Background: an optimization exercise with open tools, aiming at small area and a short achievable clock period. Do not read the settings as production practice. Function was checked by simulation only, so behaviour that the tests miss may differ from the original. Some runs may be left out. An edit can pass the tests and still lose a function that they never use. Power is estimated from default activity; no workload was simulated.

==> run_1/m1.png <==
Supply wires on this layer in gray.
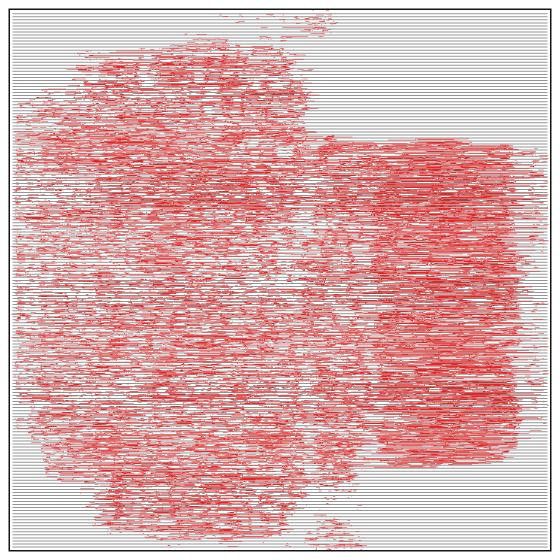
==> run_1/m2.png <==
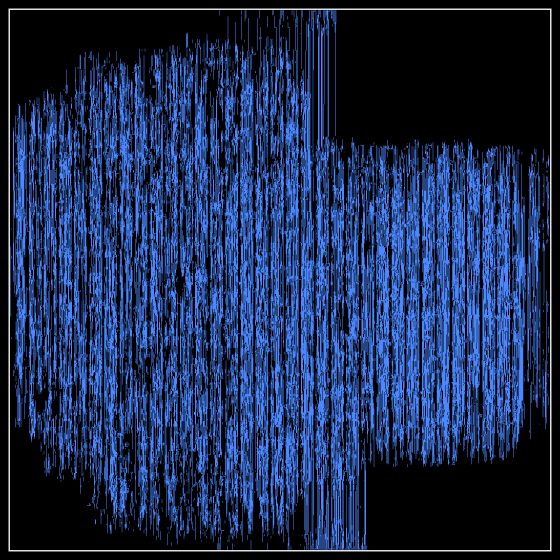
==> run_1/m3.png <==
Bar = 100 um.
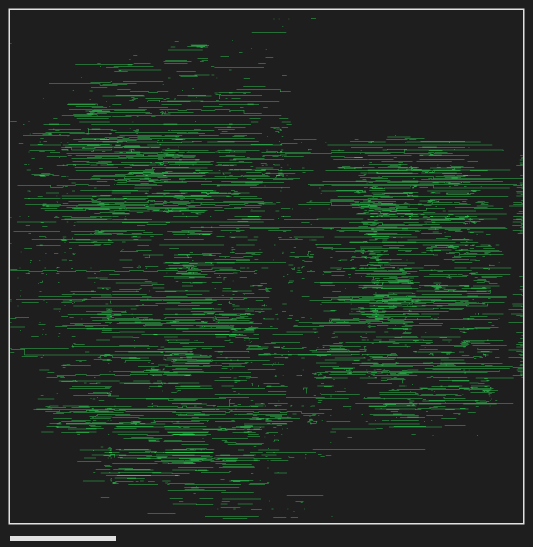
`flow/run.sh`:
```
#!/bin/bash
# synth_recipe.tcl (not shown) runs the flow's synth.tcl, then flattens the netlist and writes it again
# the make line also repeats each setting of config.mk as NAME=value (left out here)
make -C /OpenROAD-flow-scripts/flow DESIGN_CONFIG=/design/flow/config.mk WORK_HOME=/design/flow/orfs CLKGATE_MAP_FILE= SYNTH_SCRIPT=/design/flow/synth_recipe.tcl finish
```
`flow/config.mk`:
```
export PLATFORM = sky130hd
export DESIGN_NAME = singlecycle
export DESIGN_NICKNAME = singlecycle
export VERILOG_FILES = /design/flow/design.v
export SDC_FILE = /design/flow/constraint.sdc
export NUM_CORES = 4
export LEC_CHECK = 0
export CAP_MARGIN = 20
export CORE_MARGIN = 2
export CORE_UTILIZATION = 30
export PLACE_DENSITY = 0.5
export SETUP_SLACK_MARGIN = 1.0
export SLEW_MARGIN = 20
```
`flow/constraint.sdc`:
```
create_clock -name core_clock -period 28.0 [get_ports {i_clk}]
set_input_delay 5.6000 -clock core_clock [delete_from_list [all_inputs] [get_ports {i_clk}]]
set_output_delay 5.6000 -clock core_clock [all_outputs]
set_load 0.01 [all_outputs]
```
`flow/design.v`:
```
module FF32(i_clk, i_rst, D, Q);
input i_clk, i_rst;
input logic [31:0] D;
output logic [31:0] Q;
always@(posedge i_clk) begin
	if (!i_rst)
		Q <= 32'b0;
	else 
		Q <= D;
end
endmodule
module FF1(i_clk, i_rst, D, Q);
input logic i_clk, i_rst;
input logic D;
output logic Q;
always@(posedge i_clk) begin
	if (i_rst)
		Q <= 32'b0;
	else 
		Q <= D;
end
endmodule: FF1
module ImmGen(inst_in, sel, imm_out);
input [31:0] inst_in;
input [2:0] sel;
output reg [31:0] imm_out;
parameter I = 3'd1;
parameter S = 3'd2;
parameter B = 3'd3;
parameter Jal = 3'd4;
parameter Jalr = 3'd5;
parameter U = 3'd6;
always @(inst_in or sel) begin
	case(sel)
		I: imm_out = {{20{inst_in[31]}},inst_in[31:20]};
		S: imm_out = {{20{inst_in[31]}},inst_in[31:25],inst_in[11:7]};
		B: imm_out = {{20{inst_in[31]}},inst_in[7],inst_in[30:25],inst_in[11:8],1'b0};
		Jal: imm_out = {{12{inst_in[31]}}, inst_in[19:12], inst_in[20], inst_in[30:21],1'b0};
		Jalr: imm_out = {{20{inst_in[31]}},inst_in[31:20]};
		U: imm_out = {inst_in[31:12], 12'b0};
		default: imm_out = 32'd0;
	endcase
end
endmodule  
module PC(i_clk, i_rst, pc_next, pc);
input logic i_clk, i_rst;
input logic [31:0] pc_next;
output logic [31:0] pc;
always @(posedge i_clk) begin
	if (!i_rst)
		pc <= 32'b0;
	else
		pc <= pc_next;
end
endmodule
module alu(i_operand_a,  i_operand_b, i_alu_op, o_alu_data);
input logic  [31:0] i_operand_a,  i_operand_b;
input logic [3:0] i_alu_op;
output logic [31:0] o_alu_data;
wire [31:0] a0, b0, a1, b1, a2, b2, a3, b3, a4, b4, a5, b5, a6, b6, a7, b7, a8, b8, a9, b9;
wire [31:0] o0, o1, o2, o3, o4 ,o5 ,o6 ,o7 ,o8 ,o9;
assign a0 = i_operand_a;
assign b0 = i_operand_b;
assign a1 = i_operand_a;
assign b1 = i_operand_b;
assign a2 = i_operand_a;
assign b2 = i_operand_b;
assign a3 = i_operand_a;
assign b3 = i_operand_b;
assign a4 = i_operand_a;
assign b4 = i_operand_b;
assign a5 = i_operand_a;
assign b5 = i_operand_b;
assign a6 = i_operand_a;
assign b6 = i_operand_b;
assign a7 = i_operand_a;
assign b7 = i_operand_b;
assign a8 = i_operand_a;
assign b8 = i_operand_b;
assign a9 = i_operand_a;
assign b9 = i_operand_b;
FA_32 FA_32(.x(a0),
		.y(b0),
		.out(o0),
		.z(0),
		.c());
FS FS(.x(a1),
		.y(b1),
		.out(o1),
		.s());
SLT SLT(.x(a2),
		  .y(b2),
		  .out(o2));
SLTU SLTU(.x(a3),
			 .y(b3),
			 .out(o3));
EXOR EXOR(.x(a4),
			 .y(b4),
			 .out(o4));
ORR ORR(.x(a5),
		  .y(b5),
		  .out(o5));
ANDD ANDD(.x(a6),
			 .y(b6),
			 .out(o6));
SLL SLL(.x(a7),
		  .y(b7),
		  .out(o7));
SRL SRL(.x(a8),
		  .y(b8),
		  .out(o8));
SRA SRA(.x(a9),
		  .y(b9),
		  .out(o9));
Muxx Mux(.a0(o0),
		  .a1(o1),
		  .a2(o2),
		  .a3(o3),
		  .a4(o4),
		  .a5(o5),
		  .a6(o6),
		  .a7(o7),
		  .a8(o8),
		  .a9(o9),
		  .sel(i_alu_op),
		  .out(o_alu_data)
		);
endmodule
module FA(x, y, z, out, c);
input   x, y;
input  z;
output  out;
output  c;
assign out = x^y^z;
assign c = x&y|y&z|x&z;
endmodule: FA  
module FA_32(x, y, z, out, c);
input [31:0] x, y;
input  z;
output  [31:0] out;
output  c;
wire c0, c1, c2, c3, c4, c5, c6, c7, c8, c9, c10, c11, c12, c13, c14, c15, c16, c17, c18, c19, c20, c21, c22, c23, c24, c25, c26, c27, c28, c29, c30, c31;
assign c = c31;
FA FA0(.x(x[0]),
		 .y(y[0]),
		 .z(z),
		 .c(c0),
		 .out(out[0]));	 
FA FA1(.x(x[1]),
		 .y(y[1]),
		 .z(c0),
		 .c(c1),
		 .out(out[1]));
FA FA2(.x(x[2]),
		 .y(y[2]),
		 .z(c1),
		 .c(c2),
		 .out(out[2]));
FA FA3(.x(x[3]),
		 .y(y[3]),
		 .z(c2),
		 .c(c3),
		 .out(out[3]));
FA FA4(.x(x[4]),
		 .y(y[4]),
		 .z(c3),
		 .c(c4),
		 .out(out[4]));
FA FA5(.x(x[5]),
		 .y(y[5]),
		 .z(c4),
		 .c(c5),
		 .out(out[5]));
FA FA6(.x(x[6]),
		 .y(y[6]),
		 .z(c5),
		 .c(c6),
		 .out(out[6]));
FA FA7(.x(x[7]),
		 .y(y[7]),
		 .z(c6),
		 .c(c7),
		 .out(out[7]));
FA FA8(.x(x[8]),
		 .y(y[8]),
		 .z(c7),
		 .c(c8),
		 .out(out[8]));
FA FA9(.x(x[9]),
		 .y(y[9]),
		 .z(c8),
		 .c(c9),
		 .out(out[9]));
FA FA10(.x(x[10]),
		 .y(y[10]),
		 .z(c9),
		 .c(c10),
		 .out(out[10]));
FA FA11(.x(x[11]),
		 .y(y[11]),
		 .z(c10),
		 .c(c11),
		 .out(out[11]));
FA FA12(.x(x[12]),
		 .y(y[12]),
		 .z(c11),
		 .c(c12),
		 .out(out[12]));
FA FA13(.x(x[13]),
		 .y(y[13]),
		 .z(c12),
		 .c(c13),
		 .out(out[13]));
FA FA14(.x(x[14]),
		 .y(y[14]),
		 .z(c13),
		 .c(c14),
		 .out(out[14]));
FA FA15(.x(x[15]),
		 .y(y[15]),
		 .z(c14),
		 .c(c15),
		 .out(out[15]));
FA FA16(.x(x[16]),
		 .y(y[16]),
		 .z(c15),
		 .c(c16),
		 .out(out[16]));
FA FA17(.x(x[17]),
		 .y(y[17]),
		 .z(c16),
		 .c(c17),
		 .out(out[17]));
FA FA18(.x(x[18]),
		 .y(y[18]),
		 .z(c17),
		 .c(c18),
		 .out(out[18]));
FA FA19(.x(x[19]),
		 .y(y[19]),
		 .z(c18),
		 .c(c19),
		 .out(out[19]));
FA FA20(.x(x[20]),
		 .y(y[20]),
		 .z(c19),
		 .c(c20),
		 .out(out[20]));
FA FA21(.x(x[21]),
		 .y(y[21]),
		 .z(c20),
		 .c(c21),
		 .out(out[21]));
FA FA22(.x(x[22]),
		 .y(y[22]),
		 .z(c21),
		 .c(c22),
		 .out(out[22]));
FA FA23(.x(x[23]),
		 .y(y[23]),
		 .z(c22),
		 .c(c23),
		 .out(out[23]));
FA FA24(.x(x[24]),
		 .y(y[24]),
		 .z(c23),
		 .c(c24),
		 .out(out[24]));
FA FA25(.x(x[25]),
		 .y(y[25]),
		 .z(c24),
		 .c(c25),
		 .out(out[25]));
FA FA26(.x(x[26]),
		 .y(y[26]),
		 .z(c25),
		 .c(c26),
		 .out(out[26]));
FA FA27(.x(x[27]),
		 .y(y[27]),
		 .z(c26),
		 .c(c27),
		 .out(out[27]));
FA FA28(.x(x[28]),
		 .y(y[28]),
		 .z(c27),
		 .c(c28),
		 .out(out[28]));
FA FA29(.x(x[29]),
		 .y(y[29]),
		 .z(c28),
		 .c(c29),
		 .out(out[29]));
FA FA30(.x(x[30]),
		 .y(y[30]),
		 .z(c29),
		 .c(c30),
		 .out(out[30]));
FA FA31(.x(x[31]),
		 .y(y[31]),
		 .z(c30),
		 .c(c31),
		 .out(out[31]));	 
endmodule: FA_32
module FS(x, y,s, out);
input  [31:0] x, y;
output  [31:0] out;
output s;
wire [31:0] ycom;
wire c;
assign ycom = ~y;
assign c = 1;
FA_32 FA1(.x(x),
			.y(ycom),
			.z(c),
			.out(out),
			.c(s));
endmodule: FS
module SLTU(x, y, out);
input [31:0] x, y;
output [31:0] out;
wire outtemp;
FS FS(.x(x),
		.y(y),
		.s(outtemp),
		.out());
assign out = {31'b0,~outtemp};
endmodule: SLTU
module SLT (x, y, out);
input logic [31:0] x, y;
output logic  [31:0] out;
wire t;
wire a_s;
wire b_s;
assign a_s = x[31];
assign b_s = y[31];
FS FS(.x(x), 
		.y(y),
		.s(t),
		.out());
always @(*) begin
	if (a_s && !b_s)
		out = 32'b1;
	else if (!a_s && b_s)
		out = 32'b0;
	else 
		out = {31'b0,~t};
end
endmodule: SLT
module EXOR(x, y, out);
input [31:0] x, y;
output [31:0] out;
assign out = x^y;
endmodule: EXOR
module ANDD(x, y, out);
input [31:0] x, y;
output [31:0] out;
assign out = x&y;
endmodule: ANDD
module ORR(x, y, out);
input [31:0] x, y;
output [31:0] out;
assign out = x|y;
endmodule: ORR
module SLL (x, y, out);
input [31:0] x, y;
output logic [31:0] out;
always @(*) begin
	case(y[4:0])
		32'd1: out = {x[30:0], 1'b0};
		32'd2: out = {x[29:0], 2'b0};
		32'd3: out = {x[28:0], 3'b0};
		32'd4: out = {x[27:0], 4'b0};
		32'd5: out = {x[26:0], 5'b0};
		32'd6: out = {x[25:0], 6'b0};
		32'd7: out = {x[24:0], 7'b0};
		32'd8: out = {x[23:0], 8'b0};
		32'd9: out = {x[22:0], 9'b0};
		32'd10: out = {x[21:0], 10'b0};
		32'd11: out = {x[20:0], 11'b0};
		32'd12: out = {x[19:0], 12'b0};
		32'd13: out = {x[18:0], 13'b0};
		32'd14: out = {x[17:0], 14'b0};
		32'd15: out = {x[16:0], 15'b0};
		32'd16: out = {x[15:0], 16'b0};
		32'd17: out = {x[14:0], 17'b0};
		32'd18: out = {x[13:0], 18'b0};
		32'd19: out = {x[12:0], 19'b0};
		32'd20: out = {x[11:0], 20'b0}; 
		32'd21: out = {x[10:0], 21'b0};
		32'd22: out = {x[9:0], 22'b0};
		32'd23: out = {x[8:0], 23'b0};
		32'd24: out = {x[7:0], 24'b0};
		32'd25: out = {x[6:0], 25'b0};
		32'd26: out = {x[5:0], 26'b0};
		32'd27: out = {x[4:0], 27'b0};
		32'd28: out = {x[3:0], 28'b0};
		32'd29: out = {x[2:0], 29'b0};
		32'd30: out = {x[1:0], 30'b0};
		32'd31: out = {x[0], 31'b0};
		default:  out = x;
	endcase
end
endmodule: SLL
module SRL (x, y, out);
input [31:0] x, y;
output logic [31:0] out;
always @(*) begin
	case(y[4:0])
		32'd1: out = {1'b0 ,x[31:1]};
		32'd2:out = {2'b0 ,x[31:2]};
		32'd3: out = {3'b0 ,x[31:3]};
		32'd4: out = {4'b0 ,x[31:4]};
		32'd5: out = {5'b0 ,x[31:5]};
		32'd6: out = {6'b0 ,x[31:6]};
		32'd7: out = {7'b0 ,x[31:7]};
		32'd8: out = {8'b0 ,x[31:8]};
		32'd9: out = {9'b0 ,x[31:9]};
		32'd10: out = {10'b0 ,x[31:10]};
		32'd11: out = {11'b0 ,x[31:11]};
		32'd12: out = {12'b0 ,x[31:12]};
		32'd13: out = {13'b0 ,x[31:13]};
		32'd14: out = {14'b0 ,x[31:14]};
		32'd15: out = {15'b0 ,x[31:15]};
		32'd16: out = {16'b0 ,x[31:16]};
		32'd17: out = {17'b0 ,x[31:17]};
		32'd18: out = {18'b0 ,x[31:18]};
		32'd19: out = {19'b0 ,x[31:19]};
		32'd20: out = {20'b0 ,x[31:20]};
		32'd21: out = {21'b0 ,x[31:21]};
		32'd22: out = {22'b0 ,x[31:22]};
		32'd23: out = {23'b0 ,x[31:23]};
		32'd24: out = {24'b0 ,x[31:24]};
		32'd25: out = {25'b0 ,x[31:25]};
		32'd26: out = {26'b0 ,x[31:26]};
		32'd27: out = {27'b0 ,x[31:27]};
		32'd28: out = {28'b0 ,x[31:28]};
		32'd29: out = {29'b0 ,x[31:29]};
		32'd30: out = {30'b0 ,x[31:30]};
		32'd31: out = {31'b0 ,x[31:31]};
		default:  out = x;
	endcase
end
endmodule: SRL
module SRA (x, y, out);
input [31:0] x, y;
output logic [31:0] out;
wire x_s = x[31];
always@(*)
begin
	if (x_s)
		begin
				case(y[4:0])
					32'd1: out = {1'd1 ,x[31:1]};
					32'd2: out = {2'd3 ,x[31:2]};
					32'd3: out = {3'd7 ,x[31:3]};
					32'd4: out = {4'd15 ,x[31:4]};
					32'd5: out = {5'd31 ,x[31:5]};
					32'd6: out = {6'd63 ,x[31:6]};
					32'd7: out = {7'd127 ,x[31:7]};
					32'd8: out = {8'd255 ,x[31:8]};
					32'd9: out = {9'd511 ,x[31:9]};
					32'd10: out = {10'd1023 ,x[31:10]};
					32'd11: out = {11'd2047 ,x[31:11]};
					32'd12: out = {12'd4095 ,x[31:12]};
					32'd13: out = {13'd8191 ,x[31:13]};
					32'd14: out = {14'd16383 ,x[31:14]};
					32'd15: out = {15'd32767 ,x[31:15]};
					32'd16: out = {16'd65535 ,x[31:16]};
					32'd17: out = {17'd131071 ,x[31:17]};
					32'd18: out = {18'd262143 ,x[31:18]};
					32'd19: out = {19'd524287 ,x[31:19]};
					32'd20: out = {20'd1048575 ,x[31:20]};
					32'd21: out = {21'd2097151 ,x[31:21]};
					32'd22: out = {22'd4194303 ,x[31:22]};
					32'd23: out = {23'd8388607 ,x[31:23]};
					32'd24: out = {24'd16777215 ,x[31:24]};
					32'd25: out = {25'd33554431 ,x[31:25]};
					32'd26: out = {26'd67108863 ,x[31:26]};
					32'd27: out = {27'd134217727 ,x[31:27]};
					32'd28: out = {28'd268435455 ,x[31:28]};
					32'd29: out = {29'd536870911 ,x[31:29]};
					32'd30: out = {30'd1073741823 ,x[31:30]};
					32'd31: out = {31'd2147483647 ,x[31:31]};
					default:  out = x;
				 endcase
			end
	else begin
				case(y[4:0])
					32'd1: out = {1'b0 ,x[31:1]};
					32'd2:out = {2'b0 ,x[31:2]};
					32'd3: out = {3'b0 ,x[31:3]};
					32'd4: out = {4'b0 ,x[31:4]};
					32'd5: out = {5'b0 ,x[31:5]};
					32'd6: out = {6'b0 ,x[31:6]};
					32'd7: out = {7'b0 ,x[31:7]};
					32'd8: out = {8'b0 ,x[31:8]};
					32'd9: out = {9'b0 ,x[31:9]};
					32'd10: out = {10'b0 ,x[31:10]};
					32'd11: out = {11'b0 ,x[31:11]};
					32'd12: out = {12'b0 ,x[31:12]};
					32'd13: out = {13'b0 ,x[31:13]};
					32'd14: out = {14'b0 ,x[31:14]};
					32'd15: out = {15'b0 ,x[31:15]};
					32'd16: out = {16'b0 ,x[31:16]};
					32'd17: out = {17'b0 ,x[31:17]};
					32'd18: out = {18'b0 ,x[31:18]};
					32'd19: out = {19'b0 ,x[31:19]};
					32'd20: out = {20'b0 ,x[31:20]};
					32'd21: out = {21'b0 ,x[31:21]};
					32'd22: out = {22'b0 ,x[31:22]};
					32'd23: out = {23'b0 ,x[31:23]};
					32'd24: out = {24'b0 ,x[31:24]};
					32'd25: out = {25'b0 ,x[31:25]};
					32'd26: out = {26'b0 ,x[31:26]};
					32'd27: out = {27'b0 ,x[31:27]};
					32'd28: out = {28'b0 ,x[31:28]};
					32'd29: out = {29'b0 ,x[31:29]};
					32'd30: out = {30'b0 ,x[31:30]};
					32'd31: out = {31'b0 ,x[31:31]};
				 default:  out = x;
				 endcase
			end
end
endmodule: SRA
module Muxx(a0, a1, a2, a3, a4, a5, a6, a7, a8, a9, sel, out);
input logic [31:0] a0, a1, a2, a3, a4, a5, a6, a7, a8, a9;
input logic [3:0] sel;
output logic [32:0] out;
always@(*) begin
	case (sel)
		4'd0: out = a0;
		4'd1: out = a1;
		4'd2: out = a2;
		4'd3: out = a3;
		4'd4: out = a4;
		4'd5: out = a5;
		4'd6: out = a6;
		4'd7: out = a7;
		4'd8: out = a8;
		4'd9: out = a9;
		default: out = 32'b0;
	endcase
end
endmodule: Muxx
module brc(i_rs1_data, i_rs2_data, i_br_un, o_br_less, o_br_equal);
input [31:0] i_rs1_data, i_rs2_data;
input i_br_un;
output reg o_br_less, o_br_equal;
wire [31:0] a0, a1, a2, b0, b1, b2;
wire o0, o1, o2;
assign a0 = i_rs1_data;
assign b0 = i_rs2_data;
assign a1 = i_rs1_data;
assign b1 = i_rs2_data;
assign a2 = i_rs1_data;
assign b2 = i_rs2_data;
SLT SLT(.x(a1),
		  .y(b1),
		  .out(o1));
SLTU SLTU(.x(a0),
			 .y(b0),
			 .out(o0));
zero zero(.x(a2),
			 .y(b2),
			 .out(o2));
always@(*) begin
	if (i_br_un) begin
		if (!o2) begin
			o_br_less = o0;
			o_br_equal = 0; end
		else begin
			o_br_equal = 1;
			o_br_less = 0; end
	end
	else begin
		if (!o2) begin
			o_br_less = o1;
			o_br_equal = 0; end
		else begin
			o_br_equal = 1;
			o_br_less = 0; end
	end
end
endmodule
module zero(x, y, out);
input [31:0] x, y;
output reg out;
wire [31:0] temp;
assign temp = x^y;
always@(*) begin
	if(!temp)
	 out = 1;
	else 
	 out = 0;
end
endmodule: zero
module control_unit(imm_sel, inst_in, pc_sel, rd_wren, inst_vld, br_un, br_less, br_equal, opa_sel, opb_sel, alu_op, mem_wren, wb_sel);
input [31:0] inst_in;
input br_less, br_equal;
output logic [2:0] imm_sel;
output logic pc_sel, rd_wren, br_un, opa_sel, opb_sel, inst_vld;
output logic mem_wren;  
output logic [1:0]  wb_sel;
output logic [3:0] alu_op;
logic [4:0] opcode;
logic [2:0] funct3;
logic [6:0] funct7;
assign opcode = inst_in[6:2];
assign funct3 = inst_in[14:12];
assign funct7 = inst_in[31:25];
assign imm_sel = (opcode == 5'b01100) ? 3'b000 : 												 
					  ((opcode == 5'b00000) | (opcode == 5'b00100)) ? 3'b001 :				 
					  (opcode == 5'b01000) ? 3'b010 : 												 
					  (opcode == 5'b11000) ? 3'b011 :												 
					  (opcode == 5'b11011) ? 3'b100 :												 
					  (opcode == 5'b11001) ? 3'b101 :												 
					  ((opcode == 5'b01101) | (opcode == 5'b00101)) ? 3'b110 : 3'b000;	 
assign pc_sel = ((((opcode == 5'b11000)&&((funct3 == 3'b000)|(funct3 == 3'b101)|(funct3 == 3'b111)))&&br_equal)|(((opcode == 5'b11000)&&((funct3 == 3'b001)|(funct3 == 3'b100)|(funct3 == 3'b110)))&&br_less)|(((opcode == 5'b11000)&&((funct3 == 3'b001)|(funct3 == 3'b101)|(funct3 == 3'b111)))&&(~br_equal)&&(~br_less))|
	(((opcode == 5'b11011))|(opcode == 5'b11001)))?1'b1:1'b0;
assign rd_wren = ((opcode == 5'b01100) | (opcode == 5'b00100) | (opcode == 5'b11011) | (opcode == 5'b11001)|(opcode == 5'b00000)|(opcode == 5'b01101)|(opcode == 5'b00101)) ? 1'b1 : 1'b0;
assign inst_vld = ((opcode == 5'b01100) | (opcode == 5'b00100) | (opcode == 5'b00000) | (opcode == 5'b01000) | (opcode == 5'b11000) | (opcode == 5'b11011) | (opcode == 5'b11001) | (opcode == 5'b01101) | (opcode == 5'b00101)) ? 1'b1 : 1'b0;
assign opa_sel = ((opcode == 5'b01100) | (opcode == 5'b00000) | (opcode == 5'b00100) | (opcode == 5'b11001)|(opcode == 5'b01000)) ? 1'b0 : 1'b1;
assign opb_sel = (opcode == 5'b01100) ? 1'b1 : 1'b0;
assign alu_op =  ((opcode == 5'b00000)|(opcode==5'b01000)|(opcode==5'b11000)|(opcode==5'b11011)|(opcode==5'b11001)|(opcode==5'b01101)|((opcode==5'b00100)&&(funct3==3'b000))|((opcode==5'b01100)&&(funct3==3'b000)&&(funct7 == 7'b0000000)))?4'b0000:  
					  ((opcode == 5'b01100) && (funct3 == 3'b000) && (funct7 == 7'b0100000)) ? 4'b0001 : 																																								   
					  (((opcode == 5'b01100) && (funct3 == 3'b010) && (funct7 == 7'b0000000)) | ((opcode == 5'b00100) && (funct3 == 3'b010))) ? 4'b0010 :																								   
					  (((opcode == 5'b01100) && (funct3 == 3'b011) && (funct7 == 7'b0000000)) | ((opcode == 5'b00100) && (funct3 == 3'b011))) ? 4'b0011 : 																								   
					  (((opcode == 5'b01100) && (funct3 == 3'b100) && (funct7 == 7'b0000000)) | ((opcode == 5'b00100) && (funct3 == 3'b100))) ? 4'b0100 :																								   
					  (((opcode == 5'b01100) && (funct3 == 3'b110) && (funct7 == 7'b0000000)) | ((opcode == 5'b00100) && (funct3 == 3'b110))) ? 4'b0101 :                           
					  (((opcode == 5'b01100) && (funct3 == 3'b111) && (funct7 == 7'b0000000)) | ((opcode == 5'b00100) && (funct3 == 3'b111))) ? 4'b0110 :                           
					  (((opcode == 5'b01100) && (funct3 == 3'b001))|((opcode == 5'b00100) && (funct3 == 3'b001))) ? 4'b0111 :                                                                                                      
					  (((opcode == 5'b01100) && (funct3 == 3'b101) && (funct7 == 7'b0100000))|((opcode == 5'b00100) && (funct3 == 3'b101) && (funct7 == 7'b0100000))) ? 4'b1001 :                                              
					  (((opcode == 5'b01100) && (funct3 == 3'b101))|((opcode == 5'b00100) && (funct3 == 3'b101))) ? 4'b1000 :                                                                                                      
					  ((((opcode == 5'b01100) && (funct3 == 3'b101) && (funct7 == 7'b0000000)))|(((opcode == 5'b00100) && (funct3 == 3'b101) && (funct7 == 7'b0000000)))) ? 4'b0111 : 4'b0000;                                                                 
assign mem_wren = ((opcode == 5'b01000)) ? 1'b1 : 1'b0;
assign wb_sel = ((opcode == 5'b00100) | (opcode == 5'b01100) | (opcode == 5'b01101) | (opcode == 5'b00101)) ? 2'b01 : 
					 ((opcode == 5'b11011) | (opcode == 5'b11001)) ? 2'b10 : 2'b00;
assign br_un = (((opcode == 5'b11000)&&((funct3 == 3'b110)|(funct3 == 3'b111)))|((opcode == 5'b00000)&&((funct3 == 3'b100)|(funct3 == 3'b101)))|((opcode == 5'b00100)&&(funct3 == 3'b011))|((opcode == 5'b01100)&&(funct3 == 3'b011)))?1'b1:1'b0;
endmodule
module mux2(x, y, sel, out);
input logic [31:0] x, y;
input logic sel;
output logic [31:0] out;
assign out = (sel) ? y : x;
endmodule 
module mux4(a, b, c, d, sel, y);
input logic [31:0] a, b, c, d;
input [1:0] sel;
output logic [31:0] y;
logic sel0, sel1;
assign sel0 = sel[0];
assign sel1 = sel[1];
assign y = sel1 ? (sel0 ? d : c) : (sel0 ? b : a);
endmodule
module regfile(i_clk, i_rst, i_rs1_addr, i_rs2_addr, o_rs1_data, o_rs2_data, i_rd_addr, i_rd_data, i_rd_wren);
input i_clk, i_rst;
input i_rd_wren;
input logic [4:0] i_rs1_addr, i_rs2_addr, i_rd_addr;
input logic [31:0] i_rd_data;
output logic [31:0] o_rs1_data, o_rs2_data;
reg [31:0] registers[31:0];
always @(posedge i_clk) begin
	if (!i_rst) begin
		for(int i = 0; i < 32; i++) begin
			registers[i] <= 32'b0;
		end
	end
	else begin
		if (i_rd_wren) begin
			registers[i_rd_addr] <= i_rd_data;
			registers[0] <= 32'b0;
		end
		else 
			registers[i_rd_addr] <= registers[i_rd_addr];
			registers[0] <= 32'b0;
	end
end
assign o_rs1_data = registers[i_rs1_addr];
assign o_rs2_data = registers[i_rs2_addr];
endmodule 
module singlecycle(i_clk, i_rst_n, o_pc, i_instr, o_dmem_addr, o_dmem_wdata, o_dmem_we, i_ld_data, o_pc_debug, o_insn_vld);
input logic i_clk, i_rst_n;
output logic [31:0] o_pc;
input logic [31:0] i_instr;
output logic [31:0] o_dmem_addr;
output logic [31:0] o_dmem_wdata;
output logic o_dmem_we;
input logic [31:0] i_ld_data;
output logic o_insn_vld;
output logic [31:0] o_pc_debug;
logic [31:0] pc_next, pc, instr, operand_a, operand_b, alu_data, rs2_data, ld_data, wb_data;
logic pc_sel;
logic rd_wren;
logic br_un;
logic insn_vld;
logic br_less;
logic br_equal;
logic opa_sel;
logic opb_sel;
logic [3:0] alu_op;
logic mem_wren;
logic [1:0] wb_sel;
logic [31:0] rs1_data;
logic [31:0] immgen;
logic [2:0] four;
logic [31:0] rd_data;
logic [2:0] imm_sel;
logic lui_zero;
logic [31:0] pc_or_zero;
assign four = 3'd4;
wire [31:0] pc_temp;
wire [31:0] pc_next_temp;
wire [31:0] pc_four;
assign pc_temp = pc;
assign pc_next_temp = pc_next;
control_unit controlunit(.pc_sel(pc_sel),
								 .rd_wren(rd_wren),
								 .inst_vld(o_insn_vld),
								 .imm_sel(imm_sel),
								 .br_un(br_un),
								 .br_less(br_less),
								 .br_equal(br_equal),
								 .opa_sel(opa_sel),
								 .opb_sel(opb_sel),
								 .alu_op(alu_op),
								 .mem_wren(mem_wren),
								 .wb_sel(wb_sel),
								 .inst_in(instr));
mux2 pcmux(.x(pc_four),
			  .y(alu_data),
			  .sel(pc_sel),
			  .out(pc_next));
PC PC(.i_clk(i_clk),
		.i_rst(i_rst_n),
		.pc_next(pc_next),
		.pc(pc));
assign pc_four = pc_temp + 'd4;
assign o_pc = pc;
assign instr = i_instr;
regfile regfile(.i_clk(i_clk),
					 .i_rst(i_rst_n),
					 .i_rs1_addr(instr[19:15]),
					 .i_rs2_addr(instr[24:20]),
					 .o_rs1_data(rs1_data),
					 .o_rs2_data(rs2_data),
					 .i_rd_addr(instr[11:7]),
					 .i_rd_data(wb_data),
					 .i_rd_wren(rd_wren));
ImmGen ImmGen(.inst_in(instr),
				  .sel(imm_sel),
				  .imm_out(immgen));
brc brc(.i_rs1_data(rs1_data),
		  .i_rs2_data(rs2_data),
		  .i_br_un(br_un),
		  .o_br_less(br_less),
		  .o_br_equal(br_equal));
assign lui_zero = (instr[6:2] == 5'b01101);
assign pc_or_zero = lui_zero ? 32'd0 : pc;
mux2 muxa(.x(rs1_data),
			 .y(pc_or_zero),
			 .sel(opa_sel),
			 .out(operand_a));
mux2 muxb(.x(immgen),
			 .y(rs2_data),
			 .sel(opb_sel),
			 .out(operand_b));
alu alu(.i_operand_a(operand_a),
		  .i_operand_b(operand_b),
		  .i_alu_op(alu_op),
		  .o_alu_data(alu_data));
assign o_dmem_addr = alu_data;
assign o_dmem_wdata = rs2_data;
assign o_dmem_we = mem_wren;
assign ld_data = i_ld_data;
mux4 muxwb(.a(ld_data),
			  .b(alu_data),
			  .c(pc_four),
			  .d(),
			  .sel(wb_sel),
			  .y(wb_data));
FF32 FFPC(.i_clk(i_clk),
			 .i_rst(i_rst_n),
			 .D(pc),
			 .Q(o_pc_debug));
endmodule
```
==> notes.md, run 1 <==
Status:
- The flow ran to the end and the layout has no timing, DRC or antenna violations.

Cells and area:
- Leaving out filler cells and counting taps, the final layout contains 9,518.
- The antenna diode count is 14.
- The count of multi-input gates is 4,344.
- The count of buffers not belonging to the clock network in the layout is approximately 690.

Power:
- The static leakage is 28.96 nW.
- The biggest slice of the total power is consumed by sequential cells.

STA:
- The highest clock frequency the design can meet is 37.29 MHz.
- The maximum clock skew at final layout is 0.1045 ns.
- On the final layout, the worst hold slack is 0.6189 ns.
- The total setup violations reported at the end of the flow is 0.

Setup path:
- Among all stages on the critical path, the largest delay is contributed by clkdlybuf4s50_1.
- In this design, the stage delay of the slowest critical-path cell is 0.58 ns.
- The highest net fanout along the worst path is 7.

Global route:
- The met1 layer usage reported by global route is 38.36%.
- The global routing stage identified its most utilized layer as met2.
- Global routing used between 30% and 40% of the available tracks across all layers.

Detailed routing:
- After detailed routing, the average wire length per cell comes to approximately 41 um.
- The sum of met2 wire segment lengths after detailed routing is ~180,000 um.

Clock tree:
- The clock network latency to the later pin of the worst-skew pair is 0.86 ns.

Yosys:
- For this run, the number of Yosys warnings is 47.
- The dominant combinational cell family by area after synthesis is multiplexers.
- Among all cell types in the netlist, the one instantiated most often is nor2_1.
- Among all flip-flop cells after synthesis, the most frequent one is edfxtp_1.

Placed design:
- Once detailed placement completed, the half-perimeter wirelength came to 265,800 um.
## Picture notes: m1.png
share of all routed wire: 36%
main direction: horizontal
nets with wire on the layer: 6,273

## Picture notes: m2.png
main direction: vertical
share of all routed wire: 44%
longest straight run: 150 um
wire length on this layer: 175 mm

## Picture notes: m3.png
main direction: horizontal
nets with wire on the layer: 1,037
DR vias: 61.23k
met3 demand-to-capacity share in global routing: 8.895%
total routed wirelength: 394,700 um

## Run 2: files that changed since run 1, shown whole
==> flow/design.v <==
module singlecycle(i_clk, i_rst_n, o_pc, i_instr, o_dmem_addr, o_dmem_wdata, o_dmem_we, i_ld_data, o_pc_debug, o_insn_vld);
input  logic        i_clk, i_rst_n;
output logic [31:0] o_pc;
input  logic [31:0] i_instr;
output logic [31:0] o_dmem_addr;
output logic [31:0] o_dmem_wdata;
output logic        o_dmem_we;
input  logic [31:0] i_ld_data;
output logic        o_insn_vld;
output logic [31:0] o_pc_debug;
wire [4:0] opc = i_instr[6:2];
wire [2:0] f3  = i_instr[14:12];
wire [4:0] rd_a  = i_instr[11:7];
wire [4:0] rs1_a = i_instr[19:15];
wire [4:0] rs2_a = i_instr[24:20];
wire is_op     = (opc == 5'b01100);
wire is_opimm  = (opc == 5'b00100);
wire is_load   = (opc == 5'b00000);
wire is_store  = (opc == 5'b01000);
wire is_branch = (opc == 5'b11000);
wire is_jal    = (opc == 5'b11011);
wire is_jalr   = (opc == 5'b11001);
wire is_lui    = (opc == 5'b01101);
wire is_auipc  = (opc == 5'b00101);
assign o_insn_vld = is_op | is_opimm | is_load | is_store | is_branch |
                    is_jal | is_jalr | is_lui | is_auipc;
assign o_dmem_we  = is_store;
wire rd_wren = is_op | is_opimm | is_load | is_jal | is_jalr | is_lui | is_auipc;
wire [31:0] imm_i = {{20{i_instr[31]}}, i_instr[31:20]};
wire [31:0] imm_s = {{20{i_instr[31]}}, i_instr[31:25], i_instr[11:7]};
wire [31:0] imm_b = {{20{i_instr[31]}}, i_instr[7], i_instr[30:25], i_instr[11:8], 1'b0};
wire [31:0] imm_j = {{12{i_instr[31]}}, i_instr[19:12], i_instr[20], i_instr[30:21], 1'b0};
wire [31:0] imm_u = {i_instr[31:12], 12'b0};
logic [31:0] pc, pc_dbg;
logic [31:0] rf [1:31];
logic [31:0] rs1, rs2;
always_comb begin
	rs1 = 32'b0;
	rs2 = 32'b0;
	for (int k = 1; k < 32; k++) begin
		rs1 = rs1 | (rf[k] & {32{rs1_a == k[4:0]}});
		rs2 = rs2 | (rf[k] & {32{rs2_a == k[4:0]}});
	end
end
wire [31:0] imm_ls  = (i_instr[5] & ~i_instr[6]) ? imm_s : imm_i;
wire [31:0] addr    = rs1 + imm_ls;
assign o_dmem_addr  = addr;
assign o_dmem_wdata = rs2;
wire        use_imm = ~i_instr[5];             
wire [31:0] opb     = use_imm ? imm_i : rs2;
wire        sub     = is_branch | (f3[2:1] == 2'b01) | (is_op & (f3 == 3'b000) & i_instr[30]);
wire [31:0] opbx    = opb ^ {32{sub}};
wire [32:0] sum     = {1'b0, rs1} + {1'b0, opbx} + {32'b0, sub};
wire        ltu     = ~sum[32];
wire        lt      = (rs1[31] ^ opb[31]) ? rs1[31] : sum[31];
wire [31:0] x_xor   = rs1 ^ opb;
wire        eq      = (x_xor == 32'b0);
wire [4:0]  shamt   = opb[4:0];
wire        left    = ~f3[2];
wire        fill    = f3[2] & i_instr[30] & rs1[31];
logic [31:0] sh_in, sh1, sh2, sh4, sh8, sh16, sh_out;
always_comb begin
	for (int k = 0; k < 32; k++) sh_in[k] = left ? rs1[31-k] : rs1[k];
	sh1  = shamt[0] ? {fill, sh_in[31:1]}       : sh_in;
	sh2  = shamt[1] ? {{2{fill}}, sh1[31:2]}    : sh1;
	sh4  = shamt[2] ? {{4{fill}}, sh2[31:4]}    : sh2;
	sh8  = shamt[3] ? {{8{fill}}, sh4[31:8]}    : sh4;
	sh16 = shamt[4] ? {{16{fill}}, sh8[31:16]}  : sh8;
	for (int k = 0; k < 32; k++) sh_out[k] = left ? sh16[31-k] : sh16[k];
end
logic [31:0] alu;
always_comb begin
	case (f3)
		3'b000: alu = sum[31:0];
		3'b001: alu = sh_out;
		3'b010: alu = {31'b0, lt};
		3'b011: alu = {31'b0, ltu};
		3'b100: alu = x_xor;
		3'b101: alu = sh_out;
		3'b110: alu = rs1 | opb;
		default: alu = rs1 & opb;
	endcase
end
wire [31:0] pc4    = pc + 32'd4;
wire [31:0] imm_t  = is_branch ? imm_b : is_jal ? imm_j : imm_u;
wire [31:0] pc_tgt = pc + imm_t;
wire        taken  = (f3[2] ? (f3[1] ? ltu : lt) : eq) ^ f3[0];
wire        jump   = is_jal | (is_branch & taken);
wire [31:0] pc_nxt = is_jalr ? addr : jump ? pc_tgt : pc4;
wire [31:0] wb = is_load  ? i_ld_data :
                 is_lui   ? imm_u :
                 is_auipc ? pc_tgt :
                 (is_jal | is_jalr) ? pc4 : alu;
wire [31:0] wd = wb & {32{i_rst_n}};
wire        we = rd_wren | ~i_rst_n;
always_ff @(posedge i_clk) begin
	for (int k = 1; k < 32; k++)
		if (we & (~i_rst_n | (rd_a == k[4:0])))
			rf[k] <= wd;
end
always_ff @(posedge i_clk) begin
	if (!i_rst_n) begin
		pc     <= 32'b0;
		pc_dbg <= 32'b0;
	end else begin
		pc     <= pc_nxt;
		pc_dbg <= pc;
	end
end
assign o_pc       = pc;
assign o_pc_debug = pc_dbg;
endmodule
==> notes.md, run 2 <==
Placed design:
- The post-detailed-placement half-perimeter wirelength is 205,500 um (-23%).
- At the end of routability-driven placement, the weighted congestion stood at 0.9737.

Yosys:
- The most frequently used flop master after synthesis is edfxtp_1.
- Averaged over all synthesized cells, the footprint is 11.18 sq um.
- The library cell with the highest instance count after synthesis is edfxtp_1.
- Measured against the total synthesized area, the mux share comes to 2.501%.
- The synthesized design spends more area on one cell type than any other, namely edfxtp_1.
- The total of warnings raised by yosys is 2 (-96%).
- The post-synthesis instance area is 58,140 sq um.
- The portion of the post-synthesis area used by sequential elements is 53.44%.
- The adder and majority cell fraction of the synthesized area is 3.482%.
- The dominant combinational cell family by area after synthesis is compound AO/OA/AOI/OAI gates.

Clock tree:
- The clock tree buffer depth is 3.
- The post-cts hold buffer count is 0.
- The clock network latency to the later pin of the worst-skew pair is 0.80 ns (-0.06 ns).
- The maximum level of the CTS H-tree is 3.

Power:
- The static leakage is 25.32 nW (-13%).
- The dominant power group in this design is sequential cells.
- The reported sequential group power is 2.02 mW.

Cells and area:
- The antenna diode count is 31 (+17).
- The proportion of layout cells with a drive suffix above 1 is 11.86%.
- Counting the inverters off the clock network in the layout gives 105.
- The count of buffers not belonging to the clock network in the layout came to 428 (-38%).
- The final instance area is 68,180 sq um.
- The number of flip-flops and latches is 1,056.
- The count of multi-input gates is 3,644 (-16%).
- The clock buffer count is 137.
- Summing all multi-input logic gate instances after layout gives about 26,000 sq um.

STA:
- The highest clock frequency the design can meet is 51.40 MHz (+38%).
- The maximum clock skew at final layout is 0.06964 ns (-0.03489 ns).
- The worst hold margin came to 0.5677 ns (-0.05122 ns).
- The total setup violations reported at the end of the flow was 0 (unchanged).
- The number of failing hold endpoints at the final stage is 0.

Global route:
- The met1 layer usage reported by global route is 42.30% (+3.9 points).
- The busiest layer in global routing is met2.
- The number of global-route vias before repair is roughly 51k.
- The global routing usage summed across all routing layers was 33.35% (+0.71 points).

Setup path:
- Counting both buffers and inverters, the worst setup path holds a total of 5.
- The most critical setup path has its startpoint at i_instr[15].
- The startpoint of the worst register-to-register path is rf[31][0].
- The critical path's largest stage delay came to 0.90 ns (+0.32 ns).
- The standard cell with the maximum stage delay on the critical path is or4_1.
- The highest net fanout along the worst path came to 30 (+23).

Detailed routing:
- The sum of met2 wire segment lengths after detailed routing came to 141,700 um (-19%).
- The wire length per cell was 42.81 um (+3.2%).
- The wire length on met1 is 122,700 um.

Floorplan:
- The count of pins on the block boundary is between 150 and 200.

Status:
- The run finished with no timing, DRC or antenna violations.

Min path:
- The min-delay analysis places its worst path in the category flip-flop to flip-flop.
==> run_2/m3.png <==
Bar = 100 um.
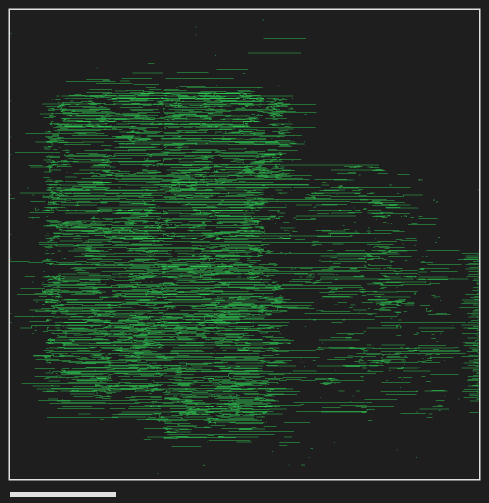
nets with wire on the layer: 1,075
wire length on this layer: 50.5 mm
longest straight run: 246 um
main direction: horizontal
share of all routed wire: 15%
total routed wirelength: 342,600 um
DR vias: 55.34k
met3 demand-to-capacity share in global routing: 10.85%

==> run_2/m4.png <==
Supply wires on this layer in gray. Cells faint in the background.
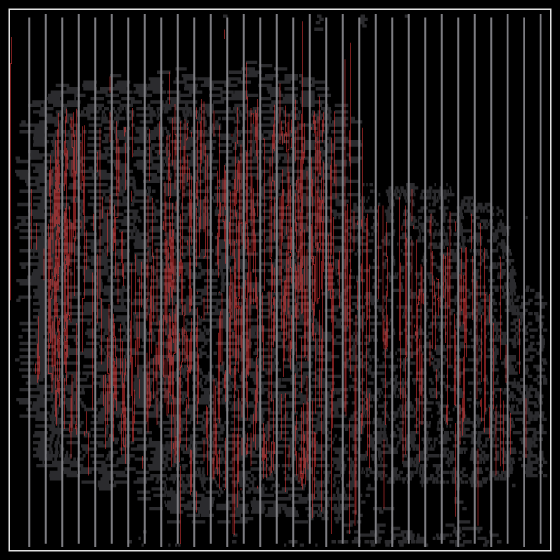
wire length on this layer: 27.7 mm
share of all routed wire: 8.1%
main direction: vertical

==> run_2/critical_path.png <==
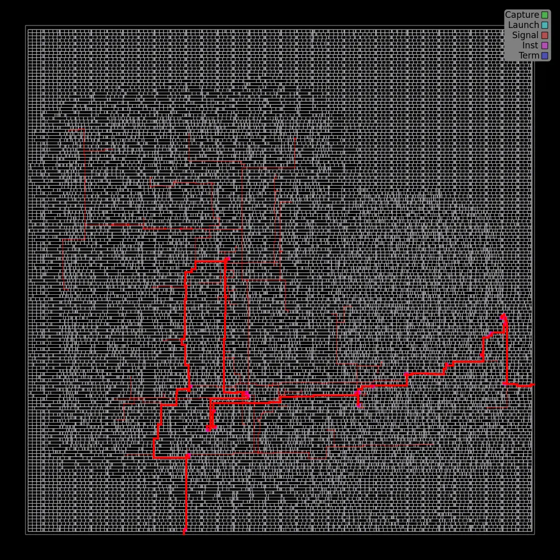
summed negative setup slack over all endpoints: 0 ns
Finished Core Util: 35.40%
setup slack of the critical path after layout: 8.544 ns
final non-filler cell total: 8,004
final critical-path required period: 19.46 ns

--- run 3 (diff from run 2) ---
--- a/flow/design.v
+++ b/flow/design.v
@@ -1,3 +1,17 @@
+module aoi222(input logic a1, input logic a2, input logic b1, input logic b2,
+              input logic c1, input logic c2, output logic y);
+assign y = ~((a1 & a2) | (b1 & b2) | (c1 & c2));
+endmodule
+module rd_bit(input logic [31:1] d, input logic [31:1] s, output logic y);
+logic [10:0] n;
+genvar g;
+generate for (g = 0; g < 10; g++) begin : g_t
+	aoi222 u (.a1(d[3*g+1]), .a2(s[3*g+1]), .b1(d[3*g+2]), .b2(s[3*g+2]),
+	          .c1(d[3*g+3]), .c2(s[3*g+3]), .y(n[g]));
+end endgenerate
+assign n[10] = ~(d[31] & s[31]);
+assign y = ~&n;
+endmodule
 module singlecycle(i_clk, i_rst_n, o_pc, i_instr, o_dmem_addr, o_dmem_wdata, o_dmem_we, i_ld_data, o_pc_debug, o_insn_vld);
 input  logic        i_clk, i_rst_n;
 output logic [31:0] o_pc;
@@ -33,18 +47,31 @@
 wire [31:0] imm_u = {i_instr[31:12], 12'b0};
 logic [31:0] pc, pc_dbg;
 logic [31:0] rf [1:31];
+logic [31:1] s1, s2;
+always_comb
+	for (int k = 1; k < 32; k++) begin
+		s1[k] = (rs1_a == k[4:0]);
+		s2[k] = (rs2_a == k[4:0]);
+	end
 logic [31:0] rs1, rs2;
-always_comb begin
-	rs1 = 32'b0;
-	rs2 = 32'b0;
-	for (int k = 1; k < 32; k++) begin
-		rs1 = rs1 | (rf[k] & {32{rs1_a == k[4:0]}});
-		rs2 = rs2 | (rf[k] & {32{rs2_a == k[4:0]}});
+genvar b;
+generate for (b = 0; b < 32; b++) begin : g_rd
+	logic [31:1] col;
+	for (genvar k = 1; k < 32; k++) begin : g_col
+		assign col[k] = rf[k][b];
 	end
-end
-wire [31:0] imm_ls  = (i_instr[5] & ~i_instr[6]) ? imm_s : imm_i;
-wire [31:0] addr    = rs1 + imm_ls;
-assign o_dmem_addr  = addr;
+	rd_bit u1 (.d(col), .s(s1), .y(rs1[b]));
+	rd_bit u2 (.d(col), .s(s2), .y(rs2[b]));
+end endgenerate
+wire        pcrel   = is_branch | is_jal | is_auipc;
+wire        use_rs1 = ~pcrel & ~is_lui;
+wire [31:0] base    = (pc & {32{pcrel}}) | (rs1 & {32{use_rs1}});
+wire [31:0] imm_x   = is_branch ? imm_b :
+                      is_jal    ? imm_j :
+                      (is_lui | is_auipc) ? imm_u :
+                      is_store  ? imm_s : imm_i;
+wire [31:0] tgt     = base + imm_x;
+assign o_dmem_addr  = tgt;
 assign o_dmem_wdata = rs2;
 wire        use_imm = ~i_instr[5];             
 wire [31:0] opb     = use_imm ? imm_i : rs2;
@@ -81,15 +108,12 @@
 		default: alu = rs1 & opb;
 	endcase
 end
-wire [31:0] pc4    = pc + 32'd4;
-wire [31:0] imm_t  = is_branch ? imm_b : is_jal ? imm_j : imm_u;
-wire [31:0] pc_tgt = pc + imm_t;
+wire [31:0] pc4    = {pc[31:2] + 30'd1, pc[1:0]};
 wire        taken  = (f3[2] ? (f3[1] ? ltu : lt) : eq) ^ f3[0];
-wire        jump   = is_jal | (is_branch & taken);
-wire [31:0] pc_nxt = is_jalr ? addr : jump ? pc_tgt : pc4;
-wire [31:0] wb = is_load  ? i_ld_data :
-                 is_lui   ? imm_u :
-                 is_auipc ? pc_tgt :
+wire        jump   = is_jal | is_jalr | (is_branch & taken);
+wire [31:0] pc_nxt = jump ? tgt : pc4;
+wire [31:0] wb = is_load ? i_ld_data :
+                 (is_lui | is_auipc) ? tgt :
                  (is_jal | is_jalr) ? pc4 : alu;
 wire [31:0] wd = wb & {32{i_rst_n}};
 wire        we = rd_wren | ~i_rst_n;
--- a/flow/config.mk
+++ b/flow/config.mk
@@ -11,3 +11,5 @@
 export PLACE_DENSITY = 0.5
 export SETUP_SLACK_MARGIN = 1.0
 export SLEW_MARGIN = 20
+export SYNTH_HIERARCHICAL = 1
+export SYNTH_MINIMUM_KEEP_SIZE = 0
==> run_3/m3.png <==
Bar = 100 um.
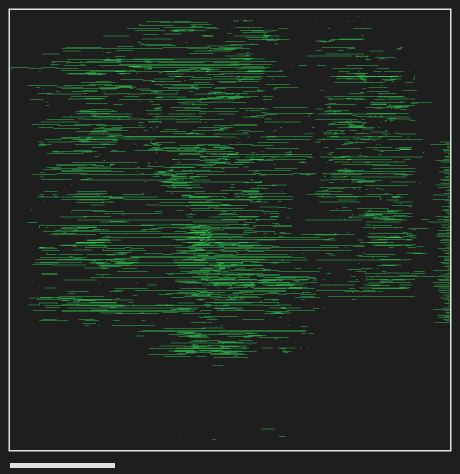
longest straight run: 176 um
nets with wire on the layer: 697
met3 demand-to-capacity share in global routing: 7.157%
total routed wirelength: 243,300 um
DR vias: 43.34k

==> run_3/m2.png <==
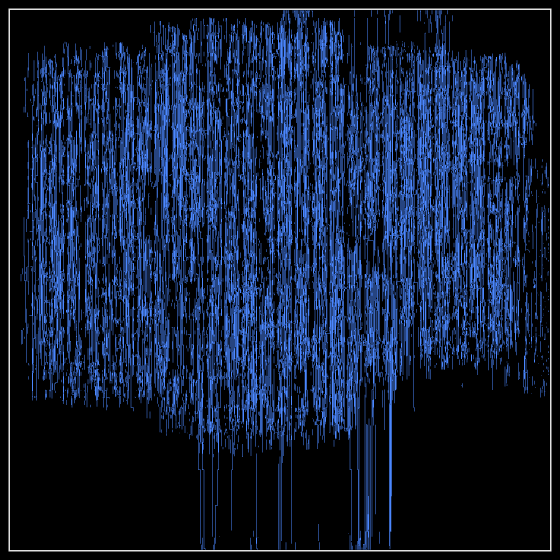
share of all routed wire: 44%
wire length on this layer: 107 mm
nets with wire on the layer: 3,813
main direction: vertical
longest straight run: 160 um
met2 routing resource usage after global routing: 40.98%

==> run_3/m4.png <==
Supply wires on this layer in gray. Cells faint in the background.
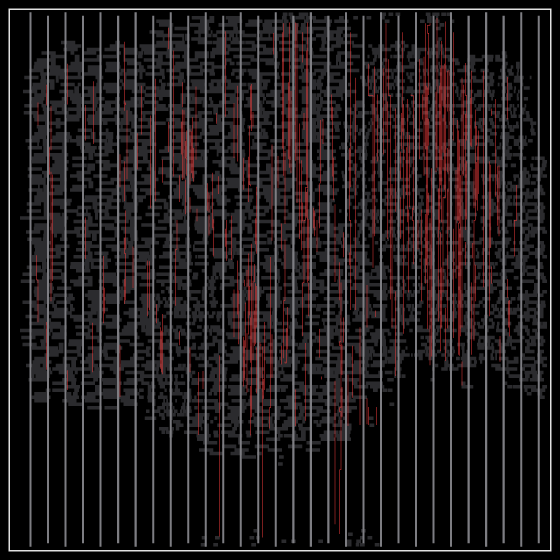
wire length on this layer: 14,400 um
share of all routed wire: 5.9%
nets with wire on the layer: 157

==> notes.md, run 3 <==
Status:
- The flow ran to the end and the layout has no timing, DRC or antenna violations.

Floorplan:
- The count of pins on the block boundary is 196 (unchanged).

Global route:
- The number of global-route vias before repair is 41.25k (-19%).
- In this run the most used layer during global routing was met2.
- The global routing usage summed across all routing layers was 26.78% (-6.6 points).

Cells and area:
- The clock buffer count is 130 (-5.1%).
- The number of flip-flops and latches is 1,056 (unchanged).
- The inverter count is 87 (-17%).
- The non-filler instance count after layout is 6,517 (-19%).
- The final cell utilization of the core was 35.94% (+0.54 points).
- The count of buffers not belonging to the clock network in the layout came to 372 (-13%).
- The count of multi-input gates is 2,560 (-30%).
- The antenna diode count is 10 (-68%).
- The final instance area is 61,460 sq um (-9.9%).
- The footprint of the multi-input gates is 20,490 sq um (-21%).

Clock tree:
- The maximum level of the CTS H-tree is 3 (unchanged).
- The post-cts hold buffer count came to 0 (unchanged).
- The clock tree buffer depth was 3 (unchanged).
- The clock network latency to the later pin of the worst-skew pair was 0.76 ns (-0.04 ns).

Yosys:
- In the synthesized netlist the dominant register cell turns out to be edfxtp_1.
- The post-synthesis compound-gate area fraction is 21.69%.
- The multiplexer area fraction after synthesis is 2.650% (+0.15 points).
- By instance count, the leading cell after synthesis is edfxtp_1.
- The dominant combinational cell family by area after synthesis is compound AO/OA/AOI/OAI gates.
- The portion of the post-synthesis area used by sequential elements is 60.38% (+6.9 points).

STA:
- The worst hold margin is 0.5386 ns (-0.02904 ns).
- The total setup violations reported at the end of the flow is 0 (unchanged).
- The final critical-path setup slack is 9.014 ns (+0.4702 ns).
- The maximum clock skew at final layout was 0.09302 ns (+0.02338 ns).
- The aggregate negative setup slack is 0 ns (unchanged).

Setup path:
- The slowest stage of the critical path belongs to the cell a2111o_1.
- The highest net fanout along the worst path is 32 (+6.7%).
- The startpoint of the worst register-to-register path is rf[1][0].

Placed design:
- The post-detailed-placement half-perimeter wirelength came to 153,600 um (-25%).
- The final weighted congestion in routability-driven placement is 0.9932 (+2.0%).

Detailed routing:
- The sum of met2 wire segment lengths after detailed routing is 106,700 um (-25%).
- The wire length on met1 was 92,320 um (-25%).

Power:
- The reported sequential group power is 2.08 mW (+3%).
- The static leakage is 21.15 nW (-16%).

Min path:
- The class of the tightest hold or removal check is flip-flop to flip-flop.
--- run 4 (diff from run 3) ---
==> flow/flow/run.sh (new file) <==
#!/bin/bash
set -euo pipefail
MARGIN=$(cat flow/margin.txt)
bash standard.sh SETUP_SLACK_MARGIN=$MARGIN finish > flow_make.log 2>&1
==> flow/flow/margin.txt (new file) <==
13
==> flow/standard.sh (new file) <==
#!/bin/bash
# synth_recipe.tcl (not shown) runs the flow's synth.tcl, then flattens the netlist and writes it again
# the make line also repeats each setting of config.mk as NAME=value (left out here)
make -C /OpenROAD-flow-scripts/flow DESIGN_CONFIG=/design/flow/config.mk WORK_HOME=/design/flow/orfs CLKGATE_MAP_FILE= SYNTH_SCRIPT=/design/flow/synth_recipe.tcl "${@:-finish}"
--- a/flow/config.mk
+++ b/flow/config.mk
@@ -9,7 +9,6 @@
 export CORE_MARGIN = 2
 export CORE_UTILIZATION = 30
 export PLACE_DENSITY = 0.5
-export SETUP_SLACK_MARGIN = 1.0
 export SLEW_MARGIN = 20
 export SYNTH_HIERARCHICAL = 1
 export SYNTH_MINIMUM_KEEP_SIZE = 0
removed: flow/run.sh
==> run_4/m4.png <==
Supply wires on this layer in gray. Cells faint in the background.
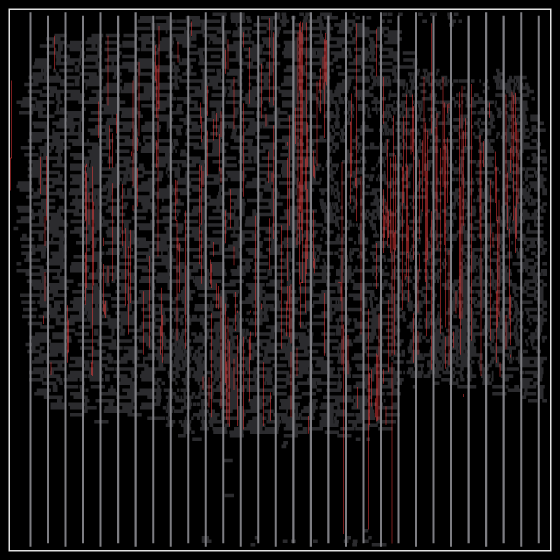
nets with wire on the layer: 160
share of all routed wire: 5.2%
DR vias: 44.38k
total routed wirelength: 250,200 um

==> run_4/m2.png <==
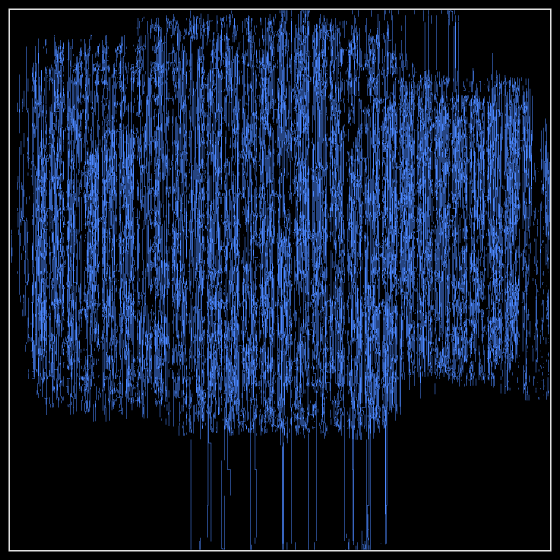
wire length on this layer: 110 mm
nets with wire on the layer: 4,014
main direction: vertical
share of all routed wire: 44%
longest straight run: 154 um
met2 routing resource usage after global routing: 41.66%

==> run_4/m1.png <==
Supply wires on this layer in gray.
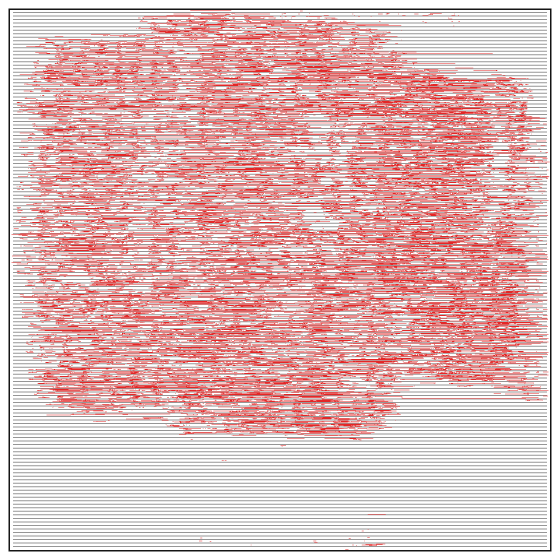
longest straight run: 128 um
nets with wire on the layer: 4,263
share of all routed wire: 39%

==> notes.md, run 4 <==
Status:
- The flow ran to the end and the layout has no timing, DRC or antenna violations.

Cells and area:
- The final cell utilization of the core is 37.56% (+1.6 points).
- The count of multi-input gates came to 2,560 (unchanged).
- The inverter count came to 87 (unchanged).
- The non-filler instance count after layout came to 6,675 (+2.4%).
- The footprint of the multi-input gates is 21,480 sq um (+4.8%).
- The clock buffer count is 127 (-2.3%).
- The count of buffers not belonging to the clock network in the layout is 526 (+41%).

Detailed routing:
- The wire length on met1 is 96,460 um (+4.5%).
- The sum of met2 wire segment lengths after detailed routing is 109,900 um (+3.1%).

STA:
- The maximum clock skew at final layout is 0.08301 ns (-0.01001 ns).
- The worst hold margin is 0.5356 ns (-0.003017 ns).
- The total setup violations reported at the end of the flow was 0 (unchanged).
- The final critical-path setup slack is 11.77 ns (+2.753 ns).

Setup path:
- The startpoint identified for the worst register-to-register timing path is rf[16][0].
- The highest net fanout along the worst path is 7 (-78%).

Global route:
- In this run the most used layer during global routing was met2.
- The number of global-route vias before repair is 41.90k (+1.6%).
- The met3 demand-to-capacity share in global routing is 6.526% (-0.63 points).

Power:
- The static leakage is 22.45 nW (+6.1%).

Yosys:
- The multiplexer area fraction after synthesis is 2.650% (unchanged).
- The portion of the post-synthesis area used by sequential elements was 60.38% (unchanged).
- Among all cell types in the netlist, the one instantiated most often is edfxtp_1.
- The post-synthesis compound-gate area fraction came to 21.69% (unchanged).
- The dominant combinational cell family by area after synthesis is compound AO/OA/AOI/OAI gates.

Floorplan:
- The count of pins on the block boundary is 196 (unchanged).

Min path:
- The tightest min-delay check is of the flip-flop to flip-flop type.

Placed design:
- The final weighted congestion in routability-driven placement is 0.9609 (-3.3%).
- The post-detailed-placement half-perimeter wirelength is 154,700 um (+0.73%).
==> run 5: a larger rewrite; changed files in full <==
==> flow/design.v <==
module add32_ks(input logic [31:0] a, input logic [31:0] b, output logic [31:0] s);
logic [31:0] gg [0:5];
logic [31:0] tt [0:5];
logic [31:0] p;
genvar l, i;
generate
	for (i = 0; i < 32; i++) begin : g_l0
		g_nand2 u_g (.a(a[i]), .b(b[i]), .y(gg[0][i]));
		g_nor2  u_t (.a(a[i]), .b(b[i]), .y(tt[0][i]));
		g_xor2  u_p (.a(a[i]), .b(b[i]), .y(p[i]));
	end
	for (l = 1; l <= 5; l++) begin : g_lv
		localparam int D = 1 << (l - 1);
		for (i = 0; i < 32; i++) begin : g_b
			if (i < D) begin : g_pass
				g_inv u_g (.a(gg[l-1][i]), .y(gg[l][i]));
				assign tt[l][i] = 1'b0;
			end else if (l % 2 == 1) begin : g_odd
				g_oai21 u_g (.a(gg[l-1][i]), .b(tt[l-1][i]), .c(gg[l-1][i-D]), .y(gg[l][i]));
				if (i >= 2 * D) begin : g_t
					g_nor2 u_t (.a(tt[l-1][i]), .b(tt[l-1][i-D]), .y(tt[l][i]));
				end else begin : g_nt
					assign tt[l][i] = 1'b0;
				end
			end else begin : g_even
				g_aoi21 u_g (.a(gg[l-1][i]), .b(tt[l-1][i]), .c(gg[l-1][i-D]), .y(gg[l][i]));
				if (i >= 2 * D) begin : g_t
					g_nand2 u_t (.a(tt[l-1][i]), .b(tt[l-1][i-D]), .y(tt[l][i]));
				end else begin : g_nt
					assign tt[l][i] = 1'b0;
				end
			end
		end
	end
	assign s[0] = p[0];
	for (i = 1; i < 32; i++) begin : g_s
		g_xor2 u_s (.a(p[i]), .b(gg[5][i-1]), .y(s[i]));
	end
endgenerate
endmodule
module g_inv  (input logic a, output logic y); assign y = ~a; endmodule
module g_nand2(input logic a, input logic b, output logic y); assign y = ~(a & b); endmodule
module g_nor2 (input logic a, input logic b, output logic y); assign y = ~(a | b); endmodule
module g_xor2 (input logic a, input logic b, output logic y); assign y = a ^ b; endmodule
module g_xnor2(input logic a, input logic b, output logic y); assign y = ~(a ^ b); endmodule
module g_nand3(input logic a, input logic b, input logic c, output logic y); assign y = ~(a & b & c); endmodule
module g_nand4(input logic a, input logic b, input logic c, input logic d, output logic y); assign y = ~(a & b & c & d); endmodule
module g_nor3 (input logic a, input logic b, input logic c, output logic y); assign y = ~(a | b | c); endmodule
module g_or3  (input logic a, input logic b, input logic c, output logic y); assign y = a | b | c; endmodule
module g_aoi21(input logic a, input logic b, input logic c, output logic y); assign y = ~(a | (b & c)); endmodule
module g_oai21(input logic a, input logic b, input logic c, output logic y); assign y = ~(a & (b | c)); endmodule
module g_aoi222(input logic a1, input logic a2, input logic b1, input logic b2,
                input logic c1, input logic c2, output logic y);
assign y = ~((a1 & a2) | (b1 & b2) | (c1 & c2));
endmodule
module rd_bit(input logic [31:1] d, input logic [31:1] s, output logic y);
logic [10:0] n;
logic [2:0]  h;
genvar g;
generate for (g = 0; g < 10; g++) begin : g_t
	g_aoi222 u (.a1(d[3*g+1]), .a2(s[3*g+1]), .b1(d[3*g+2]), .b2(s[3*g+2]),
	            .c1(d[3*g+3]), .c2(s[3*g+3]), .y(n[g]));
end endgenerate
g_nand2 u_n10 (.a(d[31]), .b(s[31]), .y(n[10]));
g_nand4 u_h0 (.a(n[0]), .b(n[1]), .c(n[2]), .d(n[3]), .y(h[0]));
g_nand4 u_h1 (.a(n[4]), .b(n[5]), .c(n[6]), .d(n[7]), .y(h[1]));
g_nand3 u_h2 (.a(n[8]), .b(n[9]), .c(n[10]), .y(h[2]));
g_or3   u_y  (.a(h[0]), .b(h[1]), .c(h[2]), .y(y));
endmodule
module rd_bit2(input logic [31:1] d, input logic [31:1] s, output logic y, output logic ya_n);
logic [10:0] n;
logic [2:0]  h;
genvar g;
generate for (g = 0; g < 10; g++) begin : g_t
	g_aoi222 u (.a1(d[3*g+1]), .a2(s[3*g+1]), .b1(d[3*g+2]), .b2(s[3*g+2]),
	            .c1(d[3*g+3]), .c2(s[3*g+3]), .y(n[g]));
end endgenerate
g_nand2 u_n10 (.a(d[31]), .b(s[31]), .y(n[10]));
g_nand4 u_h0 (.a(n[0]), .b(n[1]), .c(n[2]), .d(n[3]), .y(h[0]));
g_nand4 u_h1 (.a(n[4]), .b(n[5]), .c(n[6]), .d(n[7]), .y(h[1]));
g_nand3 u_h2 (.a(n[8]), .b(n[9]), .c(n[10]), .y(h[2]));
g_or3   u_y  (.a(h[0]), .b(h[1]), .c(h[2]), .y(y));
g_nor3  u_ya (.a(h[0]), .b(h[1]), .c(h[2]), .y(ya_n));
endmodule
module singlecycle(i_clk, i_rst_n, o_pc, i_instr, o_dmem_addr, o_dmem_wdata, o_dmem_we, i_ld_data, o_pc_debug, o_insn_vld);
input  logic        i_clk, i_rst_n;
output logic [31:0] o_pc;
input  logic [31:0] i_instr;
output logic [31:0] o_dmem_addr;
output logic [31:0] o_dmem_wdata;
output logic        o_dmem_we;
input  logic [31:0] i_ld_data;
output logic        o_insn_vld;
output logic [31:0] o_pc_debug;
wire [4:0] opc = i_instr[6:2];
wire [2:0] f3  = i_instr[14:12];
wire [4:0] rd_a  = i_instr[11:7];
wire [4:0] rs1_a = i_instr[19:15];
wire [4:0] rs2_a = i_instr[24:20];
wire is_op     = (opc == 5'b01100);
wire is_opimm  = (opc == 5'b00100);
wire is_load   = (opc == 5'b00000);
wire is_store  = (opc == 5'b01000);
wire is_branch = (opc == 5'b11000);
wire is_jal    = (opc == 5'b11011);
wire is_jalr   = (opc == 5'b11001);
wire is_lui    = (opc == 5'b01101);
wire is_auipc  = (opc == 5'b00101);
assign o_insn_vld = is_op | is_opimm | is_load | is_store | is_branch |
                    is_jal | is_jalr | is_lui | is_auipc;
assign o_dmem_we  = is_store;
wire rd_wren = is_op | is_opimm | is_load | is_jal | is_jalr | is_lui | is_auipc;
wire [31:0] imm_i = {{20{i_instr[31]}}, i_instr[31:20]};
wire [31:0] imm_s = {{20{i_instr[31]}}, i_instr[31:25], i_instr[11:7]};
wire [31:0] imm_b = {{20{i_instr[31]}}, i_instr[7], i_instr[30:25], i_instr[11:8], 1'b0};
wire [31:0] imm_j = {{12{i_instr[31]}}, i_instr[19:12], i_instr[20], i_instr[30:21], 1'b0};
wire [31:0] imm_u = {i_instr[31:12], 12'b0};
logic [31:0] pc, pc_dbg;
logic [31:0] rf [1:31];
logic [31:1] s1, s2;
always_comb
	for (int k = 1; k < 32; k++) begin
		s1[k] = (rs1_a == k[4:0]);
		s2[k] = (rs2_a == k[4:0]);
	end
logic [31:0] rs1, rs2, rs1a_n;
genvar b;
generate for (b = 0; b < 32; b++) begin : g_rd
	logic [31:1] col;
	for (genvar k = 1; k < 32; k++) begin : g_col
		assign col[k] = rf[k][b];
	end
	rd_bit2 u1 (.d(col), .s(s1), .y(rs1[b]), .ya_n(rs1a_n[b]));
	rd_bit u2 (.d(col), .s(s2), .y(rs2[b]));
end endgenerate
wire        pcrel   = is_branch | is_jal | is_auipc;
wire        use_rs1 = ~pcrel & ~is_lui;
wire [31:0] base    = (pc & {32{pcrel}}) | (~rs1a_n & {32{use_rs1}});
wire [31:0] imm_x   = is_branch ? imm_b :
                      is_jal    ? imm_j :
                      (is_lui | is_auipc) ? imm_u :
                      is_store  ? imm_s : imm_i;
wire [31:0] tgt;
add32_ks u_tgt (.a(base), .b(imm_x), .s(tgt));
assign o_dmem_addr  = tgt;
assign o_dmem_wdata = rs2;
wire        use_imm = ~i_instr[5];             
wire [31:0] opb     = use_imm ? imm_i : rs2;
wire        sub     = is_branch | (f3[2:1] == 2'b01) | (is_op & (f3 == 3'b000) & i_instr[30]);
wire [31:0] opbx    = opb ^ {32{sub}};
wire [33:0] sumc    = {1'b0, rs1, 1'b1} + {1'b0, opbx, sub};
wire [32:0] sum     = sumc[33:1];
wire        ltu     = ~sum[32];
wire        lt      = (rs1[31] ^ opb[31]) ? rs1[31] : sum[31];
wire [31:0] t_x     = rs1 ^ opb;
wire [31:0] t_a     = rs1 & opb;
wire        eq      = (t_x == 32'b0);
wire [4:0]  shamt   = opb[4:0];
wire        left    = ~f3[2];
wire        fill    = f3[2] & i_instr[30] & rs1[31];
logic [31:0] sh_in, sh1, sh2, sh4, sh8, sh16, sh_rev;
always_comb begin
	for (int k = 0; k < 32; k++) sh_in[k] = left ? rs1[31-k] : rs1[k];
	sh1  = shamt[0] ? {fill, sh_in[31:1]}       : sh_in;
	sh2  = shamt[1] ? {{2{fill}}, sh1[31:2]}    : sh1;
	sh4  = shamt[2] ? {{4{fill}}, sh2[31:4]}    : sh2;
	sh8  = shamt[3] ? {{8{fill}}, sh4[31:8]}    : sh4;
	sh16 = shamt[4] ? {{16{fill}}, sh8[31:16]}  : sh8;
	for (int k = 0; k < 32; k++) sh_rev[k] = sh16[31-k];
end
wire s_add = (f3 == 3'b000);
wire s_sl  = (f3 == 3'b001);
wire s_sr  = (f3 == 3'b101);
wire s_x   = (f3 == 3'b100) | (f3 == 3'b110);
wire s_a   = (f3[2:1] == 2'b11);
wire s_lt  = (f3 == 3'b010);
wire s_ltu = (f3 == 3'b011);
wire [31:0] alu = ({32{s_add}} & sum[31:0]) | ({32{s_sr}} & sh16) | ({32{s_sl}} & sh_rev) |
                  ({32{s_x}} & t_x) | ({32{s_a}} & t_a) |
                  {31'b0, (s_lt & lt) | (s_ltu & ltu)};
wire [31:0] pc4    = {pc[31:2] + 30'd1, pc[1:0]};
wire        taken  = (f3[2] ? (f3[1] ? ltu : lt) : eq) ^ f3[0];
wire        jump   = is_jal | is_jalr | (is_branch & taken);
wire [31:0] pc_nxt = jump ? tgt : pc4;
wire [31:0] wb = is_load ? i_ld_data :
                 (is_lui | is_auipc) ? tgt :
                 (is_jal | is_jalr) ? pc4 : alu;
wire [31:0] wd = wb & {32{i_rst_n}};
wire        we = rd_wren | ~i_rst_n;
always_ff @(posedge i_clk) begin
	for (int k = 1; k < 32; k++)
		if (we & (~i_rst_n | (rd_a == k[4:0])))
			rf[k] <= wd;
end
always_ff @(posedge i_clk) begin
	if (!i_rst_n) begin
		pc     <= 32'b0;
		pc_dbg <= 32'b0;
	end else begin
		pc     <= pc_nxt;
		pc_dbg <= pc;
	end
end
assign o_pc       = pc;
assign o_pc_debug = pc_dbg;
endmodule
==> flow/flow/run.sh <==
#!/bin/bash
# Own flow: the standard ORFS layout (standard synthesis unchanged) with
#  - small port buffers (buf_2) instead of the default delay-cell buffers;
#  - a clock tree of clkbuf_16 over larger sink clusters, no dummy loads.
# The make output goes to flow_make.log; ORFS keeps each step's log in orfs/logs.
set -euo pipefail
MARGIN=$(cat flow/margin.txt)
export BUFFER_PORTS_ARGS="-buffer_cell sky130_fd_sc_hd__buf_2"
export CTS_ARGS="-sink_clustering_enable -repair_clock_nets -dont_use_dummy_load -buf_list sky130_fd_sc_hd__clkbuf_16 -root_buf sky130_fd_sc_hd__clkbuf_16 -sink_clustering_size 24 -sink_clustering_max_diameter 80"
bash standard.sh SETUP_SLACK_MARGIN=$MARGIN "BUFFER_PORTS_ARGS=$BUFFER_PORTS_ARGS" "CTS_ARGS=$CTS_ARGS" finish > flow_make.log 2>&1
==> flow/flow/margin.txt <==
14
==> flow/config.mk <==
export PLATFORM = sky130hd
export DESIGN_NAME = singlecycle
export DESIGN_NICKNAME = singlecycle
export VERILOG_FILES = /design/flow/design.v
export SDC_FILE = /design/flow/constraint.sdc
export NUM_CORES = 4
export LEC_CHECK = 0
export CAP_MARGIN = 20
export CORE_MARGIN = 2
export CORE_UTILIZATION = 55
export PLACE_DENSITY = 0.68
export SLEW_MARGIN = 20
export SYNTH_HIERARCHICAL = 1
export SYNTH_MINIMUM_KEEP_SIZE = 0
==> run_5/critical_path.png <==
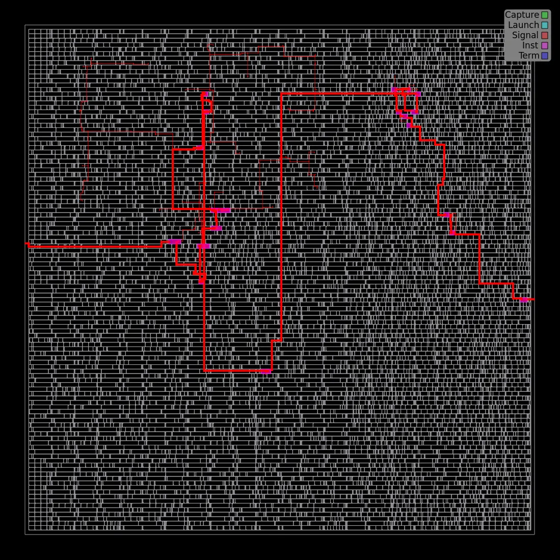
setup slack of the critical path after layout: 13.17 ns
final critical-path required period: 14.83 ns
final non-filler cell total: 5,694
Finished Core Util: 66.61%

==> run_5/m3.png <==
Bar = 100 um.
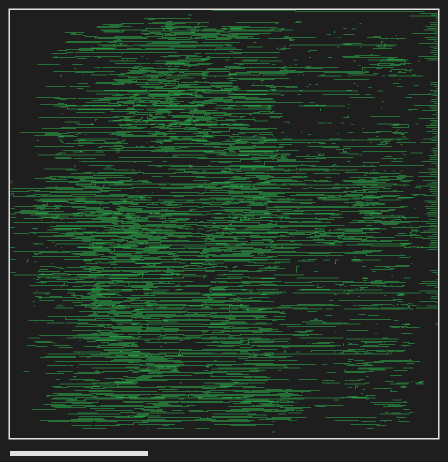
longest straight run: 166 um
main direction: horizontal
wire length on this layer: 38.9 mm

==> notes.md, run 5 <==
Cells and area:
- The footprint of the multi-input gates was 22,630 sq um (+5.3%).
- The count of multi-input gates is 2,676 (+4.5%).
- The clock buffer count was 52 (-59%).
- The count of buffers not belonging to the clock network in the layout is 589 (+12%).
- The final instance area is between 60,000 and 70,000 sq um.
- The inverter count is 57 (-34%).

Global route:
- The met3 demand-to-capacity share in global routing is 17.11% (+11 points).
- The number of antenna violations at the first check in global routing came to 17.
- The number of global-route vias before repair is 41.96k (+0.15%).
- The busiest layer in global routing is met2.
- The total overflow left after global routing is 0.

Setup path:
- The standard cell with the maximum stage delay on the critical path is a222oi_1.
- The kind of cell with the highest combined delay along the critical path is compound AO/OA/AOI/OAI gates.
- Counting both buffers and inverters, the worst setup path holds a total of 7.
- The highest net fanout along the worst path is 32 (+25).
- The startpoint of the worst register-to-register path is rf[10][3].

Placed design:
- The final weighted congestion in routability-driven placement is 1.058 (+10%).
- The post-detailed-placement half-perimeter wirelength came to 144,900 um (-6.3%).
- Input and output buffers added on the ports amount to 193.

Yosys:
- The proportion of netlist area held by the largest area contributor is 57.85%.
- After synthesis, the largest family of logic cells by area is compound AO/OA/AOI/OAI gates.
- The library cell with the highest instance count after synthesis is edfxtp_1.
- The multiplexer area fraction after synthesis was 3.110% (+0.46 points).
- The number of distinct library cells after synthesis is 79.
- The number of synthesized flops with an enable pin is 992.
- The post-synthesis compound-gate area fraction was 20.53% (-1.2 points).
- The portion of the post-synthesis area used by sequential elements is 60.34% (about the same).

Floorplan:
- For this configuration, the core starts out at a cell density of 55.34%.
- The count of pins on the block boundary is 196 (unchanged).
- The inserted tap cell count is about 1.3k.

Clock tree:
- In this run the clock root is driven by a clkbuf_16.

STA:
- The worst hold margin is 0.5512 ns (+0.01552 ns).
- The total setup violations reported at the end of the flow is 0 (unchanged).
- The maximum clock skew at final layout was 0.1510 ns (+0.06795 ns).

Power:
- The clock network accounts for 18.1% of the total power.
- The reported sequential group power is 2.10 mW.
- The static leakage is 21.73 nW (-3.2%).

Min path:
- The class of the tightest hold or removal check is flip-flop to flip-flop.

Detailed routing:
- The wire length on met1 came to 74,100 um (-23%).
- The sum of met2 wire segment lengths after detailed routing was 97,940 um (-11%).

Status:
- The flow ran to the end and the layout has no timing, DRC or antenna violations.
==> run_5/m4.png <==
Supply wires on this layer in gray. Cells faint in the background.
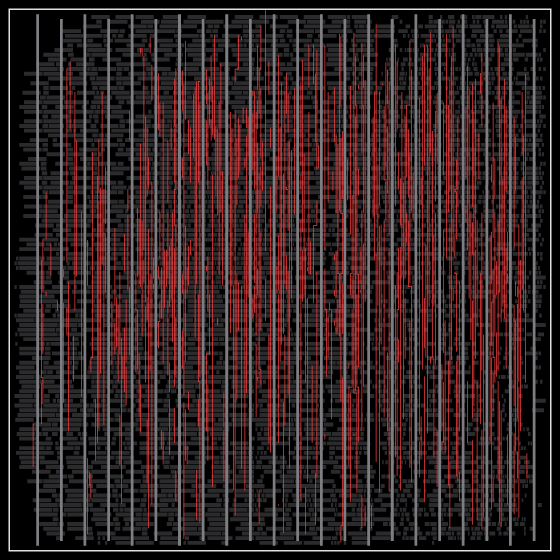
main direction: vertical
wire length on this layer: 24.4 mm
DR vias: 45.64k
total routed wirelength: 235,400 um

--- run 6 (diff from run 5) ---
==> flow/flow/margin.txt (replaced) <==
13
==> run_6/m2.png <==
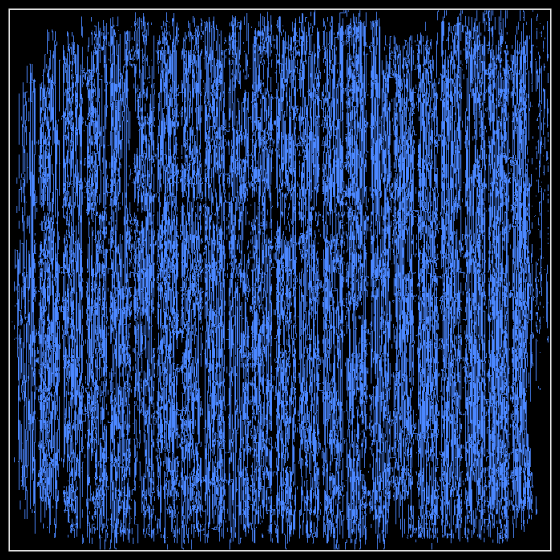
longest straight run: 145 um
nets with wire on the layer: 3,945
main direction: vertical

==> run_6/m1.png <==
Supply wires on this layer in gray.
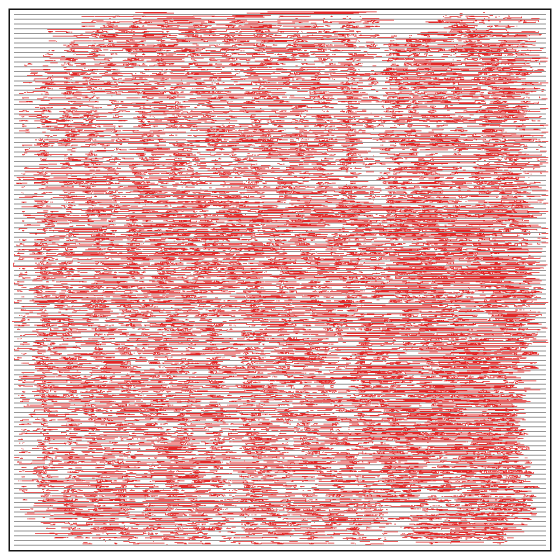
longest straight run: 85.6 um
main direction: horizontal
nets with wire on the layer: 4,127
share of all routed wire: 33%
wire length on this layer: 73.3 mm
DR vias: 43.97k
GRT met1 Usage: 57.60%
total routed wirelength: 224,900 um

==> run_6/critical_path.png <==
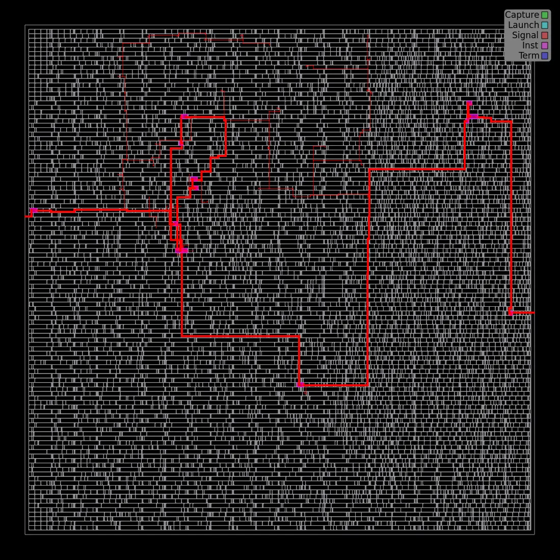
Finished Core Util: 63.27%
final non-filler cell total: 5,527

==> notes.md, run 6 <==
Setup path:
- The flop-to-flop setup slack is about 22 ns.
- On the critical path, the stage with the largest delay is an instance of nor3_2.
- The most critical setup path has its startpoint at i_instr[18].
- The startpoint of the worst register-to-register path is rf[7][2].
- The worst register-to-register path ends at rf[25][23].
- Following the worst setup path forward leads to its endpoint at o_dmem_addr[31].
- The buffer and inverter count on the worst path is 4 (-3).
- The highest net fanout along the worst path is 32 (unchanged).
- Among cell families on the critical path, the largest total delay comes from simple AND/OR/NAND/NOR gates.
- The nature of the critical path startpoint is an input pin.

Cells and area:
- The count of buffers not belonging to the clock network in the layout is 436 (-26%).
- The count of multi-input gates is 2,666 (-0.37%).
- The footprint of the multi-input gates was 21,510 sq um (-5.0%).
- The final instance area is 58,870 sq um (-5.0%).
- The clock buffer count is 52 (unchanged).
- The number of flip-flops and latches is approximately 1.1k.
- The library cell used most frequently in the layout, excluding fill and tap cells, is edfxtp_1.
- The top cell types in the final layout, fill and taps aside, are 992 x edfxtp_1, 648 x a222oi_1, 359 x nand2_1.
- The sequential fraction of total cell area is 52.78%.
- The inverter count came to 57 (unchanged).

Power:
- The reported sequential group power is 2.11 mW (about the same).
- The static leakage was 20.51 nW (-5.7%).
- The largest voltage drop on the vdd net is around 60 uV.
- The proportion of power drawn by the clock network is 18.7% (+0.6 points).

Yosys:
- The proportion of netlist area held by the largest area contributor is 57.85% (unchanged).
- The multiplexer area fraction after synthesis was 3.110% (unchanged).
- The dominant combinational cell family by area after synthesis is compound AO/OA/AOI/OAI gates.
- The portion of the post-synthesis area used by sequential elements came to 60.34% (unchanged).
- The post-synthesis compound-gate area fraction came to 20.53% (unchanged).
- edfxtp_1 is the most common cell in the netlist.
- The number of synthesized flops with an enable pin is 992 (unchanged).

Global route:
- The number of antenna violations at the first check in global routing came to 17 (unchanged).
- In this run the most used layer during global routing was met2.
- The met3 demand-to-capacity share in global routing is 14.68% (-2.4 points).
- The number of global-route vias before repair is 40.31k (-3.9%).
- The overflow left after global routing came to 0 (unchanged).

Floorplan:
- The effective utilization at floorplan is 55.34% (unchanged).
- The count of pins on the block boundary was 196 (unchanged).
- The inserted tap cell count came to 1,254 (unchanged).
- The die is roughly 310 um wide.
- The region available for standard cell placement spans 93,050 sq um.

STA:
- The final critical-path setup slack is 12.90 ns (-0.2685 ns).
- The worst hold margin came to 0.5547 ns (+0.003500 ns).
- The shortest clock period the worst path allows after layout was 15.10 ns (+0.2685 ns).
- The total setup violations reported at the end of the flow was 0 (unchanged).
- Based on the critical path, the design can be clocked at up to 66.23 MHz.

Placed design:
- The quantity of I/O buffers inserted on ports is 193 (unchanged).
- The final weighted congestion in routability-driven placement was 1.063 (+0.42%).
- The post-detailed-placement half-perimeter wirelength is 145,000 um (about the same).

Detailed routing:
- The sum of met2 wire segment lengths after detailed routing was 93,960 um (-4.1%).
- The wire length on met1 is 73,280 um (-1.1%).

Clock tree:
- The clock root buffer is clkbuf_16.
- The clock tree synthesis step divided the H-tree into 2 levels.

Status:
- The flow ran to the end and the layout has no timing, DRC or antenna violations.

Min path:
- The class of the tightest hold or removal check is flip-flop to flip-flop.
--- run 7 (diff from run 6) ---
--- a/flow/design.v
+++ b/flow/design.v
@@ -53,6 +53,7 @@
                 input logic c1, input logic c2, output logic y);
 assign y = ~((a1 & a2) | (b1 & b2) | (c1 & c2));
 endmodule
+module g_ha  (input logic a, input logic b, output logic s, output logic c); assign s = a ^ b; assign c = a & b; endmodule
 module rd_bit(input logic [31:1] d, input logic [31:1] s, output logic y);
 logic [10:0] n;
 logic [2:0]  h;
@@ -81,6 +82,26 @@
 g_nand3 u_h2 (.a(n[8]), .b(n[9]), .c(n[10]), .y(h[2]));
 g_or3   u_y  (.a(h[0]), .b(h[1]), .c(h[2]), .y(y));
 g_nor3  u_ya (.a(h[0]), .b(h[1]), .c(h[2]), .y(ya_n));
+endmodule
+module dec5(input logic [4:0] a, output logic [31:1] s);
+logic [4:0] an;
+logic [3:0] p_n;
+logic [7:0] q_n;
+genvar i, j;
+generate
+	for (i = 0; i < 5; i++) begin : g_inv
+		g_inv u (.a(a[i]), .y(an[i]));
+	end
+	for (j = 0; j < 4; j++) begin : g_p
+		g_nand2 u (.a(j[1] ? a[4] : an[4]), .b(j[0] ? a[3] : an[3]), .y(p_n[j]));
+	end
+	for (j = 0; j < 8; j++) begin : g_q
+		g_nand3 u (.a(j[2] ? a[2] : an[2]), .b(j[1] ? a[1] : an[1]), .c(j[0] ? a[0] : an[0]), .y(q_n[j]));
+	end
+	for (i = 1; i < 32; i++) begin : g_s
+		g_nor2 u (.a(p_n[i >> 3]), .b(q_n[i & 7]), .y(s[i]));
+	end
+endgenerate
 endmodule
 module singlecycle(i_clk, i_rst_n, o_pc, i_instr, o_dmem_addr, o_dmem_wdata, o_dmem_we, i_ld_data, o_pc_debug, o_insn_vld);
 input  logic        i_clk, i_rst_n;
@@ -118,11 +139,8 @@
 logic [31:0] pc, pc_dbg;
 logic [31:0] rf [1:31];
 logic [31:1] s1, s2;
-always_comb
-	for (int k = 1; k < 32; k++) begin
-		s1[k] = (rs1_a == k[4:0]);
-		s2[k] = (rs2_a == k[4:0]);
-	end
+dec5 u_dec1 (.a(rs1_a), .s(s1));
+dec5 u_dec2 (.a(rs2_a), .s(s2));
 logic [31:0] rs1, rs2, rs1a_n;
 genvar b;
 generate for (b = 0; b < 32; b++) begin : g_rd
@@ -178,7 +196,15 @@
 wire [31:0] alu = ({32{s_add}} & sum[31:0]) | ({32{s_sr}} & sh16) | ({32{s_sl}} & sh_rev) |
                   ({32{s_x}} & t_x) | ({32{s_a}} & t_a) |
                   {31'b0, (s_lt & lt) | (s_ltu & ltu)};
-wire [31:0] pc4    = {pc[31:2] + 30'd1, pc[1:0]};
+logic [31:0] pc4;
+logic [31:2] pc4_c;
+assign pc4[1:0]  = pc[1:0];
+assign pc4[2]    = ~pc[2];
+assign pc4_c[2]  = pc[2];
+genvar gi;
+generate for (gi = 3; gi < 32; gi++) begin : g_inc
+	g_ha u (.a(pc[gi]), .b(pc4_c[gi-1]), .s(pc4[gi]), .c(pc4_c[gi]));
+end endgenerate
 wire        taken  = (f3[2] ? (f3[1] ? ltu : lt) : eq) ^ f3[0];
 wire        jump   = is_jal | is_jalr | (is_branch & taken);
 wire [31:0] pc_nxt = jump ? tgt : pc4;
==> notes.md, run 7 <==
Yosys:
- The proportion of netlist area held by the largest area contributor is 58.07% (+0.22 points).
- The library cell with the highest instance count after synthesis is edfxtp_1.
- The portion of the post-synthesis area used by sequential elements is 60.57% (+0.23 points).
- The number of synthesized flops with an enable pin is 992 (unchanged).
- By area, the combinational part of the netlist is dominated by compound AO/OA/AOI/OAI gates.

Power:
- The reported sequential group power is 2.04 mW (-3%).
- The proportion of power drawn by the clock network is 20.0% (+1.3 points).
- The static leakage is 20.75 nW (+1.2%).
- The largest voltage drop on the vdd net is 60.09 uV (+0.56%).

Cells and area:
- The clock buffer count was 53 (+1.9%).
- The number of flip-flops and latches is 1,056 (unchanged).
- The sequential fraction of total cell area came to 52.84% (+0.063 points).
- The count of buffers not belonging to the clock network in the layout is 453 (+3.9%).
- The footprint of the multi-input gates is 21,210 sq um (-1.4%).
- The final instance area is 58,800 sq um (-0.12%).
- The non-filler instance count after layout is 5,584 (+1.0%).
- The inverter count is 65 (+14%).

STA:
- The shortest clock period the worst path allows after layout is 15.07 ns (-0.02800 ns).
- The highest clock frequency the design can meet is 66.35 MHz (+0.19%).
- The total setup violations reported at the end of the flow is 0 (unchanged).

Setup path:
- The startpoint of the worst register-to-register path is pc[2].
- The nature of the critical path startpoint is an input pin.
- The reg-to-reg critical path endpoint is rf[7][30].
- Tracing the worst setup path back leads to its startpoint at i_instr[17].
- The buffer and inverter count on the worst path is 6 (+2).
- Broken down by cell family, the worst path's largest delay share belongs to compound AO/OA/AOI/OAI gates.
- The highest net fanout along the worst path is 7 (-78%).
- The largest individual stage delay along the critical path comes from the cell a222oi_1.
- The timing endpoint of the critical path is o_dmem_addr[30].
- The flop-to-flop setup slack is 20.69 ns (-0.83 ns).

Global route:
- The met3 demand-to-capacity share in global routing was 13.55% (-1.1 points).
- The number of global-route vias before repair is 39.40k (-2.3%).
- The met1 layer usage reported by global route is 60.16% (+2.6 points).
- The number of antenna violations at the first check in global routing is 29 (+12).

Min path:
- The class of the tightest hold or removal check is flip-flop to flip-flop.

Placed design:
- The final weighted congestion in routability-driven placement is 1.073 (+1.0%).
- The quantity of I/O buffers inserted on ports is 193 (unchanged).

Floorplan:
- The area of the core region was 92,910 sq um (-0.15%).
- The inserted tap cell count is 1,254 (unchanged).
- The x dimension of the die is 309.4 um (-0.19%).
- The effective utilization at floorplan came to 55.21% (-0.13 points).

Detailed routing:
- The sum of met2 wire segment lengths after detailed routing is 90,410 um (-3.8%).
- The wire length on met1 is 74,280 um (+1.4%).

Clock tree:
- The maximum level of the CTS H-tree is 2 (unchanged).

Status:
- The flow ran to the end and the layout has no timing, DRC or antenna violations.
==> run_7/m1.png <==
Supply wires on this layer in gray.
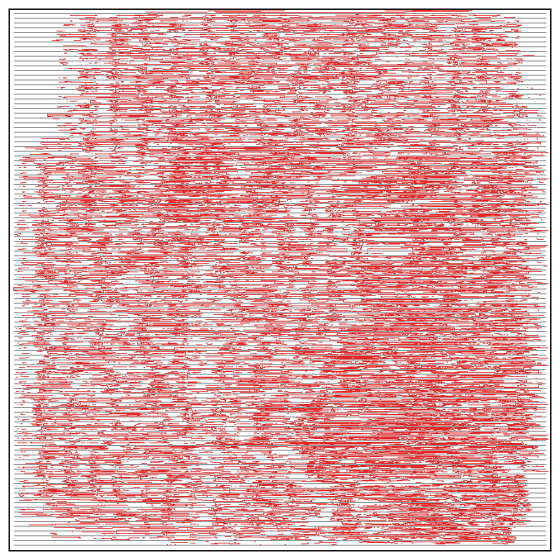
nets with wire on the layer: 4,194
main direction: horizontal
total routed wirelength: 219,600 um
DR vias: 44.06k

==> run_7/m3.png <==
Bar = 100 um.
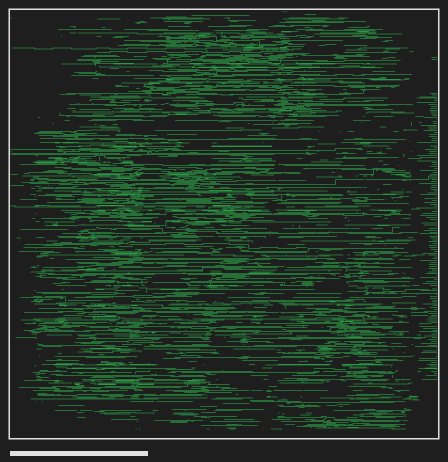
share of all routed wire: 17%
main direction: horizontal

==> run_7/critical_path.png <==
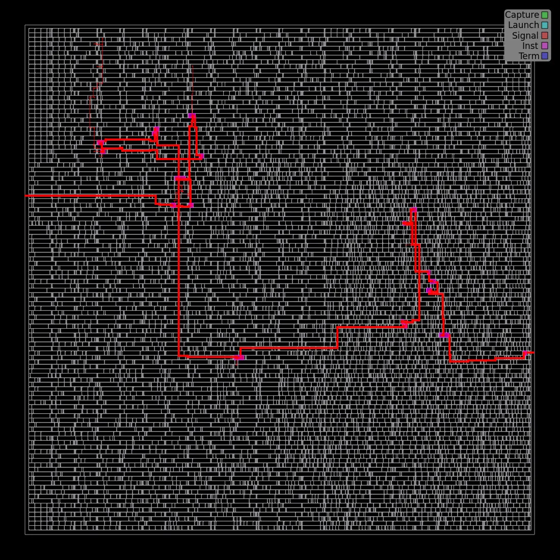
setup slack of the critical path after layout: 12.93 ns
Finished Core Util: 63.29%

==> run_7/m2.png <==
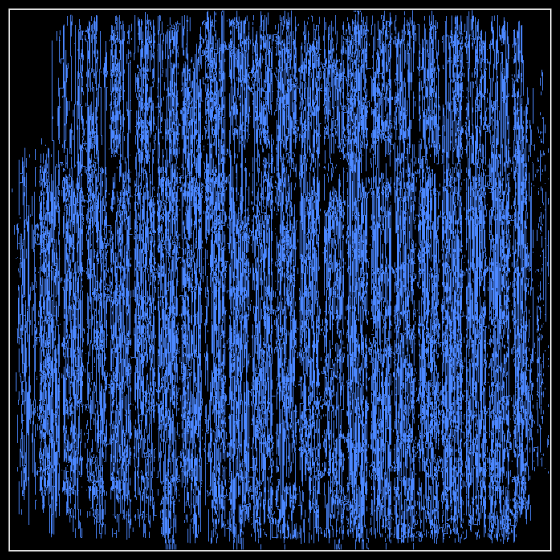

--- run 8 (diff from run 7) ---
==> flow/flow/run.sh (replaced) <==
#!/bin/bash
# Own flow: the standard ORFS layout (standard synthesis unchanged) with
#  - small port buffers (buf_1) instead of the default delay-cell buffers;
#  - a clock tree of clkbuf_16 over larger sink clusters, no dummy loads.
# The make output goes to flow_make.log; ORFS keeps each step's log in orfs/logs.
set -euo pipefail
MARGIN=$(cat flow/margin.txt)
export BUFFER_PORTS_ARGS="-buffer_cell sky130_fd_sc_hd__buf_1"
export CTS_ARGS="-sink_clustering_enable -repair_clock_nets -dont_use_dummy_load -buf_list sky130_fd_sc_hd__clkbuf_16 -root_buf sky130_fd_sc_hd__clkbuf_16 -sink_clustering_size 24 -sink_clustering_max_diameter 80"
bash standard.sh SETUP_SLACK_MARGIN=$MARGIN "BUFFER_PORTS_ARGS=$BUFFER_PORTS_ARGS" "CTS_ARGS=$CTS_ARGS" finish > flow_make.log 2>&1
==> run_8/m2.png <==
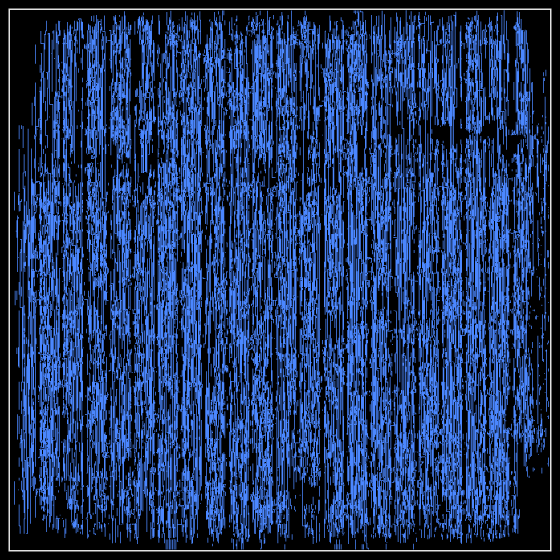
main direction: vertical
nets with wire on the layer: 3,922
share of all routed wire: 42%
longest straight run: 195 um
met2 routing resource usage after global routing: 63.85%
total routed wirelength: 217,300 um
DR vias: 43.56k

==> run_8/critical_path.png <==
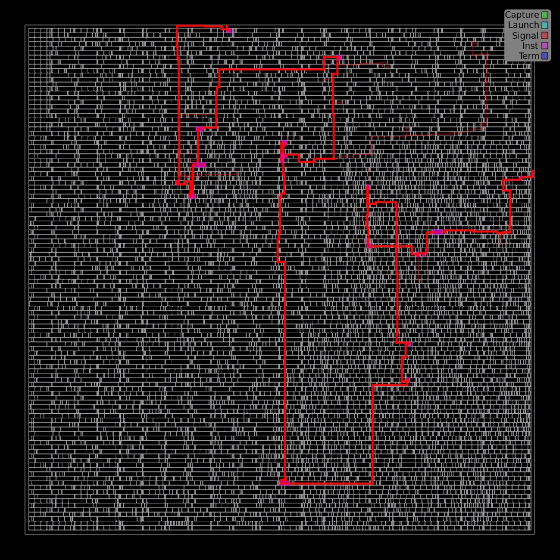
setup slack of the critical path after layout: 12.93 ns
final critical-path required period: 15.07 ns
final non-filler cell total: 5,535
Finished Core Util: 62.25%

==> notes.md, run 8 <==
Floorplan:
- The area of the core region is 92,910 sq um (unchanged).
- The x dimension of the die is 309.4 um (unchanged).

Yosys:
- After synthesis, the largest family of logic cells by area is compound AO/OA/AOI/OAI gates.
- In the post-synthesis netlist, the cell with the most instances is edfxtp_1.
- The number of synthesized flops with an enable pin was 992 (unchanged).
- The proportion of netlist area held by the largest area contributor is 58.07% (unchanged).

Global route:
- The number of global-route vias before repair is 38.96k (-1.1%).
- The number of antenna violations at the first check in global routing is 27 (-6.9%).

Setup path:
- The highest net fanout along the worst path was 14 (+7).
- The nature of the critical path startpoint is an input pin.
- The most critical setup path has its startpoint at i_instr[18].
- The reg-to-reg critical path endpoint is rf[6][30].
- The worst register-to-register path begins at pc[2].
- The standard cell with the maximum stage delay on the critical path is xor2_2.

Power:
- The proportion of power drawn by the clock network is 20.0% (about the same).
- The static leakage is 19.86 nW (-4.3%).
- The reported sequential group power is 2.04 mW (about the same).

STA:
- The highest clock frequency the design can meet came to 66.36 MHz (about the same).
- The total setup violations reported at the end of the flow was 0 (unchanged).

Cells and area:
- The count of buffers not belonging to the clock network in the layout is 408 (-9.9%).
- The final instance area is 57,830 sq um (-1.6%).
- The inverter count is 65 (unchanged).

Detailed routing:
- The sum of met2 wire segment lengths after detailed routing came to 90,880 um (+0.52%).

Status:
- The run finished with no timing, DRC or antenna violations.

Placed design:
- The final weighted congestion in routability-driven placement is 1.068 (-0.48%).
- The quantity of I/O buffers inserted on ports is 193 (unchanged).

Clock tree:
- The maximum level of the CTS H-tree came to 2 (unchanged).

Min path:
- The class of the tightest hold or removal check is flip-flop to flip-flop.
==> run_8/m1.png <==
Supply wires on this layer in gray.
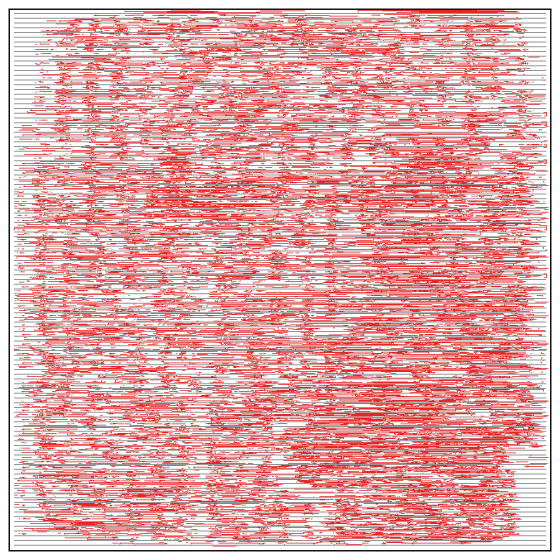
longest straight run: 88.3 um
nets with wire on the layer: 4,122
main direction: horizontal
share of all routed wire: 35%
wire length on this layer: 75.1 mm
GRT met1 Usage: 59.70%


## Gallery

Met4 routing.
Supply wires on this layer in gray. Cells faint in the background.
image #1
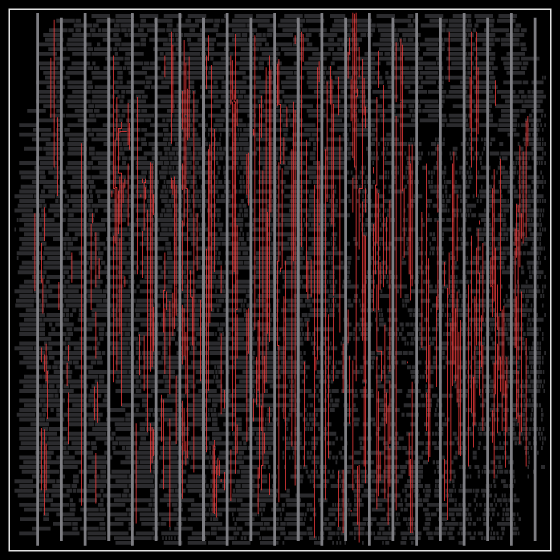
image #2
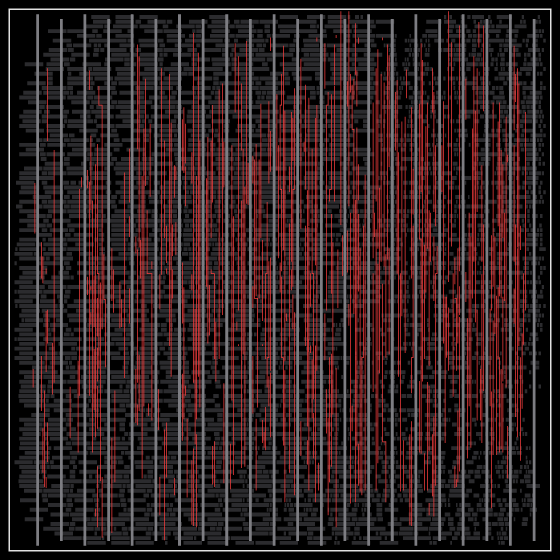
image #3
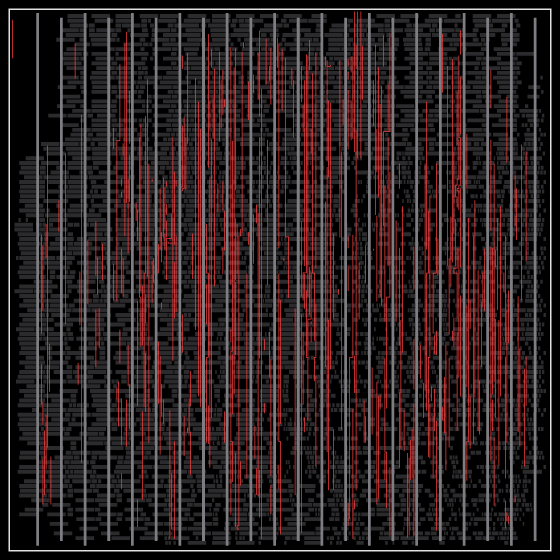
image #4
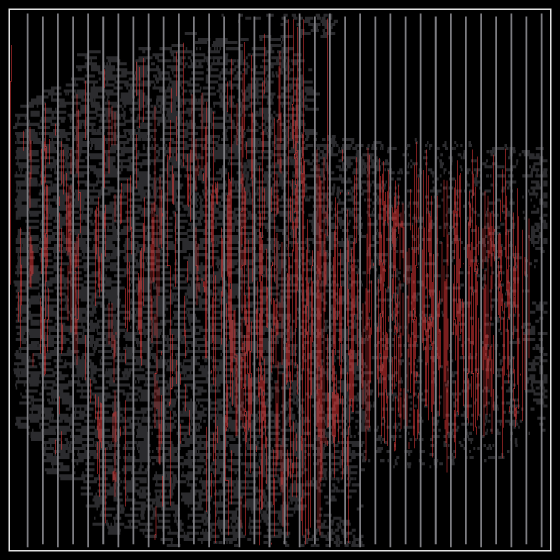
run 1 -> image #4
run 7 -> image #3
run 8 -> image #1
run 6 -> image #2

Key to image #1:
share of all routed wire: 7.6%
wire length on this layer: 16,500 um
nets with wire on the layer: 210
main direction: vertical


==> gallery <==
M1 wires.
Supply wires on this layer in gray.
shot_01.png
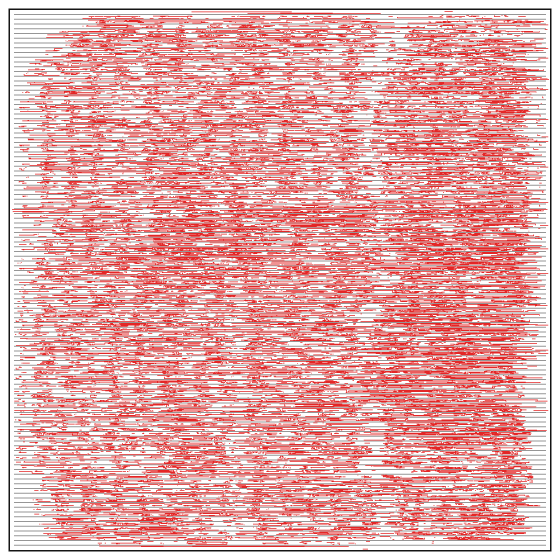
shot_02.png
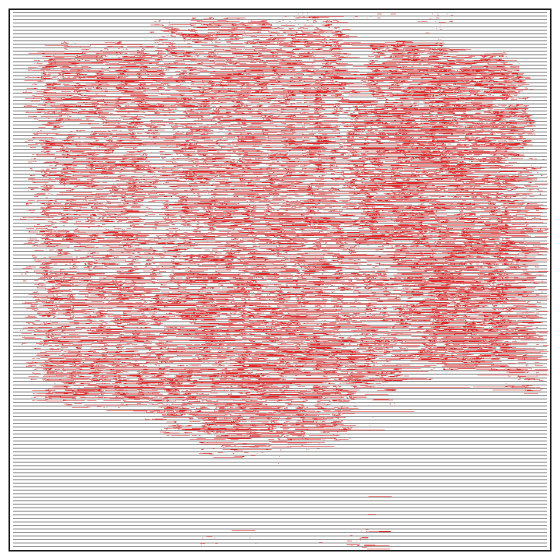
shot_03.png
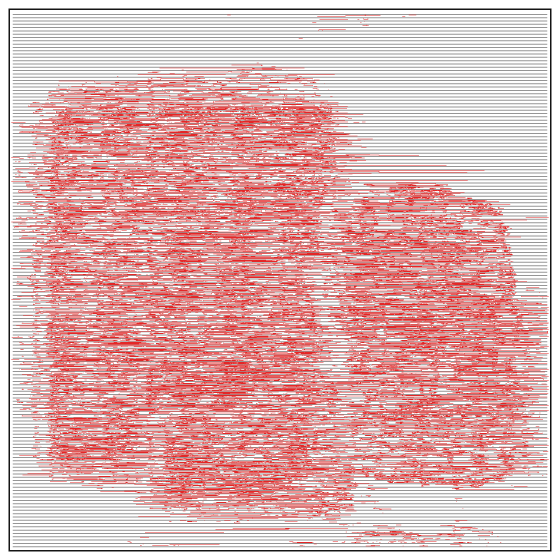
- run 5 = shot_01.png
- run 2 = shot_03.png
- run 3 = shot_02.png

Key to shot_03.png:
share of all routed wire: 36%
longest straight run: 122 um

[re-timing with driven ports]
The results above use ideal ports. As a check the final layouts listed here were re-extracted and re-timed, cells and wires unchanged.
Step 1: set_driving_cell puts a clkbuf_16 on i_clk and a buf_2 on each other input, an assumption about the parent block.
Step 2, shift: input delay + t, output delay - t, t = (earliest + latest rising clock arrival at the registers) / 2. This alone moves slack from input paths to output paths.
a / b / c = ideal ports / drivers / drivers and shift; a / b = the first two.
run | t, ns | setup WS [ns] | worst setup path at the end
run 1 | 0.905 | 1.180 / 1.130 / 1.130 | input to output
run 2 | 0.856 | 8.544 / 8.524 / 8.524 | input to output
run 3 | 0.801 | 9.014 / 8.993 / 8.993 | input to output
run 4 | 0.809 | 11.768 / 11.681 / 11.681 | input to output
run 5 | 0.735 | 13.169 / 13.026 / 13.026 | input to output
run 6 | 0.728 | 12.900 / 12.804 / 12.804 | input to output
run 7 | 0.767 | 12.928 / 12.793 / 12.793 | input to output
run 8 | 0.732 | 12.931 / 12.868 / 12.868 | input to output
After both steps every run listed still meets setup and hold. The setup slack of run 5, which loses most, moves by -0.143 ns with the drivers and by -0.143 ns with both steps.
